Background: an optimization exercise with open tools, aiming at small area, a short achievable clock period and few clock cycles per item. Do not read the settings as production practice. At most, simulation tests tie the RTL to the original design; equivalence was not proved. Some runs may be left out. An edit can pass the tests and still lose a function that they never use. Only the layout flow was run in run 2; the RTL was not checked for function there.

<file path="flow/run.sh">
#!/bin/bash
# synth_recipe.tcl (not shown) runs the flow's synth.tcl, then flattens the netlist and writes it again
# the make line also repeats each setting of config.mk as NAME=value (left out here)
make -C /OpenROAD-flow-scripts/flow DESIGN_CONFIG=/design/flow/config.mk WORK_HOME=/design/flow/orfs CLKGATE_MAP_FILE= SYNTH_SCRIPT=/design/flow/synth_recipe.tcl finish
</file>
<file path="flow/config.mk">
export PLATFORM = sky130hd
export DESIGN_NAME = svm_axi_wrapper
export DESIGN_NICKNAME = svm_axi_wrapper
export VERILOG_FILES = /design/flow/design.v
export SDC_FILE = /design/flow/constraint.sdc
export NUM_CORES = 4
export LEC_CHECK = 0
export CAP_MARGIN = 20
export CORE_MARGIN = 2
export CORE_UTILIZATION = 40
export SLEW_MARGIN = 20
</file>
<file path="flow/constraint.sdc">
create_clock -name core_clock -period 12.0 [get_ports {axi_clk}]
set_input_delay 2.4000 -clock core_clock [delete_from_list [all_inputs] [get_ports {axi_clk}]]
set_output_delay 2.4000 -clock core_clock [all_outputs]
set_load 0.01 [all_outputs]
</file>
<file path="flow/design.v">
`timescale 1ns / 1ps
module svm_axi_wrapper #(
    parameter WIDTH     = 16,
    parameter N_FEATURES = 4,
    parameter N_SV      = 31,
    parameter C_S_AXIS_TDATA_WIDTH = 32,
    parameter C_M_AXIS_TDATA_WIDTH = 32
)(
    input  wire axi_clk,
    input  wire axi_reset_n,
    input  wire [C_S_AXIS_TDATA_WIDTH-1:0] s_axis_tdata,
    input  wire                            s_axis_tvalid,
    output wire                            s_axis_tready,
    input  wire                            s_axis_tlast,
    output wire [C_M_AXIS_TDATA_WIDTH-1:0] m_axis_tdata,
    output reg                             m_axis_tvalid,
    input  wire                            m_axis_tready,
    output reg                             m_axis_tlast
);
    wire rst = ~axi_reset_n;
    reg        in_hdr;       
    reg  [1:0] wp;           
    reg  [4:0] svi;          
    reg        tl_acc;       
    reg        s_rdy;
    assign s_axis_tready = s_rdy;
    wire hs = s_axis_tvalid & s_rdy;
    wire at_last  = ~in_hdr & (wp == 2'd2) & (svi == 5'd30);
    wire pre_last = ~in_hdr & (wp == 2'd1) & (svi == 5'd30);
    reg signed [15:0] x0, x1, x2, x3;
    reg signed [15:0] rho0, rho1, rho2;
    reg [31:0] W;            
    reg        wv;           
    reg        wsec;         
    reg [31:0] A1, A2;
    reg [4:0]  T1, T2;       
    reg        tl1, tl2;     
    reg        zgo, c1, c2, c3, m0, m1, vt;
    wire [15:0] xsel_lo = (wp == 2'd0) ? x0 : x2;
    wire [15:0] xsel_hi = (wp == 2'd0) ? x1 : x3;
    wire [15:0] d_lo = xsel_lo - s_axis_tdata[15:0];
    wire [15:0] d_hi = xsel_hi - s_axis_tdata[31:16];
    wire [1:0] grp = (svi < 5'd7) ? 2'd0 : (svi < 5'd20) ? 2'd1 : 2'd2;
    reg  [1:0] cls;
    wire       mv_next;
    always @(posedge axi_clk) begin
        if (rst) begin
            in_hdr <= 1'b1;
            wp     <= 2'd0;
            svi    <= 5'd0;
            tl_acc <= 1'b0;
            wv     <= 1'b0;
            zgo    <= 1'b0;
        end else begin
            wv  <= 1'b0;
            zgo <= 1'b0;
            if (hs) begin
                if (in_hdr) begin
                    wp <= wp + 2'd1;
                    if (wp == 2'd3) begin
                        in_hdr <= 1'b0;
                        wp     <= 2'd0;
                        svi    <= 5'd0;
                    end
                    tl_acc <= tl_acc | s_axis_tlast;
                end else begin
                    if (wp == 2'd2) begin
                        wp  <= 2'd0;
                        zgo <= 1'b1;
                        if (svi == 5'd30) begin
                            in_hdr <= 1'b1;
                            tl_acc <= 1'b0;
                        end else begin
                            svi    <= svi + 5'd1;
                            tl_acc <= tl_acc | s_axis_tlast;
                        end
                    end else begin
                        wp     <= wp + 2'd1;
                        wv     <= 1'b1;
                        tl_acc <= tl_acc | s_axis_tlast;
                    end
                end
            end
        end
    end
    always @(posedge axi_clk) begin
        if (hs) begin
            if (in_hdr) begin
                case (wp)
                    2'd0: begin x0 <= s_axis_tdata[15:0]; x1 <= s_axis_tdata[31:16]; end
                    2'd1: begin x2 <= s_axis_tdata[15:0]; x3 <= s_axis_tdata[31:16]; end
                    2'd2: begin rho0 <= s_axis_tdata[15:0]; rho1 <= s_axis_tdata[31:16]; end
                    default: rho2 <= s_axis_tdata[15:0];
                endcase
            end else if (wp == 2'd2) begin
                A1  <= s_axis_tdata;
                T1  <= {svi == 5'd30, svi == 5'd7, svi == 5'd0, grp};
                tl1 <= tl_acc | s_axis_tlast;
            end else begin
                W    <= {d_hi, d_lo};
                wsec <= wp[0];
            end
        end
    end
    wire last_next = hs ? pre_last : at_last;
    always @(posedge axi_clk) begin
        if (rst) s_rdy <= 1'b1;
        else     s_rdy <= ~(last_next & mv_next);
    end
    reg [31:0] Q;
    wire signed [15:0] ql = W[15:0];
    wire signed [15:0] qh = W[31:16];
    wire [31:0] sql = ql * ql;
    wire [31:0] sqh = qh * qh;
    always @(posedge axi_clk) begin
        if (wv) Q <= (wsec ? Q : 32'd0) + sql + sqh;
    end
    wire        zsat = ~Q[31] & (Q[30:14] > 17'd4352);
    wire [15:0] zn   = -Q[29:14];                     
    wire        zlo  = zsat | ($signed(zn) <= -16'sd4608);
    wire        zhi  = ~zsat & ($signed(zn) > 16'sd4560);
    wire signed [17:0] zz0 = {zn[14:0], 3'b000};
    wire s0 = ~zz0[17];
    wire signed [17:0] zz1 = s0 ? zz0 - 18'sd18000 : zz0 + 18'sd18000;
    wire s1 = ~zz1[17];
    wire signed [17:0] zz2 = s1 ? zz1 - 18'sd8369 : zz1 + 18'sd8369;
    wire s2 = ~zz2[17];
    wire signed [17:0] zz3 = s2 ? zz2 - 18'sd4118 : zz2 + 18'sd4118;
    wire s3 = ~zz3[17];
    wire signed [17:0] zz4 = s3 ? zz3 - 18'sd2051 : zz3 + 18'sd2051;
    wire s4 = ~zz4[17];
    wire signed [17:0] zz5 = s4 ? zz4 - 18'sd2051 : zz4 + 18'sd2051;
    wire signed [17:0] zu  = zz5 + 18'sd2047;
    wire        u_neg = zu[17];
    wire        u_big = ~zu[17] & (zu[16:12] != 5'd0);
    wire [7:0]  stop  = u_neg ? 8'h00 : u_big ? 8'hff : zu[11:4];
    wire [3:0]  u4    = zu[3:0];
    reg  [2:0]  stail;
    always @(*) begin
        if (u_neg)        stail = 3'b000;
        else if (u_big)   stail = 3'b111;
        else if (u4 < 4'd3)  stail = 3'b001;
        else if (u4 < 4'd7)  stail = 3'b010;
        else if (u4 < 4'd11) stail = 3'b101;
        else if (u4 < 4'd15) stail = 3'b110;
        else                 stail = 3'b111;
    end
    reg [15:0] Zs;           
    reg        Zlo, Zhi;
    always @(posedge axi_clk) begin
        if (zgo) begin
            Zs  <= {s0, s1, s2, s3, s4, stop, stail};
            Zlo <= zlo;
            Zhi <= zhi;
        end
    end
    reg [14:0]        rx;
    reg signed [15:0] ry;
    always @(*) begin
        case (Zs[15:11])
            5'd0: begin rx = 15'd26410; ry = -16'sd20702; end
            5'd1: begin rx = 15'd24018; ry = -16'sd17552; end
            5'd2: begin rx = 15'd24018; ry = -16'sd17551; end
            5'd3: begin rx = 15'd22002; ry = -16'sd14675; end
            5'd4: begin rx = 15'd21990; ry = -16'sd14653; end
            5'd5: begin rx = 15'd20322; ry = -16'sd12009; end
            5'd6: begin rx = 15'd20322; ry = -16'sd12009; end
            5'd7: begin rx = 15'd18974; ry = -16'sd9553; end
            5'd8: begin rx = 15'd18890; ry = -16'sd9377; end
            5'd9: begin rx = 15'd17860; ry = -16'sd7081; end
            5'd10: begin rx = 15'd17860; ry = -16'sd7081; end
            5'd11: begin rx = 15'd17110; ry = -16'sd4897; end
            5'd12: begin rx = 15'd17106; ry = -16'sd4880; end
            5'd13: begin rx = 15'd16626; ry = -16'sd2772; end
            5'd14: begin rx = 15'd16627; ry = -16'sd2772; end
            5'd15: begin rx = 15'd16409; ry = -16'sd708; end
            5'd16: begin rx = 15'd16412; ry = 16'sd708; end
            5'd17: begin rx = 15'd16628; ry = 16'sd2772; end
            5'd18: begin rx = 15'd16627; ry = 16'sd2772; end
            5'd19: begin rx = 15'd17105; ry = 16'sd4880; end
            5'd20: begin rx = 15'd17111; ry = 16'sd4897; end
            5'd21: begin rx = 15'd17859; ry = 16'sd7081; end
            5'd22: begin rx = 15'd17859; ry = 16'sd7081; end
            5'd23: begin rx = 15'd18887; ry = 16'sd9377; end
            5'd24: begin rx = 15'd18977; ry = 16'sd9553; end
            5'd25: begin rx = 15'd20323; ry = 16'sd12009; end
            5'd26: begin rx = 15'd20323; ry = 16'sd12009; end
            5'd27: begin rx = 15'd21989; ry = 16'sd14653; end
            5'd28: begin rx = 15'd22003; ry = 16'sd14676; end
            5'd29: begin rx = 15'd24017; ry = 16'sd17552; end
            5'd30: begin rx = 15'd24017; ry = 16'sd17551; end
            default: begin rx = 15'd26407; ry = 16'sd20701; end
        endcase
    end
    reg [14:0]        XX;
    reg signed [15:0] YY;
    wire [14:0]        xi0 = c1 ? rx : XX;
    wire signed [15:0] yi0 = c1 ? ry : YY;
    function [30:0] citer;
        input [14:0]        xi;
        input signed [15:0] yi;
        input               sg;
        input [3:0]         sh;
        reg   [14:0]        xs;
        reg   signed [15:0] ys;
        begin
            xs = xi >> sh;
            ys = yi >>> sh;
            if (sg) citer = {xi + ys[14:0], yi + {1'b0, xs}};
            else    citer = {xi - ys[14:0], yi - {1'b0, xs}};
        end
    endfunction
    wire [3:0] sh0 = c1 ? 4'd5 : c2 ? 4'd9  : 4'd13;
    wire [3:0] sh1 = c1 ? 4'd6 : c2 ? 4'd10 : 4'd13;
    wire [3:0] sh2 = c1 ? 4'd7 : c2 ? 4'd11 : 4'd14;
    wire [3:0] sh3 = c1 ? 4'd8 : 4'd12;
    wire g0 = c1 ? Zs[10] : c2 ? Zs[6] : Zs[2];
    wire g1 = c1 ? Zs[9]  : c2 ? Zs[5] : Zs[1];
    wire g2 = c1 ? Zs[8]  : c2 ? Zs[4] : Zs[0];
    wire g3 = c1 ? Zs[7]  : Zs[3];
    wire [30:0] it0 = citer(xi0, yi0, g0, sh0);
    wire [30:0] it1 = citer(it0[30:16], it0[15:0], g1, sh1);
    wire [30:0] it2 = citer(it1[30:16], it1[15:0], g2, sh2);
    wire [30:0] it3 = citer(it2[30:16], it2[15:0], g3, sh3);
    wire signed [16:0] esum = $signed({2'b00, it2[30:16]}) + $signed(it2[15:0]);
    wire signed [32:0] eprod = esum * $signed(17'sd27135);
    wire [13:0] eval = eprod[30:17];
    reg [13:0] K;
    always @(posedge axi_clk) begin
        if (c1 | c2) begin
            XX <= it3[30:16];
            YY <= it3[15:0];
        end
        if (c3) K <= Zlo ? 14'd0 : Zhi ? 14'h30ee : eval;
    end
    always @(posedge axi_clk) begin
        if (rst) begin
            c1 <= 1'b0; c2 <= 1'b0; c3 <= 1'b0;
            m0 <= 1'b0; m1 <= 1'b0; vt <= 1'b0;
        end else begin
            c1 <= zgo;
            c2 <= c1;
            c3 <= c2;
            m0 <= c3;
            m1 <= m0;
            vt <= m1 & T2[4];
        end
    end
    always @(posedge axi_clk) begin
        if (c2) begin
            A2  <= A1;
            T2  <= T1;
            tl2 <= tl1;
        end
    end
    reg [31:0] acc01, acc02, acc12;
    wire signed [15:0] ma   = m0 ? A2[15:0] : A2[31:16];
    wire signed [30:0] prod = ma * $signed({1'b0, K});
    wire sel01 = m0 & (T2[1:0] != 2'd2);
    wire sel12 = m1 & (T2[1:0] != 2'd0);
    wire sel02 = ~sel01 & ~sel12;
    wire init  = T2[2] | (m1 & T2[3]);
    wire signed [15:0] rsel = sel01 ? rho0 : sel02 ? rho1 : rho2;
    wire [31:0] accsel = sel01 ? acc01 : sel02 ? acc02 : acc12;
    wire [19:0] rneg = -{{4{rsel[15]}}, rsel};
    wire [31:0] opa = init ? {rneg, 12'd0} : accsel;
    wire [31:0] asum = opa + {{1{prod[30]}}, prod};
    always @(posedge axi_clk) begin
        if (m0 | m1) begin
            if (sel01) acc01 <= asum;
            if (sel02) acc02 <= asum;
            if (sel12) acc12 <= asum;
        end
    end
    wire p01 = ~acc01[31] & (|acc01[30:0]);
    wire p02 = ~acc02[31] & (|acc02[30:0]);
    wire p12 = ~acc12[31] & (|acc12[30:0]);
    wire [1:0] v0 = {1'b0, p01} + {1'b0, p02};
    wire [1:0] v1 = {1'b0, ~p01} + {1'b0, p12};
    wire [1:0] v2 = {1'b0, ~p02} + {1'b0, ~p12};
    wire [1:0] vcls = (v0 >= v1 && v0 >= v2) ? 2'd0 :
                      (v1 >= v0 && v1 >= v2) ? 2'd1 : 2'd2;
    assign mv_next = vt | (m_axis_tvalid & ~m_axis_tready);
    always @(posedge axi_clk) begin
        if (rst) begin
            m_axis_tvalid <= 1'b0;
        end else begin
            m_axis_tvalid <= mv_next;
        end
        if (vt) begin
            cls          <= vcls;
            m_axis_tlast <= tl2;
        end
    end
    assign m_axis_tdata = {30'd0, cls};
endmodule
</file>
Fig. 1: run 1, logic cells by family
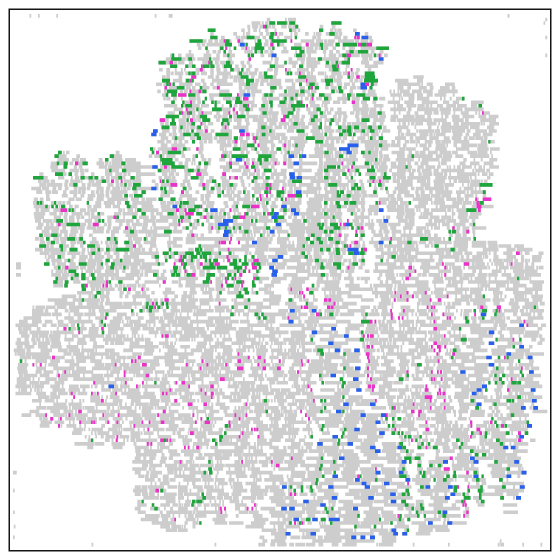
[green] aoi and oai cells | cells: 902 | where: widely spread
[magenta] nand cells | cells: 521
[blue] mux cells | cells: 151

Fig. 2: run 1, a small window of the routed layout
Bar = 10 um. Region (87, 87) to (117, 117) um. Cells in gray, sequential cells in the stronger gray; small squares are vias.
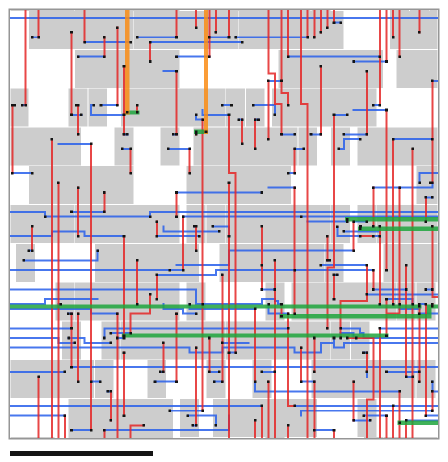
[green] M3
[red] M2
[orange] M4
[blue] M1
most frequent: fa_1 (27), inv_1 (22), nand2_1 (7)
sequential cells in the window: 0
cells with their middle in the window: 59

Fig. 3: run 1, wiring by layer
Bar = 100 um.
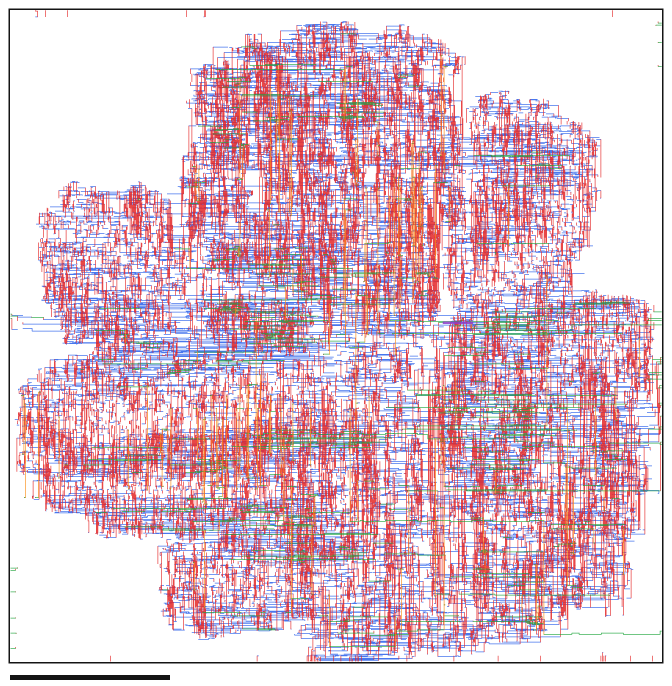
[green] M3 | wire length: 8300 um
[blue] M1 | wire length: 77.6 mm
[orange] M4 | wire length: 5070 um
[purple] M5 | wire length: 17.5 um
[red] M2 | wire length: 85.7 mm

-- run 1: timing repair --
| item | CTS | global route |
|---|---|---|
| endpoints found under the setup margin | 71 | 78 |
| resized for setup | 217 | 242 |
| pin swaps | 223 | 200 |
| setup buffers | 216 | 74 |
| hold buffers | 0 | 0 |
-- run 1: cells in the final DEF (no fill, tap or decap), drive strengths merged, types with 33 or more instances in the layout --
master,Yosys,final
inv,1364,1372
buf,63,1269
fa,937,937
ha,608,608
nand2,419,419
edfxtp,415,415
a21oi,379,379
xnor2,338,338
nor2,327,327
and2,254,254
o21ai,209,209
xor2,109,109
o21bai,106,106
a21o,87,87
mux2i,82,82
nor3,75,75
mux2,69,69
clkbuf,146,62
nor2b,57,57
dfxtp,49,49
a211oi,48,48
nand2b,46,46
clkdlybuf4s50,0,41
nand3,39,39
o21a,35,35
nor4,33,33
-- run 1: layout make-up --
class                      instances  area share
multi-input combinational       4630      0.5922
sequential                       464      0.1641
timing repair buffer            1310      0.1252
inverter                        1366     0.06287
tap                             2175     0.03319
clock buffer                      62     0.01697
clock inverter                    35    0.005433
antenna                            2  0.00006104
-- run 1: registers in the layout, indices dropped and copies added, names as in the netlist, 14 cells and up --
signal / cells
A2: 32
Zs: 16
A1: 32
rho2: 16
K: 14
x2: 16
acc02: 32
acc01: 32
x3: 16
acc12: 32
x0: 16
YY: 16
rho0: 16
ry: 16
Q: 32
W: 32
XX: 15
x1: 16
rx: 14
rho1: 16
-- run 1: stage by stage --
| step | instances | instance area [um^2] |
|---|---|---|
| 6_report | 10040 | 81990 |
| 5_1_grt | 10040 | 81990 |
| 2_1_floorplan | 6669 | 66440 |
| 4_1_cts | 9978 | 80320 |
| 3_5_place_dp | 9670 | 75950 |
| 3_3_place_gp | 9670 | 75950 |
-- run 1: cell families (layout without fill, tap and decap cells) --
kind of cell | after synthesis | count (layout) | share of synthesized area
buffers and inverters | 1575 | 2773 | 0.09291
DFF | 464 | 464 | 0.2056
and+or+nand+nor | 1372 | 1372 | 0.1024
AOI/OAI and AO/OA | 1081 | 1081 | 0.1095
muxes | 151 | 151 | 0.02468
adders and majority gates | 1548 | 1548 | 0.4036
other | 1 | 32 | 0.00005734
xor gates and xnor gates | 448 | 448 | 0.06130
-- run 1: routing by layer --
metal	part of all wire	vias to the layer above
met5	0.000096	-
met4	0.029	2
met3	0.047	262
met2	0.49	1140
met1	0.44	25180
li1	-	23790
-- run 1: worst paths after layout --
| check | from | endpoint | slack, ns | cells past startpoint |
|---|---|---|---|---|
| worst min-delay path | T1[2] | T2[2] | 0.41 | 0 |
| worst max register to register | c2 | K[13] | -4.49 | 85 |
| worst min register to register | T1[2] | T2[2] | 0.41 | 0 |
| worst max-delay path | c2 | K[13] | -4.49 | 85 |
==> flow_summary.toml, run 1 <==
[run_status]
status = "finished with violations"
failed_checks = "negative setup slack"

[grt]
grt_usage = 0.2131
grt_util_met1 = 0.2877
antenna_found_initial = 8
grt_overflow = 0
met2_usage = 0.3634
grt_max_degree = 53
met3_usage = 0.02238
grt_pass1_wl_mm = 284.8
grt_pass1_vias = 53610
busiest_layer = "met2"

[clock_network]
worstSkewPairLatency_ns = 0.67
clkSinkCount = 464
cts_tree = "done"
clock_path_buffers = 3
clk_pin_slew_ns = 0.07
numCtsBuffers = 52
htreeDepth = 2
cts.root.buffer_cell = "clkbuf_16"

[sta]
post-route-period-util = 1.374
worst_slew_pin_slew_ns = 1.123
skew_ns = 0.02599
relSlewSlack = 0.2506
rsz0062_at_grt = "true"
finalMaxSlewViolations = 0
layout_setup_ws_ns = -4.493
fmax_ghz = 0.06063
holdWs_ns = 0.4115
finalHoldViolations = 0
setup_tns_ns = -95.48
fin_crit_ns = 16.49
finalSetupViolCount = 68

[die]
die_y_um = 408.3
initial_core_util = 0.4022
io_pins = 72
die_w_um = 408.3
num_rows = 148
core_um2 = 162600
die_area_um2 = 166700

[synthesis]
synth_warnings = 1
async_flop_share = 0
synth_top_cells_by_count = "inv_1 (1362), fa_1 (937), ha_1 (608)"
synth.area.top_cells = "fa_1 (29%), edfxtp_1 (19%), ha_1 (12%), inv_1 (7.8%), xnor2_1 (4.4%)"
synth_cells = 6640
ys_seq_elements = 464
yosys.area.top_type = "fa_1"
synth_top_cell_area_share = 0.2868
syn_area_um2 = 65400
synth_ff_type = "edfxtp_1"
avgSynthCellArea_um2 = 9.849
yosysUniqueCellTypes = 122
synth_edf_count = 415
synth_most_common_cell = "inv_1"
ys_seq_area_frac = 0.2056

[worst_setup_path]
path_delay_family = "compound AO/OA/AOI/OAI gates"
critPathLaunchType = "flop"
crit_path_end_kind = "flop"
slowest_delay_ns = 0.57
cp.required_ns = 12.36
crit_arrival_ns = 16.85
path_max_fanout = 7
crit_type = "flop to flop"
slowest_stage = "fa_1"
crit_buf_inv = 10
crit_top_cell = "a21oi_2"

[finish]
seq_area_um2 = 13450
multiInputGateArea_um2 = 48560
syn2layout_area_growth_pct = 25.38
drive_above_1_share = 0.2480
nFillCells = 14870
fin_util = 0.5043
fin_nets = 9406

[placed_design]
io_buffers = 41
dp_hpwl_mm = 141.4
gp_congestion = 0.8955
place_ws_ns = -4.968

[routing]
wl_per_cell_um = 17.59
drc = 0
viasPerCell = 5.015
vias = 50370
dr.pass1.iters = 5
wirelength_mm = 176.7
ant_nets = 0
drtIter0Drc = 2920

[run]
cap_violations = 0

[worst_hold_path]
hp-class = "flop to flop"
Testbench counts for the RTL of run 1, summed over its fixed seeds: cycles 24,896, samples 256.
Fig. 4: run 1, clock network drawn from the DEF
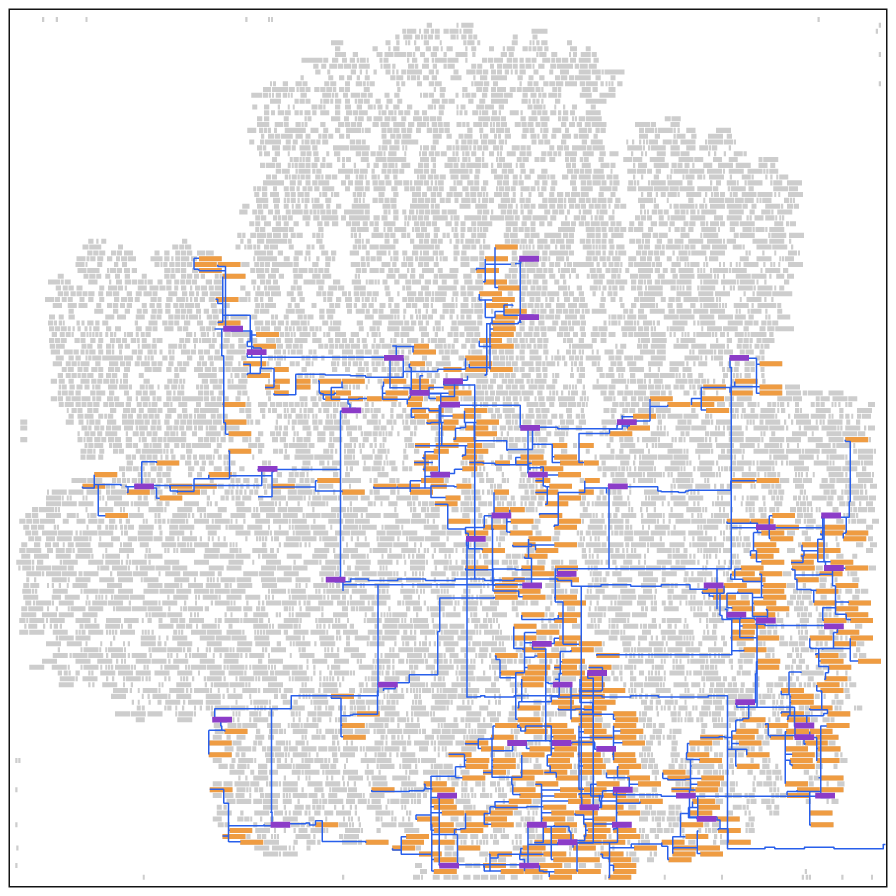

==> run 2: a larger rewrite; changed files in full <==
==> flow/design.v <==
`timescale 1ns / 1ps
module cordic_0 (
    input  wire        aclk,
    input  wire        aresetn,
    input  wire        s_axis_phase_tvalid,
    input  wire [15:0] s_axis_phase_tdata,
    output wire        m_axis_dout_tvalid,
    output wire [31:0] m_axis_dout_tdata
);
    localparam N_ST = 16;
    function [3:0] st_shift;
        input integer k;
        begin
            case (k)
                0: st_shift = 4'd1;   1: st_shift = 4'd2;   2: st_shift = 4'd3;
                3: st_shift = 4'd4;   4: st_shift = 4'd4;   5: st_shift = 4'd5;
                6: st_shift = 4'd6;   7: st_shift = 4'd7;   8: st_shift = 4'd8;
                9: st_shift = 4'd9;  10: st_shift = 4'd10; 11: st_shift = 4'd11;
               12: st_shift = 4'd12; 13: st_shift = 4'd13; 14: st_shift = 4'd13;
               default: st_shift = 4'd14;
            endcase
        end
    endfunction
    function signed [17:0] st_angle;
        input integer k;
        begin
            case (k)
                0: st_angle = 18'sd18000;  1: st_angle = 18'sd8369;
                2: st_angle = 18'sd4118;   3: st_angle = 18'sd2051;
                4: st_angle = 18'sd2051;   5: st_angle = 18'sd1024;
                6: st_angle = 18'sd512;    7: st_angle = 18'sd256;
                8: st_angle = 18'sd128;    9: st_angle = 18'sd64;
               10: st_angle = 18'sd32;    11: st_angle = 18'sd16;
               12: st_angle = 18'sd8;     13: st_angle = 18'sd4;
               14: st_angle = 18'sd4;     default: st_angle = 18'sd2;
            endcase
        end
    endfunction
    reg signed [17:0] xs [0:N_ST];
    reg signed [17:0] ys [0:N_ST];
    reg signed [17:0] zs [0:N_ST];
    reg [N_ST:0]      vs;
    always @(posedge aclk) begin
        if (!aresetn) begin
            vs <= {(N_ST+1){1'b0}};
        end else begin
            vs <= {vs[N_ST-1:0], s_axis_phase_tvalid};
        end
    end
    always @(posedge aclk) begin
        zs[0] <= {s_axis_phase_tdata, 2'b00};
    end
    genvar g;
    generate
        for (g = 0; g < N_ST; g = g + 1) begin : stage
            wire signed [17:0] xi  = (g == 0) ? 18'sd19784 : xs[g];
            wire signed [17:0] yi  = (g == 0) ? 18'sd0     : ys[g];
            wire signed [17:0] xsh = xi >>> st_shift(g);
            wire signed [17:0] ysh = yi >>> st_shift(g);
            always @(posedge aclk) begin
                if (zs[g] >= 0) begin
                    xs[g+1] <= xi + ysh;
                    ys[g+1] <= yi + xsh;
                    zs[g+1] <= zs[g] - st_angle(g);
                end else begin
                    xs[g+1] <= xi - ysh;
                    ys[g+1] <= yi - xsh;
                    zs[g+1] <= zs[g] + st_angle(g);
                end
            end
        end
    endgenerate
    assign m_axis_dout_tvalid = vs[N_ST];
    assign m_axis_dout_tdata  = {ys[N_ST][15:0], xs[N_ST][15:0]};
endmodule
`timescale 1ns / 1ps
module exp_ip(
    input wire clk,
    input wire rst,
    input wire signed [15:0] z_in,      
    input wire valid_in,
    output reg signed [15:0] exp_out,   
    output reg valid_out
    ); 
    wire signed [15:0] z_cordic = z_in <<< 1;
    wire [31:0] cordic_out;
    wire cordic_valid;
    cordic_0 cordic_inst(
        .aclk(clk),
        .aresetn(~rst),
        .s_axis_phase_tvalid(valid_in),
        .s_axis_phase_tdata(z_cordic),
        .m_axis_dout_tvalid(cordic_valid),
        .m_axis_dout_tdata(cordic_out)
    );
    reg signed [15:0] z_fifo [0:31];
    reg [4:0] wr_ptr, rd_ptr;
    always @(posedge clk) begin
        if (rst) begin
            wr_ptr <= 5'd0;
            rd_ptr <= 5'd0;
        end else begin
            if (valid_in) begin
                z_fifo[wr_ptr] <= z_in;
                wr_ptr <= wr_ptr + 1'b1;
            end
            if (cordic_valid) begin
                rd_ptr <= rd_ptr + 1'b1;
            end
        end
    end
    wire signed [15:0] z_delayed = z_fifo[rd_ptr];
    wire signed [15:0] sinh = cordic_out[31:16];
    wire signed [15:0] cosh = cordic_out[15:0];
    wire signed [16:0] sum = $signed(cosh) + $signed(sinh);
    localparam signed [15:0] K_INV = 16'h69ff;
    wire signed [32:0] scaled_result = sum * K_INV;  
    always @(posedge clk) begin
        if (rst) begin
            exp_out   <= 16'd0;
            valid_out <= 1'b0;
        end else begin
            valid_out <= cordic_valid;
            if (z_delayed <= 16'shEE00) begin 
                    exp_out <= 16'h0000;  
                end else 
                if (z_delayed > 16'sh11D0) begin
                    exp_out <= 16'h30ee;
                end else begin
                    exp_out <= scaled_result >>> 17; 
                end
        end
    end
endmodule
`timescale 1ns / 1ps
`timescale 1ns / 1ps
module dist_calc #(
    parameter N_FEATURES = 4,
    parameter WIDTH      = 16
)(
    input  wire              clk,
    input  wire              rst,
    input  wire              start,         
    input  wire signed [WIDTH-1:0] x_in,
    input  wire signed [WIDTH-1:0] sv_in,
    output reg signed [31:0] dist_out,
    output reg               done
);
    reg [2:0]         feature_count;
    reg signed [31:0] accumulator;
    reg               active;              
    wire signed [WIDTH-1:0]  diff   = x_in - sv_in;
    wire signed [31:0]        square = diff * diff;
    always @(posedge clk) begin
        if (rst) begin
            accumulator   <= 32'd0;
            dist_out      <= 32'd0;
            feature_count <= 3'd0;
            done          <= 1'b0;
            active        <= 1'b0;
        end else begin
            done <= 1'b0;  
            if (start) begin
                accumulator   <= square;
                feature_count <= 3'd1;
                active        <= 1'b1;
            end else if (active) begin
                if (feature_count < N_FEATURES - 1) begin
                    accumulator   <= accumulator + square;
                    feature_count <= feature_count + 1'b1;
                end else begin
                    dist_out      <= accumulator + square;
                    done          <= 1'b1;
                    feature_count <= 3'd0;
                    accumulator   <= 32'd0;
                    active        <= 1'b0;
                end
            end
        end
    end
endmodule
`timescale 1ns / 1ps
module kernel #(
    parameter WIDTH = 16,
    parameter N_FEATURES = 4
)(
    input wire clk,
    input wire rst,
    input wire start,
    input wire signed [WIDTH-1:0] x_in,    
    input wire signed [WIDTH-1:0] sv_in,   
    output wire signed [15:0] kernel_out,  
    output wire valid_out
);
    wire signed [31:0] squared_dist_q24;  
    wire dist_done;
    reg signed [15:0] z_to_exp;
    reg z_valid;
    dist_calc #(
        .N_FEATURES(N_FEATURES),
        .WIDTH(WIDTH)
    ) distance_inst (
        .clk(clk),
        .rst(rst),
        .start(start),
        .x_in(x_in),
        .sv_in(sv_in),
        .dist_out(squared_dist_q24), 
        .done(dist_done)
    );
    always @(posedge clk) begin
        if (rst) begin
            z_to_exp <= 16'd0;
            z_valid  <= 1'b0;
        end else if (dist_done) begin
            z_valid <= 1'b1;
            begin : scaling_logic
                integer scaled_z;
                scaled_z = -(squared_dist_q24 >>> 14);
                if (scaled_z < -16'sh1100) begin  
                    z_to_exp <= 16'shEE00;        
                end else begin
                    z_to_exp <= scaled_z[15:0];
                end
            end
        end else begin
            z_valid <= 1'b0;
        end
    end
    exp_ip exponential_inst (
        .clk(clk),
        .rst(rst),
        .z_in(z_to_exp),       
        .valid_in(z_valid),
        .exp_out(kernel_out),  
        .valid_out(valid_out)
    );
endmodule
`timescale 1ns / 1ps
module svm_decision_engine #(
    parameter WIDTH = 16,
    parameter FRAC = 12,
    parameter N_SV = 31
)(
    input  wire              clk,
    input  wire              rst,
    input  wire              start,          
    input  wire signed [15:0] kernel_val,     
    input  wire              kernel_valid,   
    input  wire signed [15:0] dual_coeff,     
    input  wire signed [15:0] intercept,      
    output reg signed [31:0]  decision_out,   
    output reg               done,           
    output wire [5:0]        sv_count_o      
);
    reg signed [31:0] accumulator;
    reg [5:0]         sv_count;
    assign sv_count_o = sv_count;
    wire signed [31:0] product = $signed(dual_coeff) * $signed(kernel_val);
    always @(posedge clk) begin
        if (rst) begin
            sv_count     <= 6'd0;
            done         <= 1'b0;
            decision_out <= 32'd0;
            accumulator  <= 32'd0;
        end else if (start) begin
            accumulator  <= -{ {4{intercept[15]}}, intercept, 12'd0 };
            sv_count     <= 6'd0;
            done         <= 1'b0;
        end else if (kernel_valid) begin
            accumulator <= accumulator + product;
            if (sv_count == (N_SV - 1)) begin
                done         <= 1'b1; 
                decision_out <= accumulator + product;
                sv_count     <= 6'd0; 
            end else begin
                sv_count     <= sv_count + 1;
                done         <= 1'b0;
            end
        end else begin
            done <= 1'b0;  
        end
    end
endmodule
`timescale 1ns / 1ps
module svm_top #(
    parameter WIDTH = 16,
    parameter N_FEATURES = 4,
    parameter N_SV = 31
)(
    input  wire              clk,
    input  wire              rst,
    input  wire              sample_start,    
    input  wire              sv_start,        
    input  wire signed [WIDTH-1:0] x_in,      
    input  wire signed [WIDTH-1:0] sv_in,     
    input  wire signed [WIDTH-1:0] alpha_0,   
    input  wire signed [WIDTH-1:0] alpha_1,   
    input  wire signed [WIDTH-1:0] rho_0,     
    input  wire signed [WIDTH-1:0] rho_1,     
    input  wire signed [WIDTH-1:0] rho_2,     
    output wire [1:0]        predicted_class,
    output wire              ready,           
    output wire              k_valid_out      
);
    wire signed [15:0] k_out;
    wire               k_valid;
    assign k_valid_out = k_valid;    
    wire signed [31:0] score_01, score_02, score_12;
    wire               done_01, done_02, done_12;
    reg signed [15:0] coeff_01, coeff_02, coeff_12;
    wire [5:0] sv_idx;
    always @(*) begin
        if (sv_idx < 7) begin
            coeff_01 = alpha_0;
            coeff_02 = alpha_1;
            coeff_12 = 16'd0;
        end else if (sv_idx < 20) begin
            coeff_01 = alpha_0;
            coeff_02 = 16'd0;
            coeff_12 = alpha_1;
        end else begin
            coeff_01 = 16'd0;
            coeff_02 = alpha_0;
            coeff_12 = alpha_1;
        end
    end
    kernel #(
        .WIDTH(WIDTH),
        .N_FEATURES(N_FEATURES)
    ) kernel_unit (
        .clk(clk),
        .rst(rst),
        .start(sv_start),
        .x_in(x_in),
        .sv_in(sv_in),
        .kernel_out(k_out),
        .valid_out(k_valid)
    );
    svm_decision_engine #(
        .WIDTH(WIDTH),
        .N_SV(N_SV)
    ) engine_01 (
        .clk(clk),
        .rst(rst),
        .start(sample_start),
        .kernel_val(k_out),
        .kernel_valid(k_valid),
        .dual_coeff(coeff_01),
        .intercept(rho_0),
        .decision_out(score_01),
        .done(done_01),
        .sv_count_o(sv_idx)
    );
    svm_decision_engine #(
        .WIDTH(WIDTH),
        .N_SV(N_SV)
    ) engine_02 (
        .clk(clk),
        .rst(rst),
        .start(sample_start),
        .kernel_val(k_out),
        .kernel_valid(k_valid),
        .dual_coeff(coeff_02),
        .intercept(rho_1),
        .decision_out(score_02),
        .done(done_02),
        .sv_count_o()
    );
    svm_decision_engine #(
        .WIDTH(WIDTH),
        .N_SV(N_SV)
    ) engine_12 (
        .clk(clk),
        .rst(rst),
        .start(sample_start),
        .kernel_val(k_out),
        .kernel_valid(k_valid),
        .dual_coeff(coeff_12),
        .intercept(rho_2),
        .decision_out(score_12),
        .done(done_12),
        .sv_count_o()
    );
    assign ready = done_01 & done_02 & done_12;
    wire [1:0] votes_0 = (score_01 > 0 ? 1 : 0) + (score_02 > 0 ? 1 : 0);
    wire [1:0] votes_1 = (score_01 <= 0 ? 1 : 0) + (score_12 > 0 ? 1 : 0);
    wire [1:0] votes_2 = (score_02 <= 0 ? 1 : 0) + (score_12 <= 0 ? 1 : 0);
    assign predicted_class = (votes_0 >= votes_1 && votes_0 >= votes_2) ? 2'd0 :
                             (votes_1 >= votes_0 && votes_1 >= votes_2) ? 2'd1 :
                                                                          2'd2;
endmodule
`timescale 1ns / 1ps
module svm_axi_wrapper #(
    parameter WIDTH     = 16,
    parameter N_FEATURES = 4,
    parameter N_SV      = 31,
    parameter C_S_AXIS_TDATA_WIDTH = 32,
    parameter C_M_AXIS_TDATA_WIDTH = 32
)(
    input  wire axi_clk,
    input  wire axi_reset_n,
    input  wire [C_S_AXIS_TDATA_WIDTH-1:0] s_axis_tdata,
    input  wire                            s_axis_tvalid,
    output wire                            s_axis_tready,
    input  wire                            s_axis_tlast,
    output wire [C_M_AXIS_TDATA_WIDTH-1:0] m_axis_tdata,
    output reg                             m_axis_tvalid,
    input  wire                            m_axis_tready,
    output reg                             m_axis_tlast
);
    wire rst = ~axi_reset_n;
    localparam [3:0]
        S_IDLE        = 4'd0,    
        S_LOAD_HDR    = 4'd1,    
        S_LOAD_SV     = 4'd2,    
        S_FEED_F0     = 4'd3,    
        S_FEED_F1     = 4'd4,    
        S_FEED_F2     = 4'd5,    
        S_FEED_F3     = 4'd6,    
        S_WAIT_KERNEL = 4'd7,    
        S_DONE_WAIT   = 4'd8,    
        S_OUTPUT      = 4'd9;    
    reg [3:0] state;
    reg signed [15:0] x_reg [0:N_FEATURES-1];
    reg signed [15:0] sv_reg [0:N_FEATURES-1];
    reg signed [15:0] alpha0_reg;        
    reg signed [15:0] alpha1_reg;        
    reg signed [15:0] rho_reg [0:2];
    reg [1:0] hdr_cnt;           
    reg [1:0] sv_word_cnt;       
    reg [5:0] sv_idx;            
    reg       first_sv_flag;     
    reg       tlast_captured;    
    reg              sample_start_r;     
    reg              sv_start_r;         
    reg signed [15:0] x_in_r;            
    reg signed [15:0] sv_in_r;           
    wire [1:0] predicted_class;          
    wire       svm_ready;                
    wire       k_valid;                  
    assign s_axis_tready = (state == S_IDLE) 
                         | (state == S_LOAD_HDR) 
                         | (state == S_LOAD_SV);
    wire axis_handshake = s_axis_tvalid & s_axis_tready;
    assign m_axis_tdata = {30'd0, predicted_class};
    always @(posedge axi_clk) begin
        if (rst) begin
            state          <= S_IDLE;
            hdr_cnt        <= 2'd0;
            sv_word_cnt    <= 2'd0;
            sv_idx         <= 6'd0;
            first_sv_flag  <= 1'b0;
            tlast_captured <= 1'b0;
            sample_start_r <= 1'b0;
            sv_start_r     <= 1'b0;
            m_axis_tvalid  <= 1'b0;
            m_axis_tlast   <= 1'b0;
            x_in_r         <= 16'd0;
            sv_in_r        <= 16'd0;
            alpha0_reg     <= 16'd0;
            alpha1_reg     <= 16'd0;
        end else begin
            sample_start_r <= 1'b0;
            sv_start_r     <= 1'b0;
            if (axis_handshake && s_axis_tlast) begin
                tlast_captured <= 1'b1;
            end
            case (state)
                S_IDLE: begin
                    m_axis_tvalid <= 1'b0;
                    m_axis_tlast  <= 1'b0;
                    if (axis_handshake) begin
                        x_reg[0] <= s_axis_tdata[15:0];
                        x_reg[1] <= s_axis_tdata[31:16];
                        hdr_cnt  <= 2'd1;
                        state    <= S_LOAD_HDR;
                    end
                end
                S_LOAD_HDR: begin
                    if (axis_handshake) begin
                        case (hdr_cnt)
                            2'd1: begin
                                x_reg[2] <= s_axis_tdata[15:0];
                                x_reg[3] <= s_axis_tdata[31:16];
                                hdr_cnt  <= 2'd2;
                            end
                            2'd2: begin
                                rho_reg[0] <= s_axis_tdata[15:0];
                                rho_reg[1] <= s_axis_tdata[31:16];
                                hdr_cnt    <= 2'd3;
                            end
                            2'd3: begin
                                rho_reg[2]    <= s_axis_tdata[15:0];
                                sv_idx        <= 6'd0;
                                first_sv_flag <= 1'b1;
                                sv_word_cnt   <= 2'd0;
                                hdr_cnt       <= 2'd0;
                                state         <= S_LOAD_SV;
                            end
                            default: ;
                        endcase
                    end
                end
                S_LOAD_SV: begin
                    if (axis_handshake) begin
                        case (sv_word_cnt)
                            2'd0: begin
                                sv_reg[0]   <= s_axis_tdata[15:0];
                                sv_reg[1]   <= s_axis_tdata[31:16];
                                sv_word_cnt <= 2'd1;
                            end
                            2'd1: begin
                                sv_reg[2]   <= s_axis_tdata[15:0];
                                sv_reg[3]   <= s_axis_tdata[31:16];
                                sv_word_cnt <= 2'd2;
                            end
                            2'd2: begin
                                alpha0_reg  <= s_axis_tdata[15:0];
                                alpha1_reg  <= s_axis_tdata[31:16];
                                sv_word_cnt <= 2'd0;
                                state <= S_FEED_F0;
                            end
                            default: ;
                        endcase
                    end
                end
                S_FEED_F0: begin
                    sv_start_r     <= 1'b1;
                    sample_start_r <= first_sv_flag;
                    first_sv_flag  <= 1'b0;
                    x_in_r         <= x_reg[0];
                    sv_in_r        <= sv_reg[0];
                    state          <= S_FEED_F1;
                end
                S_FEED_F1: begin
                    x_in_r  <= x_reg[1];
                    sv_in_r <= sv_reg[1];
                    state   <= S_FEED_F2;
                end
                S_FEED_F2: begin
                    x_in_r  <= x_reg[2];
                    sv_in_r <= sv_reg[2];
                    state   <= S_FEED_F3;
                end
                S_FEED_F3: begin
                    x_in_r  <= x_reg[3];
                    sv_in_r <= sv_reg[3];
                    state   <= S_WAIT_KERNEL;
                end
                S_WAIT_KERNEL: begin
                    if (k_valid) begin
                        if (sv_idx == N_SV - 1) begin
                            state <= S_DONE_WAIT;
                        end else begin
                            sv_idx <= sv_idx + 1'b1;
                            state  <= S_LOAD_SV;
                        end
                    end
                end
                S_DONE_WAIT: begin
                    m_axis_tvalid <= 1'b1;
                    m_axis_tlast  <= tlast_captured;
                    state         <= S_OUTPUT;
                end
                S_OUTPUT: begin
                    if (m_axis_tready) begin
                        m_axis_tvalid  <= 1'b0;
                        m_axis_tlast   <= 1'b0;
                        tlast_captured <= 1'b0;
                        state          <= S_IDLE;
                    end
                end
                default: state <= S_IDLE;
            endcase
        end
    end
    svm_top #(
        .WIDTH(WIDTH),
        .N_FEATURES(N_FEATURES),
        .N_SV(N_SV)
    ) svm_inst (
        .clk           (axi_clk),
        .rst           (rst),
        .sample_start  (sample_start_r),
        .sv_start      (sv_start_r),
        .x_in          (x_in_r),
        .sv_in         (sv_in_r),
        .alpha_0       (alpha0_reg),
        .alpha_1       (alpha1_reg),
        .rho_0         (rho_reg[0]),
        .rho_1         (rho_reg[1]),
        .rho_2         (rho_reg[2]),
        .predicted_class (predicted_class),
        .ready         (svm_ready),
        .k_valid_out   (k_valid)
    );
endmodule
Fig. 5: run 2, clock network drawn from the DEF
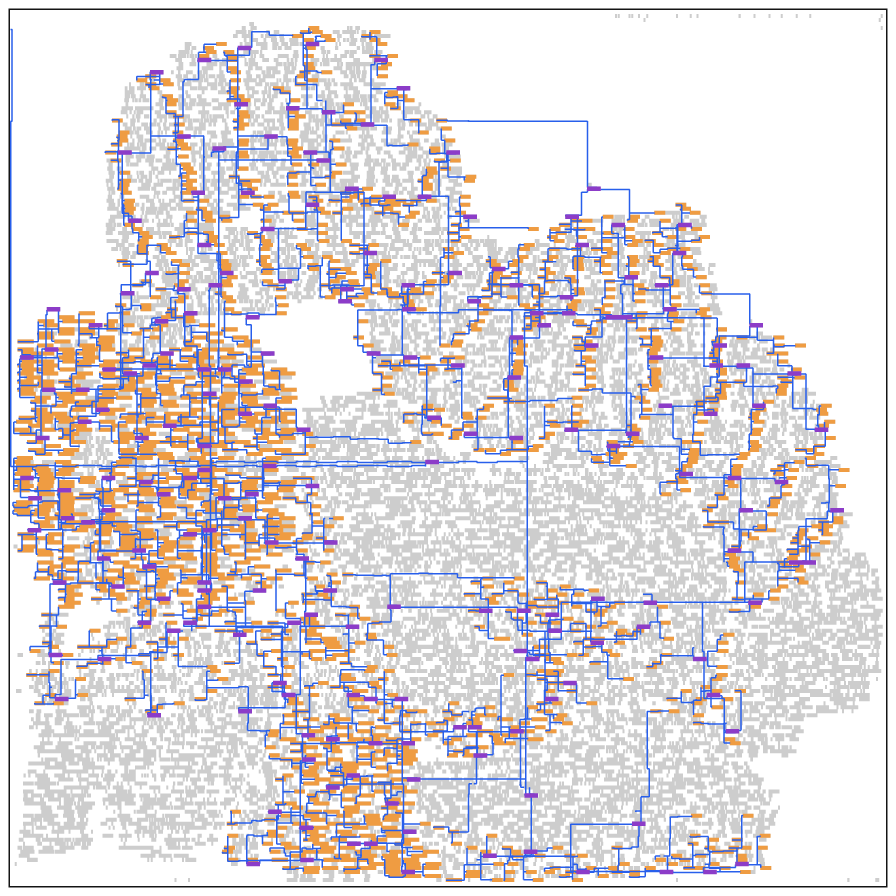
[purple] clock-net drivers | count: 211
[blue] clock wires | length: 25.5 mm
[orange] flip-flops | count: 1870
flops lie: widely spread
routed clock nets: 212

Fig. 6: run 2, critical path on the layout
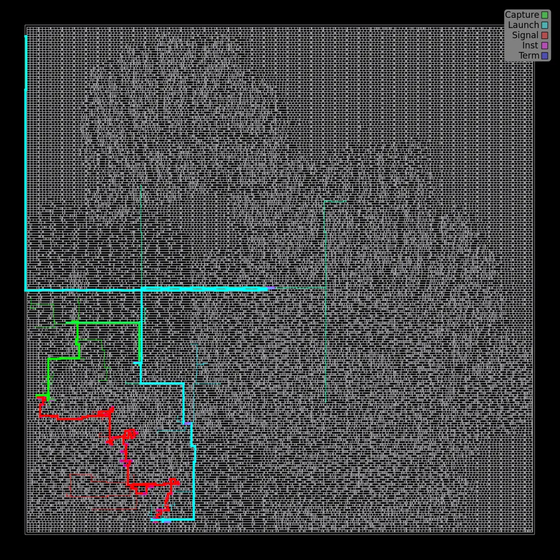
total negative setup slack: 0 ns
final std cells w/o fill: 18410
Tmin final: 11.06 ns
setup ws final: 0.9388 ns

==> flow_summary.toml, run 2 <==
[synthesis]
ys_seq_elements = 1870
synth_top_cell_area_share = 0.1873
syn_area_um2 = 138700
synth_ff_type = "dfxtp_1"
ys_seq_area_frac = 0.3195
synth_warnings = 16
yosys.area.top_type = "fa_1"
yosysUniqueCellTypes = 87
async_flop_share = 0
synth_edf_count = 688
avgSynthCellArea_um2 = 10.16
synth.area.top_cells = "fa_1 (19%), dfxtp_1 (17%), edfxtp_1 (15%), ha_1 (12%), xnor2_1 (5.3%)"

[die]
initial_core_util = 0.4013
die_y_um = 592.9
die_area_um2 = 351500
num_rows = 216
die_w_um = 592.9
io_pins = 72
core_um2 = 345700

[worst_setup_path]
path_max_fanout = 12
critPathLaunchType = "flop"
slowest_stage = "fa_1"
slowest_delay_ns = 0.57
r2r-start = "x_in_r[0]"
crit_type = "flop to flop"
cp.required_ns = 12.75
crit_arrival_ns = 11.81

[finish]
drive_above_1_share = 0.05699
mostFrequentLayoutCell = "inv_1"
fin_nets = 16280
nFillCells = 32820
largestRegisters = "svm_inst.kernel_unit.exponential_inst.z_fifo (512), svm_inst.kernel_unit.exponential_inst.cordic_inst.ys (267), svm_inst.kernel_unit.exponential_inst.cordic_inst.xs (259)"
fin_util = 0.4382
layout_common_cells = "inv_1 (1711), ha_1 (1298), fa_1 (1297)"
syn2layout_area_growth_pct = 9.190
largest_register_ff_count = 512

[placed_design]
gp_congestion = 0.8645
dp_hpwl_mm = 246.7
io_buffers = 41
place_inst = 18010

[clock_network]
post_cts_buffers = 0
htreeDepth = 4
clock_path_buffers = 4
clk_pin_slew_ns = 0.06
numCtsBuffers = 211
clkSinkCount = 1870
cts_tree = "done"
worstSkewPairLatency_ns = 0.89
cts.root.buffer_cell = "clkbuf_16"

[sta]
skew_ns = 0.08457
finalSetupViolCount = 0
fmax_ghz = 0.09041
relSlewSlack = 0.2714
rsz0062_at_grt = "false"
worst_slew_pin_slew_ns = 1.085

[routing]
ant_nets = 0
wirelength_mm = 323.5
viasPerCell = 5.103
drtIter0Drc = 5593
wl_per_cell_um = 17.57
drc = 0

[grt]
antenna_found_initial = 13
grt_pass1_vias = 95440
grt_usage = 0.1856

[worst_hold_path]
hp-class = "flop to flop"

[run_status]
status = "complete, no violations"

[run]
cap_violations = 0
Fig. 7: run 2, a small window of the routed layout
Bar = 10 um. Region (133, 133) to (163, 163) um. Cells in gray, sequential cells in the stronger gray; small squares are vias.
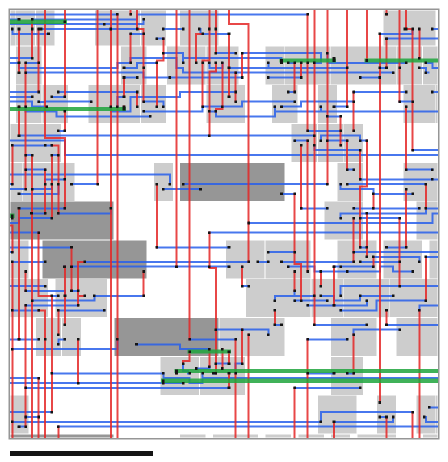
[blue] M1
[green] M3
[red] M2
sequential cells in the window: 4
cells with their middle in the window: 57
most frequent: o21ai_0 (8), nor2_1 (7), ha_1 (6)
netlist names of flops here include: `svm_inst.kernel_unit.distance_inst.accumulator` (4)

-- run 2: cell count changes in the layout (fill, tap and decap cells not counted), sizes merged, moves of 380 or more --
| cell | delta |
|---|---|
| a21oi | +380 |
| buf | -1112 |
| dfxtp | +1133 |
| ha | +690 |
| nand2 | +781 |
| nor2 | +558 |
| xnor2 | +507 |
-- run 2: worst paths after layout --
path,endpoint,slack (ns),cells past startpoint
min reg2reg,flop,0.32,0
max,flop,0.94,45
min,flop,0.32,0
max reg2reg,flop,0.94,45
-- run 2: area by class of cell --
class | instances | area (um^2) | area share
Inverter | 1723 | 6475 | 0.04275
Timing Repair Buffer | 197 | 1599 | 0.01056
Sequential cell | 1870 | 44370 | 0.2930
Multi-Input combinational cell | 9646 | 86280 | 0.5697
Tap cell | 4578 | 5728 | 0.03782
Antenna cell | 5 | 12.51 | 0.00008261
Clock buffer | 286 | 5884 | 0.03885
Clock inverter | 105 | 1106 | 0.007303
-- run 2: logic make-up after synthesis --
logic type,after synthesis,synth area share
adders and majority gates,2596,0.3044
other,1,0.00002704
and+or+nand+nor,3419,0.1146
buffers and inverters,2162,0.05981
AOI/OAI and AO/OA,2286,0.1044
xor gates and xnor gates,1086,0.06857
DFF,1870,0.3195
muxes,229,0.02862
-- run 2: metal layers --
metal | global-route usage | wire [um] | share of wire | up-vias
met1 | 0.2541 | 147700 | 0.46 | 45940
met2 | 0.3159 | 154600 | 0.48 | 1764
met3 | 0.01875 | 13990 | 0.043 | 404
li1 | - | - | - | 45840
met4 | 0.04319 | 7269 | 0.022 | 0
met5 | 0 | 0 | 0 | -
-- run 2: what timing repair did --
action,in CTS,in global routing
endpoints found under the setup margin,0,1
resized for setup,0,1
hold buffers,0,0
-- run 2: through the flow --
stage | setup slack [ns] | hold WS [ns] | instance area, um^2
2_1_floorplan | 2.152 | 0.3096 | 138800
3_3_place_gp | 1.139 | 0.3104 | 144400
3_5_place_dp | 1.042 | 0.3121 | 144400
4_1_cts | 1.016 | 0.3251 | 151400
5_1_grt | 0.03342 | 0.3304 | 151400
6_report | 0.9388 | 0.3245 | 151500
-- run 2: critical path: cells and delay by family (launching register included) --
family                   cells  cell delay (ns)
AND/OR/NAND/NOR             10             1.55
XOR/XNOR                     3             0.52
adder cells (fa/ha/maj)     10             4.32
buffers and inverters        7             0.88
AO/OA/AOI/OAI               15             3.38
flip-flops                   1             0.29
Fig. 8: run 2, wiring by layer
Bar = 200 um.
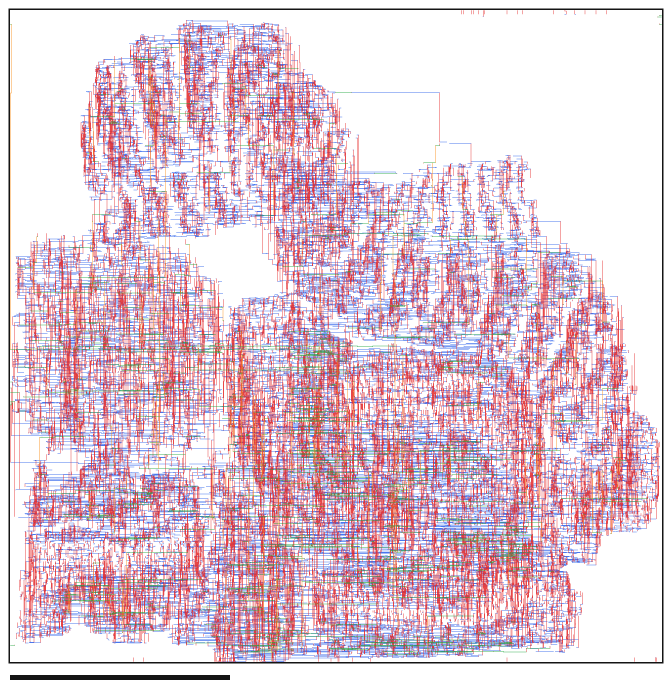

==> run 3: too many edits to list; what changed since run 2 <==
flow/design.v: 598 -> 1411 lines; modules unchanged: 0
  svm_cordic_rom: new, 139 lines
  svm_sqsum: new, 556 lines
  svm_mac: new, 433 lines
  svm_axi_wrapper: edited, 205 -> 282 lines
  removed: cordic_0, exp_ip, dist_calc, kernel, svm_decision_engine, svm_top
==> module svm_cordic_rom as of run 3 <==
module svm_cordic_rom (
    input  wire [6:0]  s,
    output reg  [14:0] rx,
    output reg  [15:0] ry
);
    always @(*) begin
        case (s)
            7'd0: begin rx = 15'd27394; ry = 16'haa43; end
            7'd1: begin rx = 15'd26720; ry = 16'had8f; end
            7'd2: begin rx = 15'd26074; ry = 16'hb0c9; end
            7'd3: begin rx = 15'd25452; ry = 16'hb3ed; end
            7'd4: begin rx = 15'd24853; ry = 16'hb703; end
            7'd5: begin rx = 15'd24281; ry = 16'hba01; end
            7'd6: begin rx = 15'd23732; ry = 16'hbcf0; end
            7'd7: begin rx = 15'd23206; ry = 16'hbfcc; end
            7'd8: begin rx = 15'd24853; ry = 16'hb704; end
            7'd9: begin rx = 15'd24281; ry = 16'hba02; end
            7'd10: begin rx = 15'd23732; ry = 16'hbcf1; end
            7'd11: begin rx = 15'd23206; ry = 16'hbfcd; end
            7'd12: begin rx = 15'd22702; ry = 16'hc2a0; end
            7'd13: begin rx = 15'd22220; ry = 16'hc55c; end
            7'd14: begin rx = 15'd21762; ry = 16'hc80c; end
            7'd15: begin rx = 15'd21324; ry = 16'hcaac; end
            7'd16: begin rx = 15'd22688; ry = 16'hc2b6; end
            7'd17: begin rx = 15'd22208; ry = 16'hc572; end
            7'd18: begin rx = 15'd21751; ry = 16'hc822; end
            7'd19: begin rx = 15'd21313; ry = 16'hcac2; end
            7'd20: begin rx = 15'd20896; ry = 16'hcd59; end
            7'd21: begin rx = 15'd20500; ry = 16'hcfdf; end
            7'd22: begin rx = 15'd20124; ry = 16'hd25b; end
            7'd23: begin rx = 15'd19768; ry = 16'hd4c9; end
            7'd24: begin rx = 15'd20896; ry = 16'hcd59; end
            7'd25: begin rx = 15'd20500; ry = 16'hcfdf; end
            7'd26: begin rx = 15'd20124; ry = 16'hd25b; end
            7'd27: begin rx = 15'd19768; ry = 16'hd4c9; end
            7'd28: begin rx = 15'd19432; ry = 16'hd732; end
            7'd29: begin rx = 15'd19114; ry = 16'hd98c; end
            7'd30: begin rx = 15'd18816; ry = 16'hdbdc; end
            7'd31: begin rx = 15'd18534; ry = 16'hde22; end
            7'd32: begin rx = 15'd19340; ry = 16'hd7e6; end
            7'd33: begin rx = 15'd19028; ry = 16'hda3c; end
            7'd34: begin rx = 15'd18734; ry = 16'hdc8b; end
            7'd35: begin rx = 15'd18458; ry = 16'hdecf; end
            7'd36: begin rx = 15'd18202; ry = 16'he10f; end
            7'd37: begin rx = 15'd17962; ry = 16'he343; end
            7'd38: begin rx = 15'd17740; ry = 16'he572; end
            7'd39: begin rx = 15'd17536; ry = 16'he798; end
            7'd40: begin rx = 15'd18202; ry = 16'he10f; end
            7'd41: begin rx = 15'd17962; ry = 16'he343; end
            7'd42: begin rx = 15'd17740; ry = 16'he572; end
            7'd43: begin rx = 15'd17536; ry = 16'he798; end
            7'd44: begin rx = 15'd17349; ry = 16'he9bc; end
            7'd45: begin rx = 15'd17179; ry = 16'hebd6; end
            7'd46: begin rx = 15'd17025; ry = 16'heded; end
            7'd47: begin rx = 15'd16887; ry = 16'heffd; end
            7'd48: begin rx = 15'd17344; ry = 16'he9cd; end
            7'd49: begin rx = 15'd17174; ry = 16'hebe7; end
            7'd50: begin rx = 15'd17021; ry = 16'hedfe; end
            7'd51: begin rx = 15'd16885; ry = 16'hf00e; end
            7'd52: begin rx = 15'd16765; ry = 16'hf220; end
            7'd53: begin rx = 15'd16661; ry = 16'hf42a; end
            7'd54: begin rx = 15'd16575; ry = 16'hf631; end
            7'd55: begin rx = 15'd16503; ry = 16'hf835; end
            7'd56: begin rx = 15'd16766; ry = 16'hf220; end
            7'd57: begin rx = 15'd16662; ry = 16'hf42a; end
            7'd58: begin rx = 15'd16576; ry = 16'hf631; end
            7'd59: begin rx = 15'd16504; ry = 16'hf835; end
            7'd60: begin rx = 15'd16452; ry = 16'hfa3c; end
            7'd61: begin rx = 15'd16412; ry = 16'hfc3c; end
            7'd62: begin rx = 15'd16390; ry = 16'hfe3c; end
            7'd63: begin rx = 15'd16382; ry = 16'h003c; end
            7'd64: begin rx = 15'd16387; ry = 16'hffc4; end
            7'd65: begin rx = 15'd16393; ry = 16'h01c4; end
            7'd66: begin rx = 15'd16415; ry = 16'h03c4; end
            7'd67: begin rx = 15'd16453; ry = 16'h05c4; end
            7'd68: begin rx = 15'd16507; ry = 16'h07cb; end
            7'd69: begin rx = 15'd16577; ry = 16'h09cf; end
            7'd70: begin rx = 15'd16663; ry = 16'h0bd6; end
            7'd71: begin rx = 15'd16765; ry = 16'h0de0; end
            7'd72: begin rx = 15'd16506; ry = 16'h07cb; end
            7'd73: begin rx = 15'd16576; ry = 16'h09cf; end
            7'd74: begin rx = 15'd16662; ry = 16'h0bd6; end
            7'd75: begin rx = 15'd16764; ry = 16'h0de0; end
            7'd76: begin rx = 15'd16886; ry = 16'h0ff2; end
            7'd77: begin rx = 15'd17020; ry = 16'h1202; end
            7'd78: begin rx = 15'd17173; ry = 16'h1419; end
            7'd79: begin rx = 15'd17341; ry = 16'h1633; end
            7'd80: begin rx = 15'd16890; ry = 16'h1003; end
            7'd81: begin rx = 15'd17026; ry = 16'h1213; end
            7'd82: begin rx = 15'd17180; ry = 16'h142a; end
            7'd83: begin rx = 15'd17348; ry = 16'h1644; end
            7'd84: begin rx = 15'd17537; ry = 16'h1868; end
            7'd85: begin rx = 15'd17739; ry = 16'h1a8e; end
            7'd86: begin rx = 15'd17961; ry = 16'h1cbd; end
            7'd87: begin rx = 15'd18199; ry = 16'h1ef1; end
            7'd88: begin rx = 15'd17537; ry = 16'h1868; end
            7'd89: begin rx = 15'd17739; ry = 16'h1a8e; end
            7'd90: begin rx = 15'd17961; ry = 16'h1cbd; end
            7'd91: begin rx = 15'd18199; ry = 16'h1ef1; end
            7'd92: begin rx = 15'd18457; ry = 16'h2131; end
            7'd93: begin rx = 15'd18731; ry = 16'h2375; end
            7'd94: begin rx = 15'd19025; ry = 16'h25c4; end
            7'd95: begin rx = 15'd19335; ry = 16'h281a; end
            7'd96: begin rx = 15'd18539; ry = 16'h21dd; end
            7'd97: begin rx = 15'd18819; ry = 16'h2423; end
            7'd98: begin rx = 15'd19117; ry = 16'h2675; end
            7'd99: begin rx = 15'd19433; ry = 16'h28cf; end
            7'd100: begin rx = 15'd19771; ry = 16'h2b37; end
            7'd101: begin rx = 15'd20125; ry = 16'h2da5; end
            7'd102: begin rx = 15'd20501; ry = 16'h3021; end
            7'd103: begin rx = 15'd20895; ry = 16'h32a7; end
            7'd104: begin rx = 15'd19771; ry = 16'h2b37; end
            7'd105: begin rx = 15'd20125; ry = 16'h2da5; end
            7'd106: begin rx = 15'd20501; ry = 16'h3021; end
            7'd107: begin rx = 15'd20895; ry = 16'h32a7; end
            7'd108: begin rx = 15'd21314; ry = 16'h353e; end
            7'd109: begin rx = 15'd21750; ry = 16'h37de; end
            7'd110: begin rx = 15'd22207; ry = 16'h3a8e; end
            7'd111: begin rx = 15'd22685; ry = 16'h3d4a; end
            7'd112: begin rx = 15'd21327; ry = 16'h3555; end
            7'd113: begin rx = 15'd21763; ry = 16'h37f5; end
            7'd114: begin rx = 15'd22221; ry = 16'h3aa5; end
            7'd115: begin rx = 15'd22701; ry = 16'h3d61; end
            7'd116: begin rx = 15'd23207; ry = 16'h4034; end
            7'd117: begin rx = 15'd23731; ry = 16'h4310; end
            7'd118: begin rx = 15'd24280; ry = 16'h45ff; end
            7'd119: begin rx = 15'd24850; ry = 16'h48fd; end
            7'd120: begin rx = 15'd23207; ry = 16'h4033; end
            7'd121: begin rx = 15'd23731; ry = 16'h430f; end
            7'd122: begin rx = 15'd24280; ry = 16'h45fe; end
            7'd123: begin rx = 15'd24850; ry = 16'h48fc; end
            7'd124: begin rx = 15'd25451; ry = 16'h4c12; end
            7'd125: begin rx = 15'd26071; ry = 16'h4f36; end
            7'd126: begin rx = 15'd26717; ry = 16'h5270; end
            7'd127: begin rx = 15'd27389; ry = 16'h55bc; end
            default: begin rx = 15'd0; ry = 16'h0000; end
        endcase
    end
endmodule
Fig. 9: run 3, wiring by layer
Bar = 100 um.
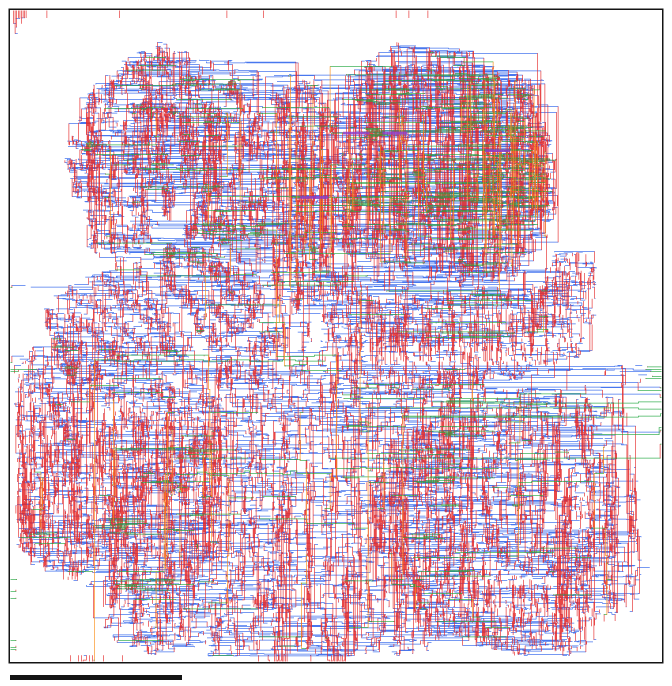
[blue] M1 | wire length: 77.7 mm
[red] M2 | wire length: 74.2 mm
[orange] M4 | wire length: 4780 um
[green] M3 | wire length: 11100 um
[purple] M5 | wire length: 54.3 um

Fig. 10: run 3, critical path on the layout
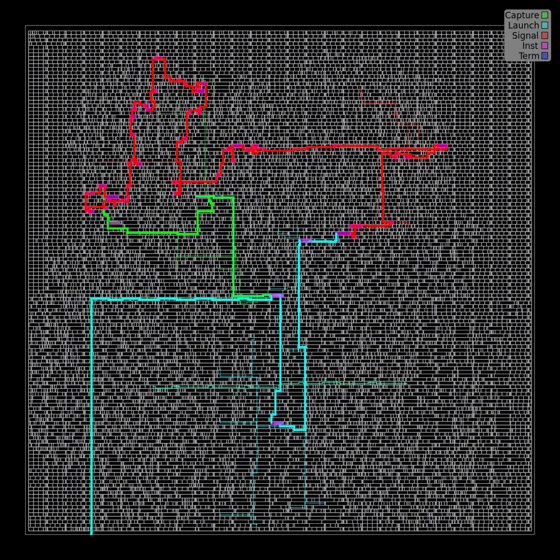
setup ws final: 0.6011 ns
final std cells w/o fill: 8026
Tmin final: 11.40 ns

==> flow_summary.toml, run 3 <==
[run_status]
status = "complete, no violations"

[synthesis]
synth_top_cell_area_share = 0.2536
yosys.area.top_type = "edfxtp_1"
syn_area_um2 = 56370
synth_most_common_cell = "inv_1"
ys_seq_area_frac = 0.2614
synth_edf_count = 476
synth_cells = 5894
ys_seq_elements = 498
async_flop_share = 0
synth.area.top_cells = "edfxtp_1 (25%), fa_1 (20%), ha_1 (11%), inv_1 (5.8%), xnor2_1 (3.5%)"
synth_top_cells_by_count = "inv_1 (871), fa_1 (572), nor2_1 (480)"
yosysUniqueCellTypes = 109
avgSynthCellArea_um2 = 9.564
synth_ff_type = "edfxtp_1"
synth_warnings = 2

[worst_setup_path]
crit_arrival_ns = 11.78
cp.required_ns = 12.38
r2r_slack_ns = 0.60
critPathLaunchType = "flop"
slowest_delay_ns = 0.55
slowest_stage = "mux4_2"
path_max_fanout = 8
crit_type = "flop to flop"
rr_worst_depth = 56
crit_path_end_kind = "flop"

[grt]
grt_overflow = 0
grt_pass1_wl_mm = 259.9
grt_pass1_vias = 43670
grt_max_degree = 62
antenna_found_initial = 12
grt_usage = 0.2348

[placed_design]
gp_congestion = 0.9751
io_buffers = 41
place_inst = 7908
dp_hpwl_mm = 131.2

[finish]
nFillCells = 13390
fin_util = 0.4511
syn2layout_area_growth_pct = 11.81
drive_above_1_share = 0.1102
mostFrequentLayoutCell = "inv_1"
fin_nets = 7184
layout_common_cells = "inv_1 (870), fa_1 (572), nor2_1 (478)"

[sta]
post-route-period-util = 0.9499
finalSetupViolCount = 0
fmax_ghz = 0.08773
finalMaxSlewViolations = 0
finalHoldViolations = 0
skew_ns = 0.05451
relSlewSlack = 0.1987
worst_slew_pin_slew_ns = 1.187

[routing]
dr.pass1.iters = 5
drc = 0
vias = 43440
drtIter0Drc = 3550
ant_nets = 0
wirelength_mm = 167.8
wl_per_cell_um = 20.90
viasPerCell = 5.413

[die]
core_um2 = 139700
num_rows = 137
initial_core_util = 0.4035
io_pins = 72
die_area_um2 = 143900
die_y_um = 379.4
die_w_um = 379.4

[clock_network]
htreeDepth = 2
clkSinkCount = 498
clk_pin_slew_ns = 0.07
worstSkewPairLatency_ns = 0.69
clock_path_buffers = 3
cts.root.buffer_cell = "clkbuf_16"
numCtsBuffers = 58
cts_tree = "done"

[worst_hold_path]
hold_depth = 0
hp-class = "flop to flop"

[run]
cap_violations = 0
Testbench counts for the RTL of run 3, summed over its fixed seeds: cycles 24,912, samples 256.
Fig. 11: run 3, clock network drawn from the DEF
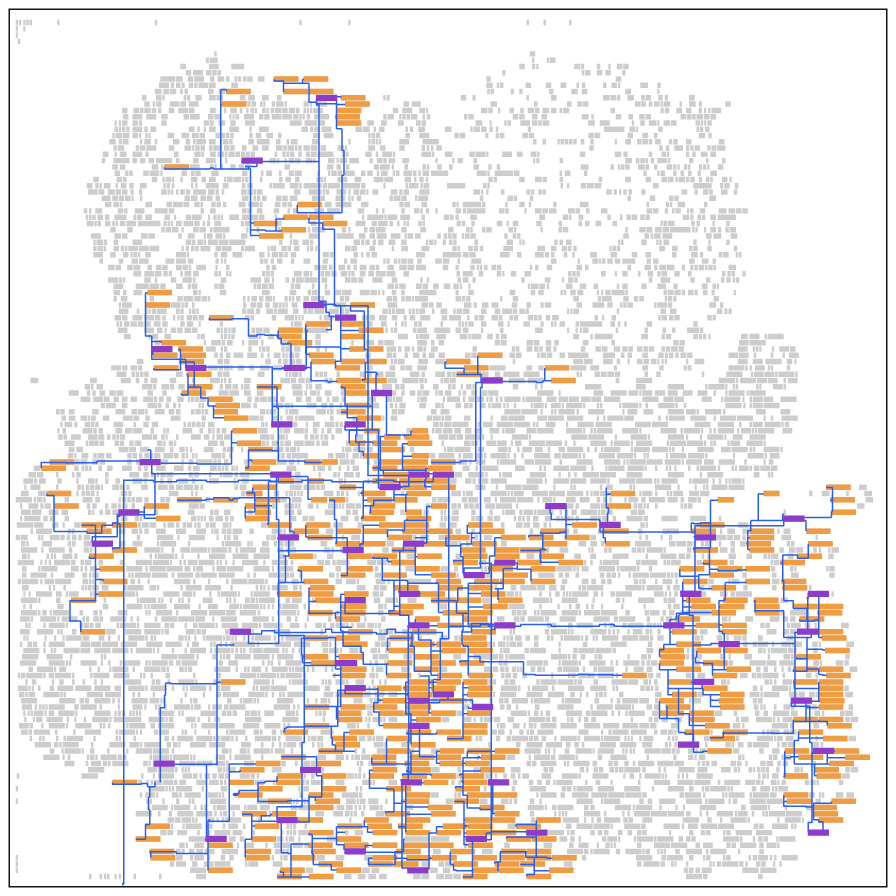
[blue] clock wires | length: 7410 um
[orange] flip-flops | count: 498
[purple] clock-net drivers | count: 58
routed clock nets: 59

==> run 3: cell count changes in the layout (fill, tap and decap cells not counted), moves of 154 or more <==
cell / previous run / this run
a21oi_1: 758 / 300
and3_1: 255 / 30
buf_4: 155 / 327
clkbuf_16: 213 / 59
dfxtp_1: 1153 / 20
edfxtp_1: 688 / 476
fa_1: 1297 / 572
ha_1: 1298 / 470
inv_1: 1711 / 870
nand2_1: 1199 / 306
nor2_1: 880 / 478
o21ai_0: 462 / 242
xnor2_1: 844 / 219
==> run 3: what timing repair did <==
| action | CTS | global route |
|---|---|---|
| hold buffers | 0 | 0 |
| buffers inserted | 0 | 5 |
| endpoints found under the setup margin | 0 | 16 |
| gates resized for setup | 0 | 90 |
==> run 3: path summary, 6_finish.rpt <==
kind,start,to
max reg2reg,Zs[10],YY[15]
min reg2reg,T2[3],T3[3]
max,Zs[10],YY[15]
min,T2[3],T3[3]
==> run 3: stage by stage <==
| stage | TNS [ns] | hold WS [ns] | setup WS, ns | area [um^2] |
|---|---|---|---|---|
| 2_1_floorplan | 0 | 0.4003 | 0.2274 | 56480 |
| 3_3_place_gp | 0 | 0.4002 | 0.2557 | 60670 |
| 3_5_place_dp | 0 | 0.4045 | 0.1362 | 60680 |
| 4_1_cts | 0 | 0.3639 | 0.02258 | 62590 |
| 5_1_grt | -0.1305 | 0.3822 | -0.05965 | 63020 |
| 6_report | 0 | 0.3710 | 0.6011 | 63030 |
==> run 3: worst max-delay path, delay by kind of cell (launching register included) <==
family | cells | cell delay [ns]
adder cells (fa/ha/maj) | 5 | 1.49
buffers and inverters | 9 | 1.24
AO/OA/AOI/OAI | 24 | 4.17
flip-flops | 1 | 0.41
XOR/XNOR | 6 | 1.38
AND/OR/NAND/NOR | 10 | 1.56
multiplexers | 2 | 0.83
==> run 3: final cells by class <==
class / count / area (um^2) / area share
well taps: 1876 / 2347 / 0.03724
repair buffers: 381 / 3084 / 0.04893
clock buffers: 67 / 1505 / 0.02388
flip-flops and latches: 498 / 14740 / 0.2339
multi-input cells: 4281 / 37640 / 0.5972
inverters: 879 / 3303 / 0.05241
diodes: 4 / 10.01 / 0.0001588
clock inverters: 40 / 400.4 / 0.006353
==> run 3: logic make-up after synthesis <==
group | synth area share
adder cells (fa/ha/maj) | 0.3088
flip-flops | 0.2614
AO/OA/AOI/OAI | 0.1326
AND/OR/NAND/NOR | 0.1404
buffers and inverters | 0.07942
XOR/XNOR | 0.05114
multiplexers | 0.02612
other | 0.0001332
==> run 3: routing by layer <==
metal	vias to the layer above	global-route usage	part of all wire
li1	20230	-	-
met1	21540	0.3418	0.46
met2	1387	0.3646	0.44
met3	279	0.03196	0.066
met4	8	0.06499	0.029
met5	-	0	0.00032
Fig. 12: run 3, logic cells by family
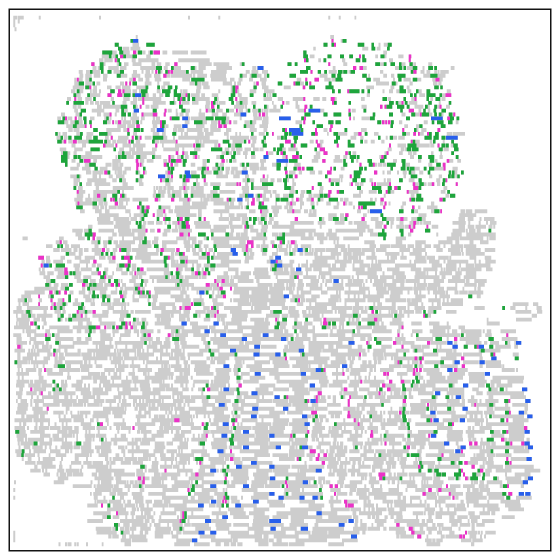

==> run 4: too many edits to list; what changed since run 3 <==
flow/design.v: 1411 -> 1680 lines; modules unchanged: 3
  svm_emul: new, 267 lines
  svm_axi_wrapper: edited, 282 -> 284 lines
==> module svm_axi_wrapper as of run 4 <==
module svm_axi_wrapper #(
    parameter WIDTH     = 16,
    parameter N_FEATURES = 4,
    parameter N_SV      = 31,
    parameter C_S_AXIS_TDATA_WIDTH = 32,
    parameter C_M_AXIS_TDATA_WIDTH = 32
)(
    input  wire axi_clk,
    input  wire axi_reset_n,
    input  wire [C_S_AXIS_TDATA_WIDTH-1:0] s_axis_tdata,
    input  wire                            s_axis_tvalid,
    output wire                            s_axis_tready,
    input  wire                            s_axis_tlast,
    output wire [C_M_AXIS_TDATA_WIDTH-1:0] m_axis_tdata,
    output reg                             m_axis_tvalid,
    input  wire                            m_axis_tready,
    output reg                             m_axis_tlast
);
    wire rst = ~axi_reset_n;
    reg        in_hdr;       
    reg  [1:0] wp;           
    reg  [4:0] svi;          
    reg        tl_acc;       
    reg        s_rdy;
    assign s_axis_tready = s_rdy;
    wire hs = s_axis_tvalid & s_rdy;
    wire at_last  = ~in_hdr & (wp == 2'd2) & (svi == 5'd30);
    wire pre_last = ~in_hdr & (wp == 2'd1) & (svi == 5'd30);
    reg signed [15:0] x0, x1, x2, x3;
    reg signed [15:0] rho0, rho1, rho2;
    reg [31:0] A1, A2;
    reg [31:0] A3;
    reg [4:0]  T1, T2, T3;   
    reg        tl1, tl2, tl3;  
    reg [31:0] W;            
    reg        wv;           
    reg        wsec;         
    reg        dv, zgo, z2, c1, c2, c3, ek, m0, m1, vt;
    wire [1:0] grp = (svi < 5'd7) ? 2'd0 : (svi < 5'd20) ? 2'd1 : 2'd2;
    wire       mv_next;
    always @(posedge axi_clk) begin
        if (rst) begin
            in_hdr <= 1'b1;
            wp     <= 2'd0;
            svi    <= 5'd0;
            tl_acc <= 1'b0;
            wv     <= 1'b0;
            zgo    <= 1'b0;
        end else begin
            wv  <= 1'b0;
            zgo <= 1'b0;
            if (hs) begin
                if (in_hdr) begin
                    wp <= wp + 2'd1;
                    if (wp == 2'd3) begin
                        in_hdr <= 1'b0;
                        wp     <= 2'd0;
                        svi    <= 5'd0;
                    end
                    tl_acc <= tl_acc | s_axis_tlast;
                end else begin
                    if (wp == 2'd2) begin
                        wp  <= 2'd0;
                        zgo <= 1'b1;
                        if (svi == 5'd30) begin
                            in_hdr <= 1'b1;
                            tl_acc <= 1'b0;
                        end else begin
                            svi    <= svi + 5'd1;
                            tl_acc <= tl_acc | s_axis_tlast;
                        end
                    end else begin
                        wp     <= wp + 2'd1;
                        wv     <= 1'b1;
                        tl_acc <= tl_acc | s_axis_tlast;
                    end
                end
            end
        end
    end
    wire [15:0] xsel_lo = wp[0] ? x2 : x0;
    wire [15:0] xsel_hi = wp[0] ? x3 : x1;
    wire [15:0] d_lo = xsel_lo - s_axis_tdata[15:0];
    wire [15:0] d_hi = xsel_hi - s_axis_tdata[31:16];
    always @(posedge axi_clk) begin
        if (hs) begin
            if (in_hdr) begin
                case (wp)
                    2'd0: begin x0 <= s_axis_tdata[15:0]; x1 <= s_axis_tdata[31:16]; end
                    2'd1: begin x2 <= s_axis_tdata[15:0]; x3 <= s_axis_tdata[31:16]; end
                    2'd2: begin rho0 <= s_axis_tdata[15:0]; rho1 <= s_axis_tdata[31:16]; end
                    default: rho2 <= s_axis_tdata[15:0];
                endcase
            end else if (wp == 2'd2) begin
                A1  <= s_axis_tdata;
                T1  <= {svi == 5'd30, svi == 5'd7, svi == 5'd0, grp};
                tl1 <= tl_acc | s_axis_tlast;
            end else begin
                W    <= {d_hi, d_lo};
                wsec <= wp[0];
            end
        end
    end
    wire last_next = hs ? pre_last : at_last;
    always @(posedge axi_clk) begin
        if (rst) s_rdy <= 1'b1;
        else     s_rdy <= ~(last_next & mv_next);
    end
    reg  [31:0] Q;
    wire [31:0] qsum;
    svm_sqsum u_sq (.a(W[15:0]), .b(W[31:16]), .c(wsec ? Q : 32'd0), .y(qsum));
    always @(posedge axi_clk) begin
        if (wv) Q <= qsum;
    end
    wire        zsat = ~Q[31] & (Q[30:14] > 17'd4352);
    wire [15:0] zt   = Q[29:14];
    wire [15:0] zn   = -zt;
    wire        zlo  = zsat | ($signed(zn) <= -16'sd4608);
    wire        zhi  = ~zsat & ($signed(zn) > 16'sd4560);
    wire               s0 = zt[15] | (zt == 16'd0);
    wire signed [17:0] p1 = {zt[14:0], 3'b000} + (s0 ? 18'sd17999 : -18'sd18001);
    wire               s1 = p1[17];
    wire signed [17:0] p2 = p1 + (s1 ? 18'sd8369 : -18'sd8369);
    wire               s2 = p2[17];
    wire signed [17:0] p3 = p2 + (s2 ? 18'sd4118 : -18'sd4118);
    reg  [17:0] Zp;
    reg  [2:0]  Zs3;
    reg         Zlo1, Zhi1;
    always @(posedge axi_clk) begin
        if (dv) begin
            Zp   <= p3;
            Zs3  <= {s0, s1, s2};
            Zlo1 <= zlo;
            Zhi1 <= zhi;
        end
    end
    wire               s3 = Zp[17];
    wire signed [17:0] p4 = Zp + (s3 ? 18'sd2051 : -18'sd2051);
    wire               s4 = p4[17];
    wire signed [17:0] zu = ~p4 + (s4 ? -18'sd4 : 18'sd4098);
    wire        u_neg = zu[17];
    wire        u_big = ~zu[17] & (zu[16:12] != 5'd0);
    wire [7:0]  stop  = u_neg ? 8'h00 : u_big ? 8'hff : zu[11:4];
    wire [3:0]  u4    = zu[3:0];
    reg  [2:0]  stail;
    always @(*) begin
        if (u_neg)           stail = 3'b000;
        else if (u_big)      stail = 3'b111;
        else if (u4 < 4'd3)  stail = 3'b001;
        else if (u4 < 4'd7)  stail = 3'b010;
        else if (u4 < 4'd11) stail = 3'b101;
        else if (u4 < 4'd15) stail = 3'b110;
        else                 stail = 3'b111;
    end
    wire [14:0] rx;
    wire [15:0] ry;
    svm_cordic_rom u_rom (.s({Zs3, s3, s4, stop[7:6]}), .rx(rx), .ry(ry));
    reg  [8:0]  Zs;          
    reg         Zlo, Zhi;
    reg  [14:0] RX;
    reg  [15:0] RY;
    always @(posedge axi_clk) begin
        RX <= rx;
        RY <= ry;
        if (z2) begin
            Zs  <= {stop[5:0], stail};
            Zlo <= Zlo1;
            Zhi <= Zhi1;
        end
    end
    reg [14:0]        XX;
    reg signed [15:0] YY;
    reg               Xlo, Xhi;
    wire [14:0]        xi0 = c1 ? RX : XX;
    wire signed [15:0] yi0 = c1 ? RY : YY;
    function [30:0] citer;
        input [14:0]        xi;
        input signed [15:0] yi;
        input               sg;
        input [3:0]         sh;
        reg   [14:0]        xs;
        reg   signed [15:0] ys;
        begin
            xs = xi >> sh;
            ys = yi >>> sh;
            if (sg) citer = {xi + ys[14:0], yi + {1'b0, xs}};
            else    citer = {xi - ys[14:0], yi - {1'b0, xs}};
        end
    endfunction
    wire [3:0] sh0 = c1 ? 4'd7 : c2 ? 4'd10 : 4'd13;
    wire [3:0] sh1 = c1 ? 4'd8 : c2 ? 4'd11 : 4'd13;
    wire [3:0] sh2 = c1 ? 4'd9 : c2 ? 4'd12 : 4'd14;
    wire g0 = c1 ? Zs[8] : c2 ? Zs[5] : Zs[2];
    wire g1 = c1 ? Zs[7] : c2 ? Zs[4] : Zs[1];
    wire g2 = c1 ? Zs[6] : c2 ? Zs[3] : Zs[0];
    wire [30:0] it0 = citer(xi0, yi0, g0, sh0);
    wire [30:0] it1 = citer(it0[30:16], it0[15:0], g1, sh1);
    wire [30:0] it2 = citer(it1[30:16], it1[15:0], g2, sh2);
    always @(posedge axi_clk) begin
        XX <= it2[30:16];
        YY <= it2[15:0];
        if (c3) begin
            Xlo <= Zlo;
            Xhi <= Zhi;
        end
    end
    wire [30:0] eprod;
    svm_emul u_emul (.x(XX), .y(YY), .p(eprod));
    reg [13:0] K;
    always @(posedge axi_clk) begin
        if (ek) K <= Xlo ? 14'd0 : Xhi ? 14'h30ee : eprod[30:17];
    end
    always @(posedge axi_clk) begin
        if (rst) begin
            dv <= 1'b0; z2 <= 1'b0;
            c1 <= 1'b0; c2 <= 1'b0; c3 <= 1'b0; ek <= 1'b0;
            m0 <= 1'b0; m1 <= 1'b0; vt <= 1'b0;
        end else begin
            dv <= wv & wsec;
            z2 <= zgo;
            c1 <= z2;
            c2 <= c1;
            c3 <= c2;
            ek <= c3;
            m0 <= ek;
            m1 <= m0;
            vt <= m1 & T3[4];
        end
    end
    always @(posedge axi_clk) begin
        if (c1) begin
            A2  <= A1;
            T2  <= T1;
            tl2 <= tl1;
        end
        if (ek) begin
            A3  <= A2;
            T3  <= T2;
            tl3 <= tl2;
        end
    end
    reg [31:0] acc01, acc02, acc12;
    wire [4:0]  tg    = T3;
    wire [15:0] ma    = m0 ? A3[15:0] : A3[31:16];
    wire sel01 = m0 & (tg[1:0] != 2'd2);
    wire sel12 = m1 & (tg[1:0] != 2'd0);
    wire sel02 = ~sel01 & ~sel12;
    wire init  = tg[2] | (m1 & tg[3]);
    wire signed [15:0] rsel = sel01 ? rho0 : sel02 ? rho1 : rho2;
    wire [31:0] accsel = sel01 ? acc01 : sel02 ? acc02 : acc12;
    wire [19:0] rneg = -{{4{rsel[15]}}, rsel};
    wire [31:0] opa = init ? {rneg, 12'd0} : accsel;
    wire [31:0] asum;
    svm_mac u_mac (.a(ma), .k(K), .c(opa), .y(asum));
    always @(posedge axi_clk) begin
        if (m0 | m1) begin
            if (sel01) acc01 <= asum;
            if (sel02) acc02 <= asum;
            if (sel12) acc12 <= asum;
        end
    end
    reg  [1:0] cls;
    wire p01 = ~acc01[31] & (|acc01[30:0]);
    wire p02 = ~acc02[31] & (|acc02[30:0]);
    wire p12 = ~acc12[31] & (|acc12[30:0]);
    wire [1:0] v0 = {1'b0, p01} + {1'b0, p02};
    wire [1:0] v1 = {1'b0, ~p01} + {1'b0, p12};
    wire [1:0] v2 = {1'b0, ~p02} + {1'b0, ~p12};
    wire [1:0] vcls = (v0 >= v1 && v0 >= v2) ? 2'd0 :
                      (v1 >= v0 && v1 >= v2) ? 2'd1 : 2'd2;
    assign mv_next = vt | (m_axis_tvalid & ~m_axis_tready);
    always @(posedge axi_clk) begin
        if (rst) begin
            m_axis_tvalid <= 1'b0;
        end else begin
            m_axis_tvalid <= mv_next;
        end
        if (vt) begin
            cls          <= vcls;
            m_axis_tlast <= tl3;
        end
    end
    assign m_axis_tdata = {30'd0, cls};
endmodule
Fig. 13: run 4, logic cells by family
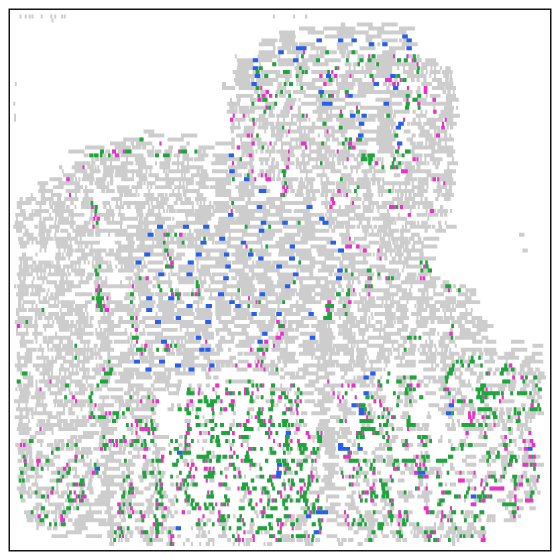
[blue] mux cells | cells: 123
[magenta] nand cells | cells: 552 | where: widely spread
[green] aoi and oai cells | cells: 941 | where: widely spread

Fig. 14: run 4, wiring by layer
Bar = 100 um.
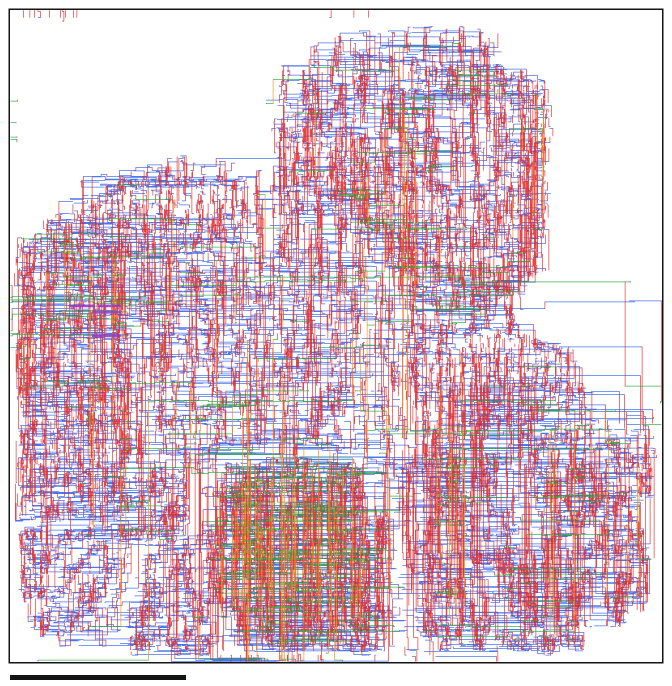
[red] M2 | wire length: 76.0 mm
[orange] M4 | wire length: 7180 um
[green] M3 | wire length: 9120 um
[blue] M1 | wire length: 68.6 mm
[purple] M5 | wire length: 53.4 um

Fig. 15: run 4, clock network drawn from the DEF
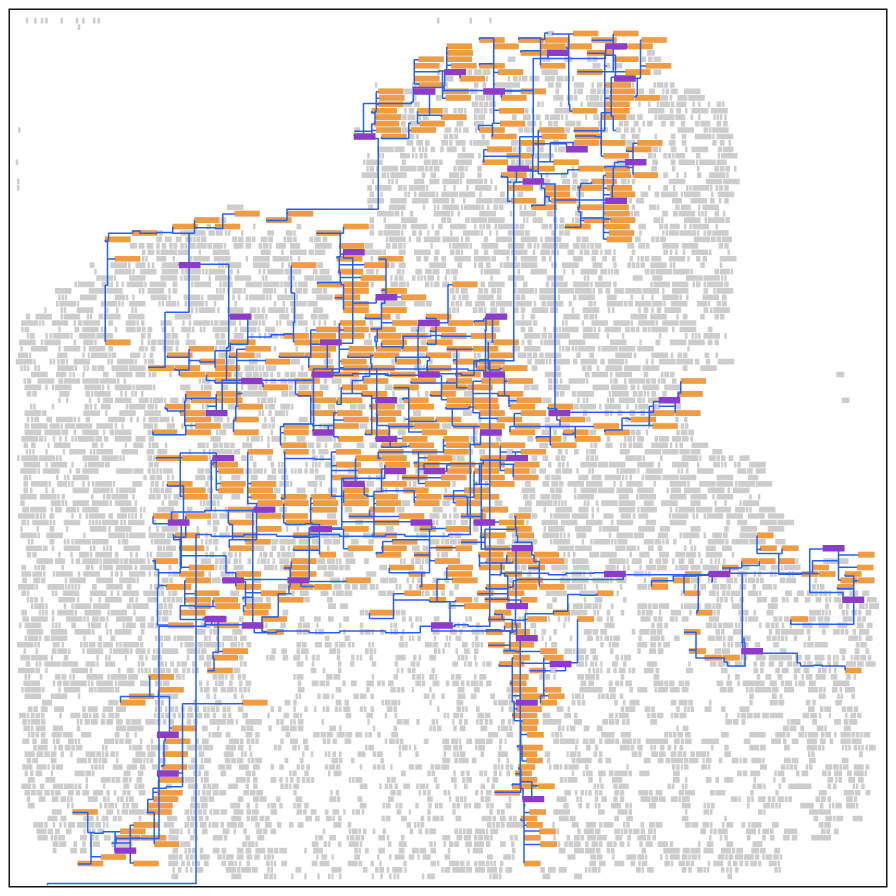
[blue] clock wires | length: 7330 um
[purple] clock-net drivers | count: 59
[orange] flip-flops | count: 522
routed clock nets: 60

==> flow_summary.toml, run 4 <==
[finish]
layout_common_cells = "inv_1 (764), fa_1 (524), nor2_1 (439)"
layout.cells.non_filler = 7395
drive_above_1_share = 0.06415
fin_util = 0.4362
final_area_um2 = 58140
nFillCells = 12990
syn2layout_area_growth_pct = 8.293
fin_nets = 6555

[synthesis]
synth_cells = 5609
synth_ff_type = "edfxtp_1"
async_flop_share = 0
yosysUniqueCellTypes = 114
synth_edf_count = 438
synth.area.top_cells = "edfxtp_1 (25%), fa_1 (20%), ha_1 (10%), inv_1 (5.4%), xnor2_1 (3.2%)"
syn_area_um2 = 53680
synth_top_cells_by_count = "inv_1 (766), fa_1 (524), nor2_1 (439)"

[worst_setup_path]
r2r_slack_ns = 0.94
cp.required_ns = 12.56
r2r-end = "XX[14]"
crit_type = "flop to flop"
slowest_delay_ns = 0.47
crit_path_end_kind = "flop"

[sta]
finalHoldViolations = 0
holdWs_ns = 0.4097
fmax_ghz = 0.09043
relSlewSlack = 0.2602
finalMaxSlewViolations = 0
worst_slew_pin_slew_ns = 1.110

[die]
io_pins = 72
core_um2 = 133300

[routing]
vias = 40870
wirelength_mm = 160.9
viasPerCell = 5.526
drc = 0
wl_met1_mm = 68.59

[run]
cap_violations = 0

[worst_hold_path]
hp-class = "flop to flop"
worstHoldStart = "A1[16]"

[grt]
antenna_found_initial = 25
grt_max_degree = 134
grt_overflow = 0
grt_pass1_wl_mm = 249.1
grt_usage = 0.2361
grt_pass1_vias = 41250

[clock_network]
clock_path_buffers = 3
clkSinkCount = 522
numCtsBuffers = 59
cts.root.buffer_cell = "clkbuf_16"

[placed_design]
place_area_um2 = 55990
dp_hpwl_mm = 122.5
io_buffers = 41

[run_status]
status = "complete, no violations"
Testbench counts for the RTL of run 4, summed over its fixed seeds: cycles 24,912, samples 256.
run 4: cell types whose count changed after synthesis, moves of 11 or more:
| cell | previous run | this run |
|---|---|---|
| o21bai_1 | 45 | 34 |
| edfxtp_1 | 476 | 438 |
| nor3_1 | 104 | 89 |
| nor2_1 | 480 | 439 |
| xnor2_1 | 223 | 198 |
| ha_1 | 476 | 429 |
| inv_1 | 871 | 766 |
| nand2_1 | 306 | 347 |
| o311ai_0 | 23 | 11 |
| fa_1 | 572 | 524 |
| nor2b_1 | 175 | 163 |
| dfxtp_1 | 22 | 84 |
run 4: cell families after synthesis:
group / Yosys count / synth area share
flops: 522 / 0.2763
other cells: 2 / 0.0001399
compound gates: 1124 / 0.1365
fa+ha+maj: 953 / 0.2954
mux: 123 / 0.02424
buf+inv: 1029 / 0.07470
simple gates: 1563 / 0.1439
xor+xnor: 293 / 0.04878
run 4: layer usage:
metal  GRT usage  vias up
met2      0.3906     1338
met4      0.1006        8
met3     0.03453      336
met1      0.3080    20330
li1            -    18860
met5           0        -
run 4: layout make-up:
type | instances | share of cell area
well taps | 1768 | 0.03805
flip-flops and latches | 522 | 0.2554
clock buffers | 73 | 0.02813
multi-input cells | 4087 | 0.6025
diodes | 15 | 0.0006457
clock inverters | 35 | 0.007124
repair buffers | 125 | 0.01842
inverters | 770 | 0.04974
run 4: how the worst max path moves through the flow:
stage | endpoint | startpoint | slack, ns | cells after the start
2_1_floorplan | YY[15] | c1 | 0.15 | 56
3_3_place_gp | XX[14] | c2 | 0.73 | 54
3_5_place_dp | XX[14] | c2 | 0.68 | 54
4_1_cts | XX[14] | c2 | 0.59 | 54
5_1_grt | YY[15] | XX[12] | 0.05 | 53
6_report | XX[14] | c2 | 0.94 | 55
run 4: repair_timing:
| item | 4_1_cts | 5_1_grt |
|---|---|---|
| gates resized for setup | 0 | 7 |
| setup buffers | 0 | 1 |
| endpoints found under the setup margin | 0 | 7 |
Fig. 16: run 4, critical path on the layout
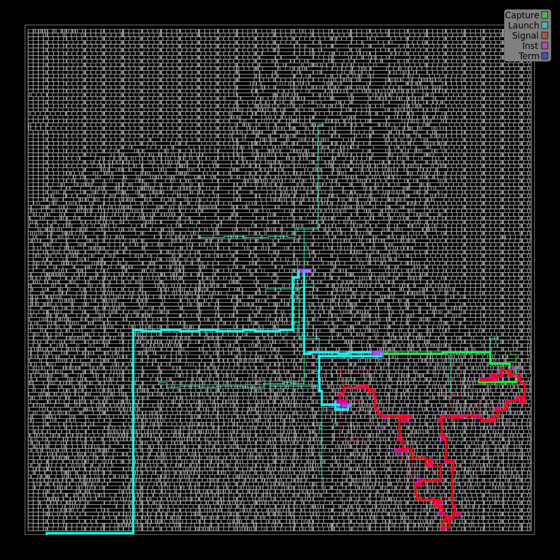

==> run 4 -> run 5 <==
--- a/flow/config.mk
+++ b/flow/config.mk
@@ -6,4 +6,5 @@
 export NUM_CORES = 4
 export LEC_CHECK = 0
+export ABC_AREA = 1
 export CAP_MARGIN = 20
 export CORE_MARGIN = 2
Fig. 17: run 5, critical path on the layout
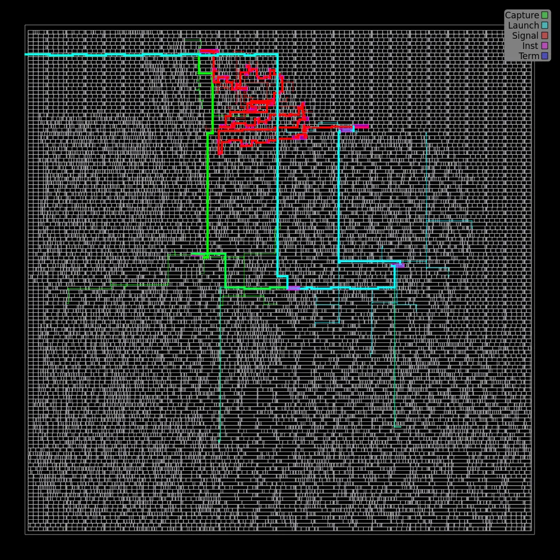
setup ws final: 2.091 ns
final std cells w/o fill: 8063

Fig. 18: run 5, a small window of the routed layout
Bar = 10 um. Region (77, 77) to (107, 107) um. Cells in gray, sequential cells in the stronger gray; small squares are vias.
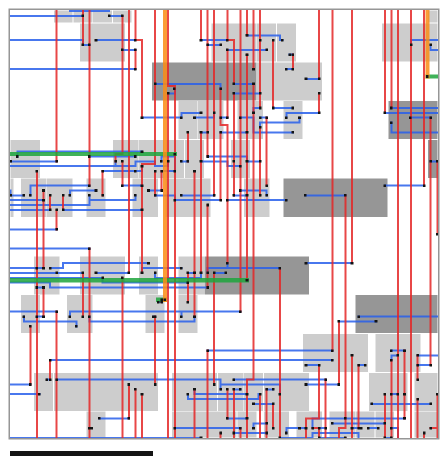
[green] M3
[blue] M1
[red] M2
[orange] M4
netlist names of flops here include: `XX` (4)
sequential cells in the window: 4
most frequent: nand2_1 (10), nand3_1 (8)
cells with their middle in the window: 53

==> flow_summary.toml, run 5 <==
[run_status]
status = "complete, no violations"

[worst_setup_path]
slowest_stage = "and2_1"
crit_buf_inv = 7
critPathLaunchType = "flop"
r2r_slack_ns = 2.09
crit_type = "flop to flop"
crit_arrival_ns = 10.30
cp.required_ns = 12.39
path_delay_family = "simple AND/OR/NAND/NOR gates"
crit_path_end_kind = "flop"
slowest_delay_ns = 0.59
path_max_fanout = 17
crit_top_cell = "nand2_1"

[grt]
grt_overflow = 0
grt_max_degree = 63
antenna_found_initial = 2
busiest_layer = "met2"
grt_pass1_vias = 41950
met3_usage = 0.02472
grt_pass1_wl_mm = 244.1
grt_util_met1 = 0.3123

[die]
die_y_um = 368.4
die_area_um2 = 135700
io_pins = 72
core_um2 = 131600
initial_core_util = 0.4035
die_w_um = 368.4

[sta]
worst_slew_pin_slew_ns = 1.150
setup_tns_ns = 0
fin_crit_ns = 9.909
holdWs_ns = 0.4121
relSlewSlack = 0.2283

[synthesis]
synth_cells = 6260
ys_seq_area_frac = 0.2793
synth_top_cells_by_count = "inv_1 (1206), nand2_1 (1064), nor2_1 (626)"
syn_area_um2 = 53110
synth_warnings = 2
async_flop_share = 0
avgSynthCellArea_um2 = 8.484
synth_most_common_cell = "inv_1"
synth_ff_type = "edfxtp_1"
yosysUniqueCellTypes = 78
synth.area.top_cells = "edfxtp_1 (25%), fa_1 (20%), ha_1 (10%), inv_1 (8.5%), nand2_1 (7.5%)"

[finish]
multiInputGateArea_um2 = 32900
syn2layout_area_growth_pct = 8.180
antenna_cells = 0
nFillCells = 13040
mostFrequentLayoutCell = "inv_1"
layout_common_cells = "inv_1 (1205), nand2_1 (1064), nor2_1 (618)"
fin_nets = 7249

[clock_network]
worstSkewPairLatency_ns = 0.65
cts.root.buffer_cell = "clkbuf_16"
clk_pin_slew_ns = 0.06
post_cts_buffers = 0
holdBufCountCts = 0
clock_path_buffers = 3
numCtsBuffers = 59
cts_tree = "done"
htreeDepth = 2

[worst_hold_path]
hp-class = "flop to flop"

[routing]
wl_per_cell_um = 19.52
viasPerCell = 5.189
drtIter0Drc = 3324
ant_nets = 0
dr.pass1.iters = 6
vias = 41840

[placed_design]
gp_congestion = 1.010
place_area_um2 = 55440
Fig. 19: run 5, logic cells by family
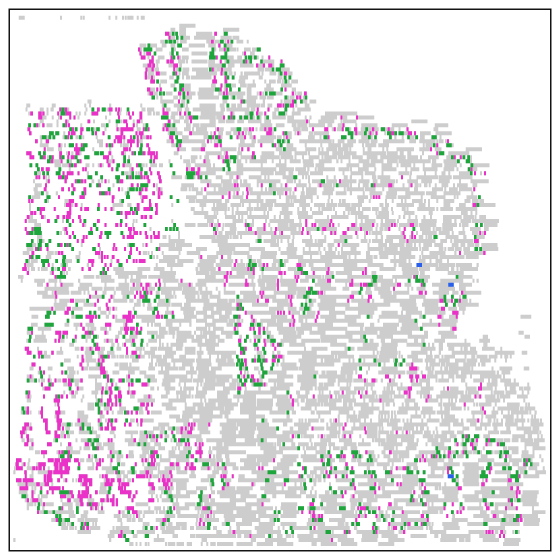
[magenta] nand cells | cells: 1437 | where: widely spread
[blue] mux cells | cells: 3
[green] aoi and oai cells | cells: 845 | where: widely spread

[run 5: cell count changes after synthesis, moves of 97 or more]
cell and delta:
nand2_1 +717, inv_1 +440, nor2_1 +187, nand3_1 +184, nor2b_1 -163, xnor2_1 -109
xor2_1 +103, and2_1 -97
[run 5: layer usage]
| metal | wire length [um] | vias to the layer above | part of all wire |
|---|---|---|---|
| met5 | 19 | - | 0.00012 |
| met4 | 6870 | 4 | 0.044 |
| met3 | 8871 | 331 | 0.056 |
| met2 | 73420 | 1314 | 0.47 |
| met1 | 68240 | 20310 | 0.43 |
| li1 | - | 19890 | - |
[run 5: cell families after synthesis]
family	Yosys count	share of synthesized area
other	2	0.0001414
adders and majority gates	953	0.2986
buffers and inverters	1429	0.1046
DFF	522	0.2793
xor gates and xnor gates	282	0.04665
AOI/OAI and AO/OA	882	0.09454
and+or+nand+nor	2187	0.1755
muxes	3	0.0005890
[run 5: cell type report]
cell class / count / share of cell area
Timing Repair Buffer: 99 / 0.01529
Inverter: 1239 / 0.08099
Sequential cell: 522 / 0.2583
Clock buffer: 71 / 0.02722
Multi-Input combinational cell: 4338 / 0.5726
Clock inverter: 39 / 0.007383
Tap cell: 1755 / 0.03822
[run 5: worst paths after layout]
path | start | cells past startpoint | endpoint
min | A2[8] | 0 | A3[8]
min reg2reg | A2[8] | 0 | A3[8]
max | Q[14] | 53 | Zp[13]
max reg2reg | Q[14] | 53 | Zp[13]
[run 5: stage by stage]
step	utilization	std cells	worst slack, ns
global route	0.4365	8063	0.9675
CTS	0.4363	8062	2.138
finish	0.4365	8063	2.091
global placement	0.4210	7951	2.298
floorplan	-	6289	2.715
detailed placement	0.4212	7952	2.203

[port drivers added, routing unchanged]
No port has a modelled driver above. Below, the same layouts with a new extraction and two added sets of constraints. Step 1 sets driving cells, clkbuf_16 on the clock port and buf_2 on the other inputs (assumed; they add their load-dependent delay and slew). Step 2 also shifts input and output timing later by t, the mid clock arrival at the registers, as if the neighbouring blocks saw the same clock. a / b / c = ideal / step 1 / step 2; a / b = the first two.
| run | t, ns | setup slack, ns | worst setup path at the end |
|---|---|---|---|
| run 1 | 0.730 | -4.493 / -4.493 / -4.493 | register to register |
| run 2 | 0.944 | 0.939 / 0.939 / 0.939 | register to register |
| run 3 | 0.740 | 0.601 / 0.601 / 0.601 | register to register |
| run 4 | 0.713 | 0.941 / 0.941 / 0.941 | register to register |
| run 5 | 0.713 | 2.091 / 2.091 / 2.091 | register to register |
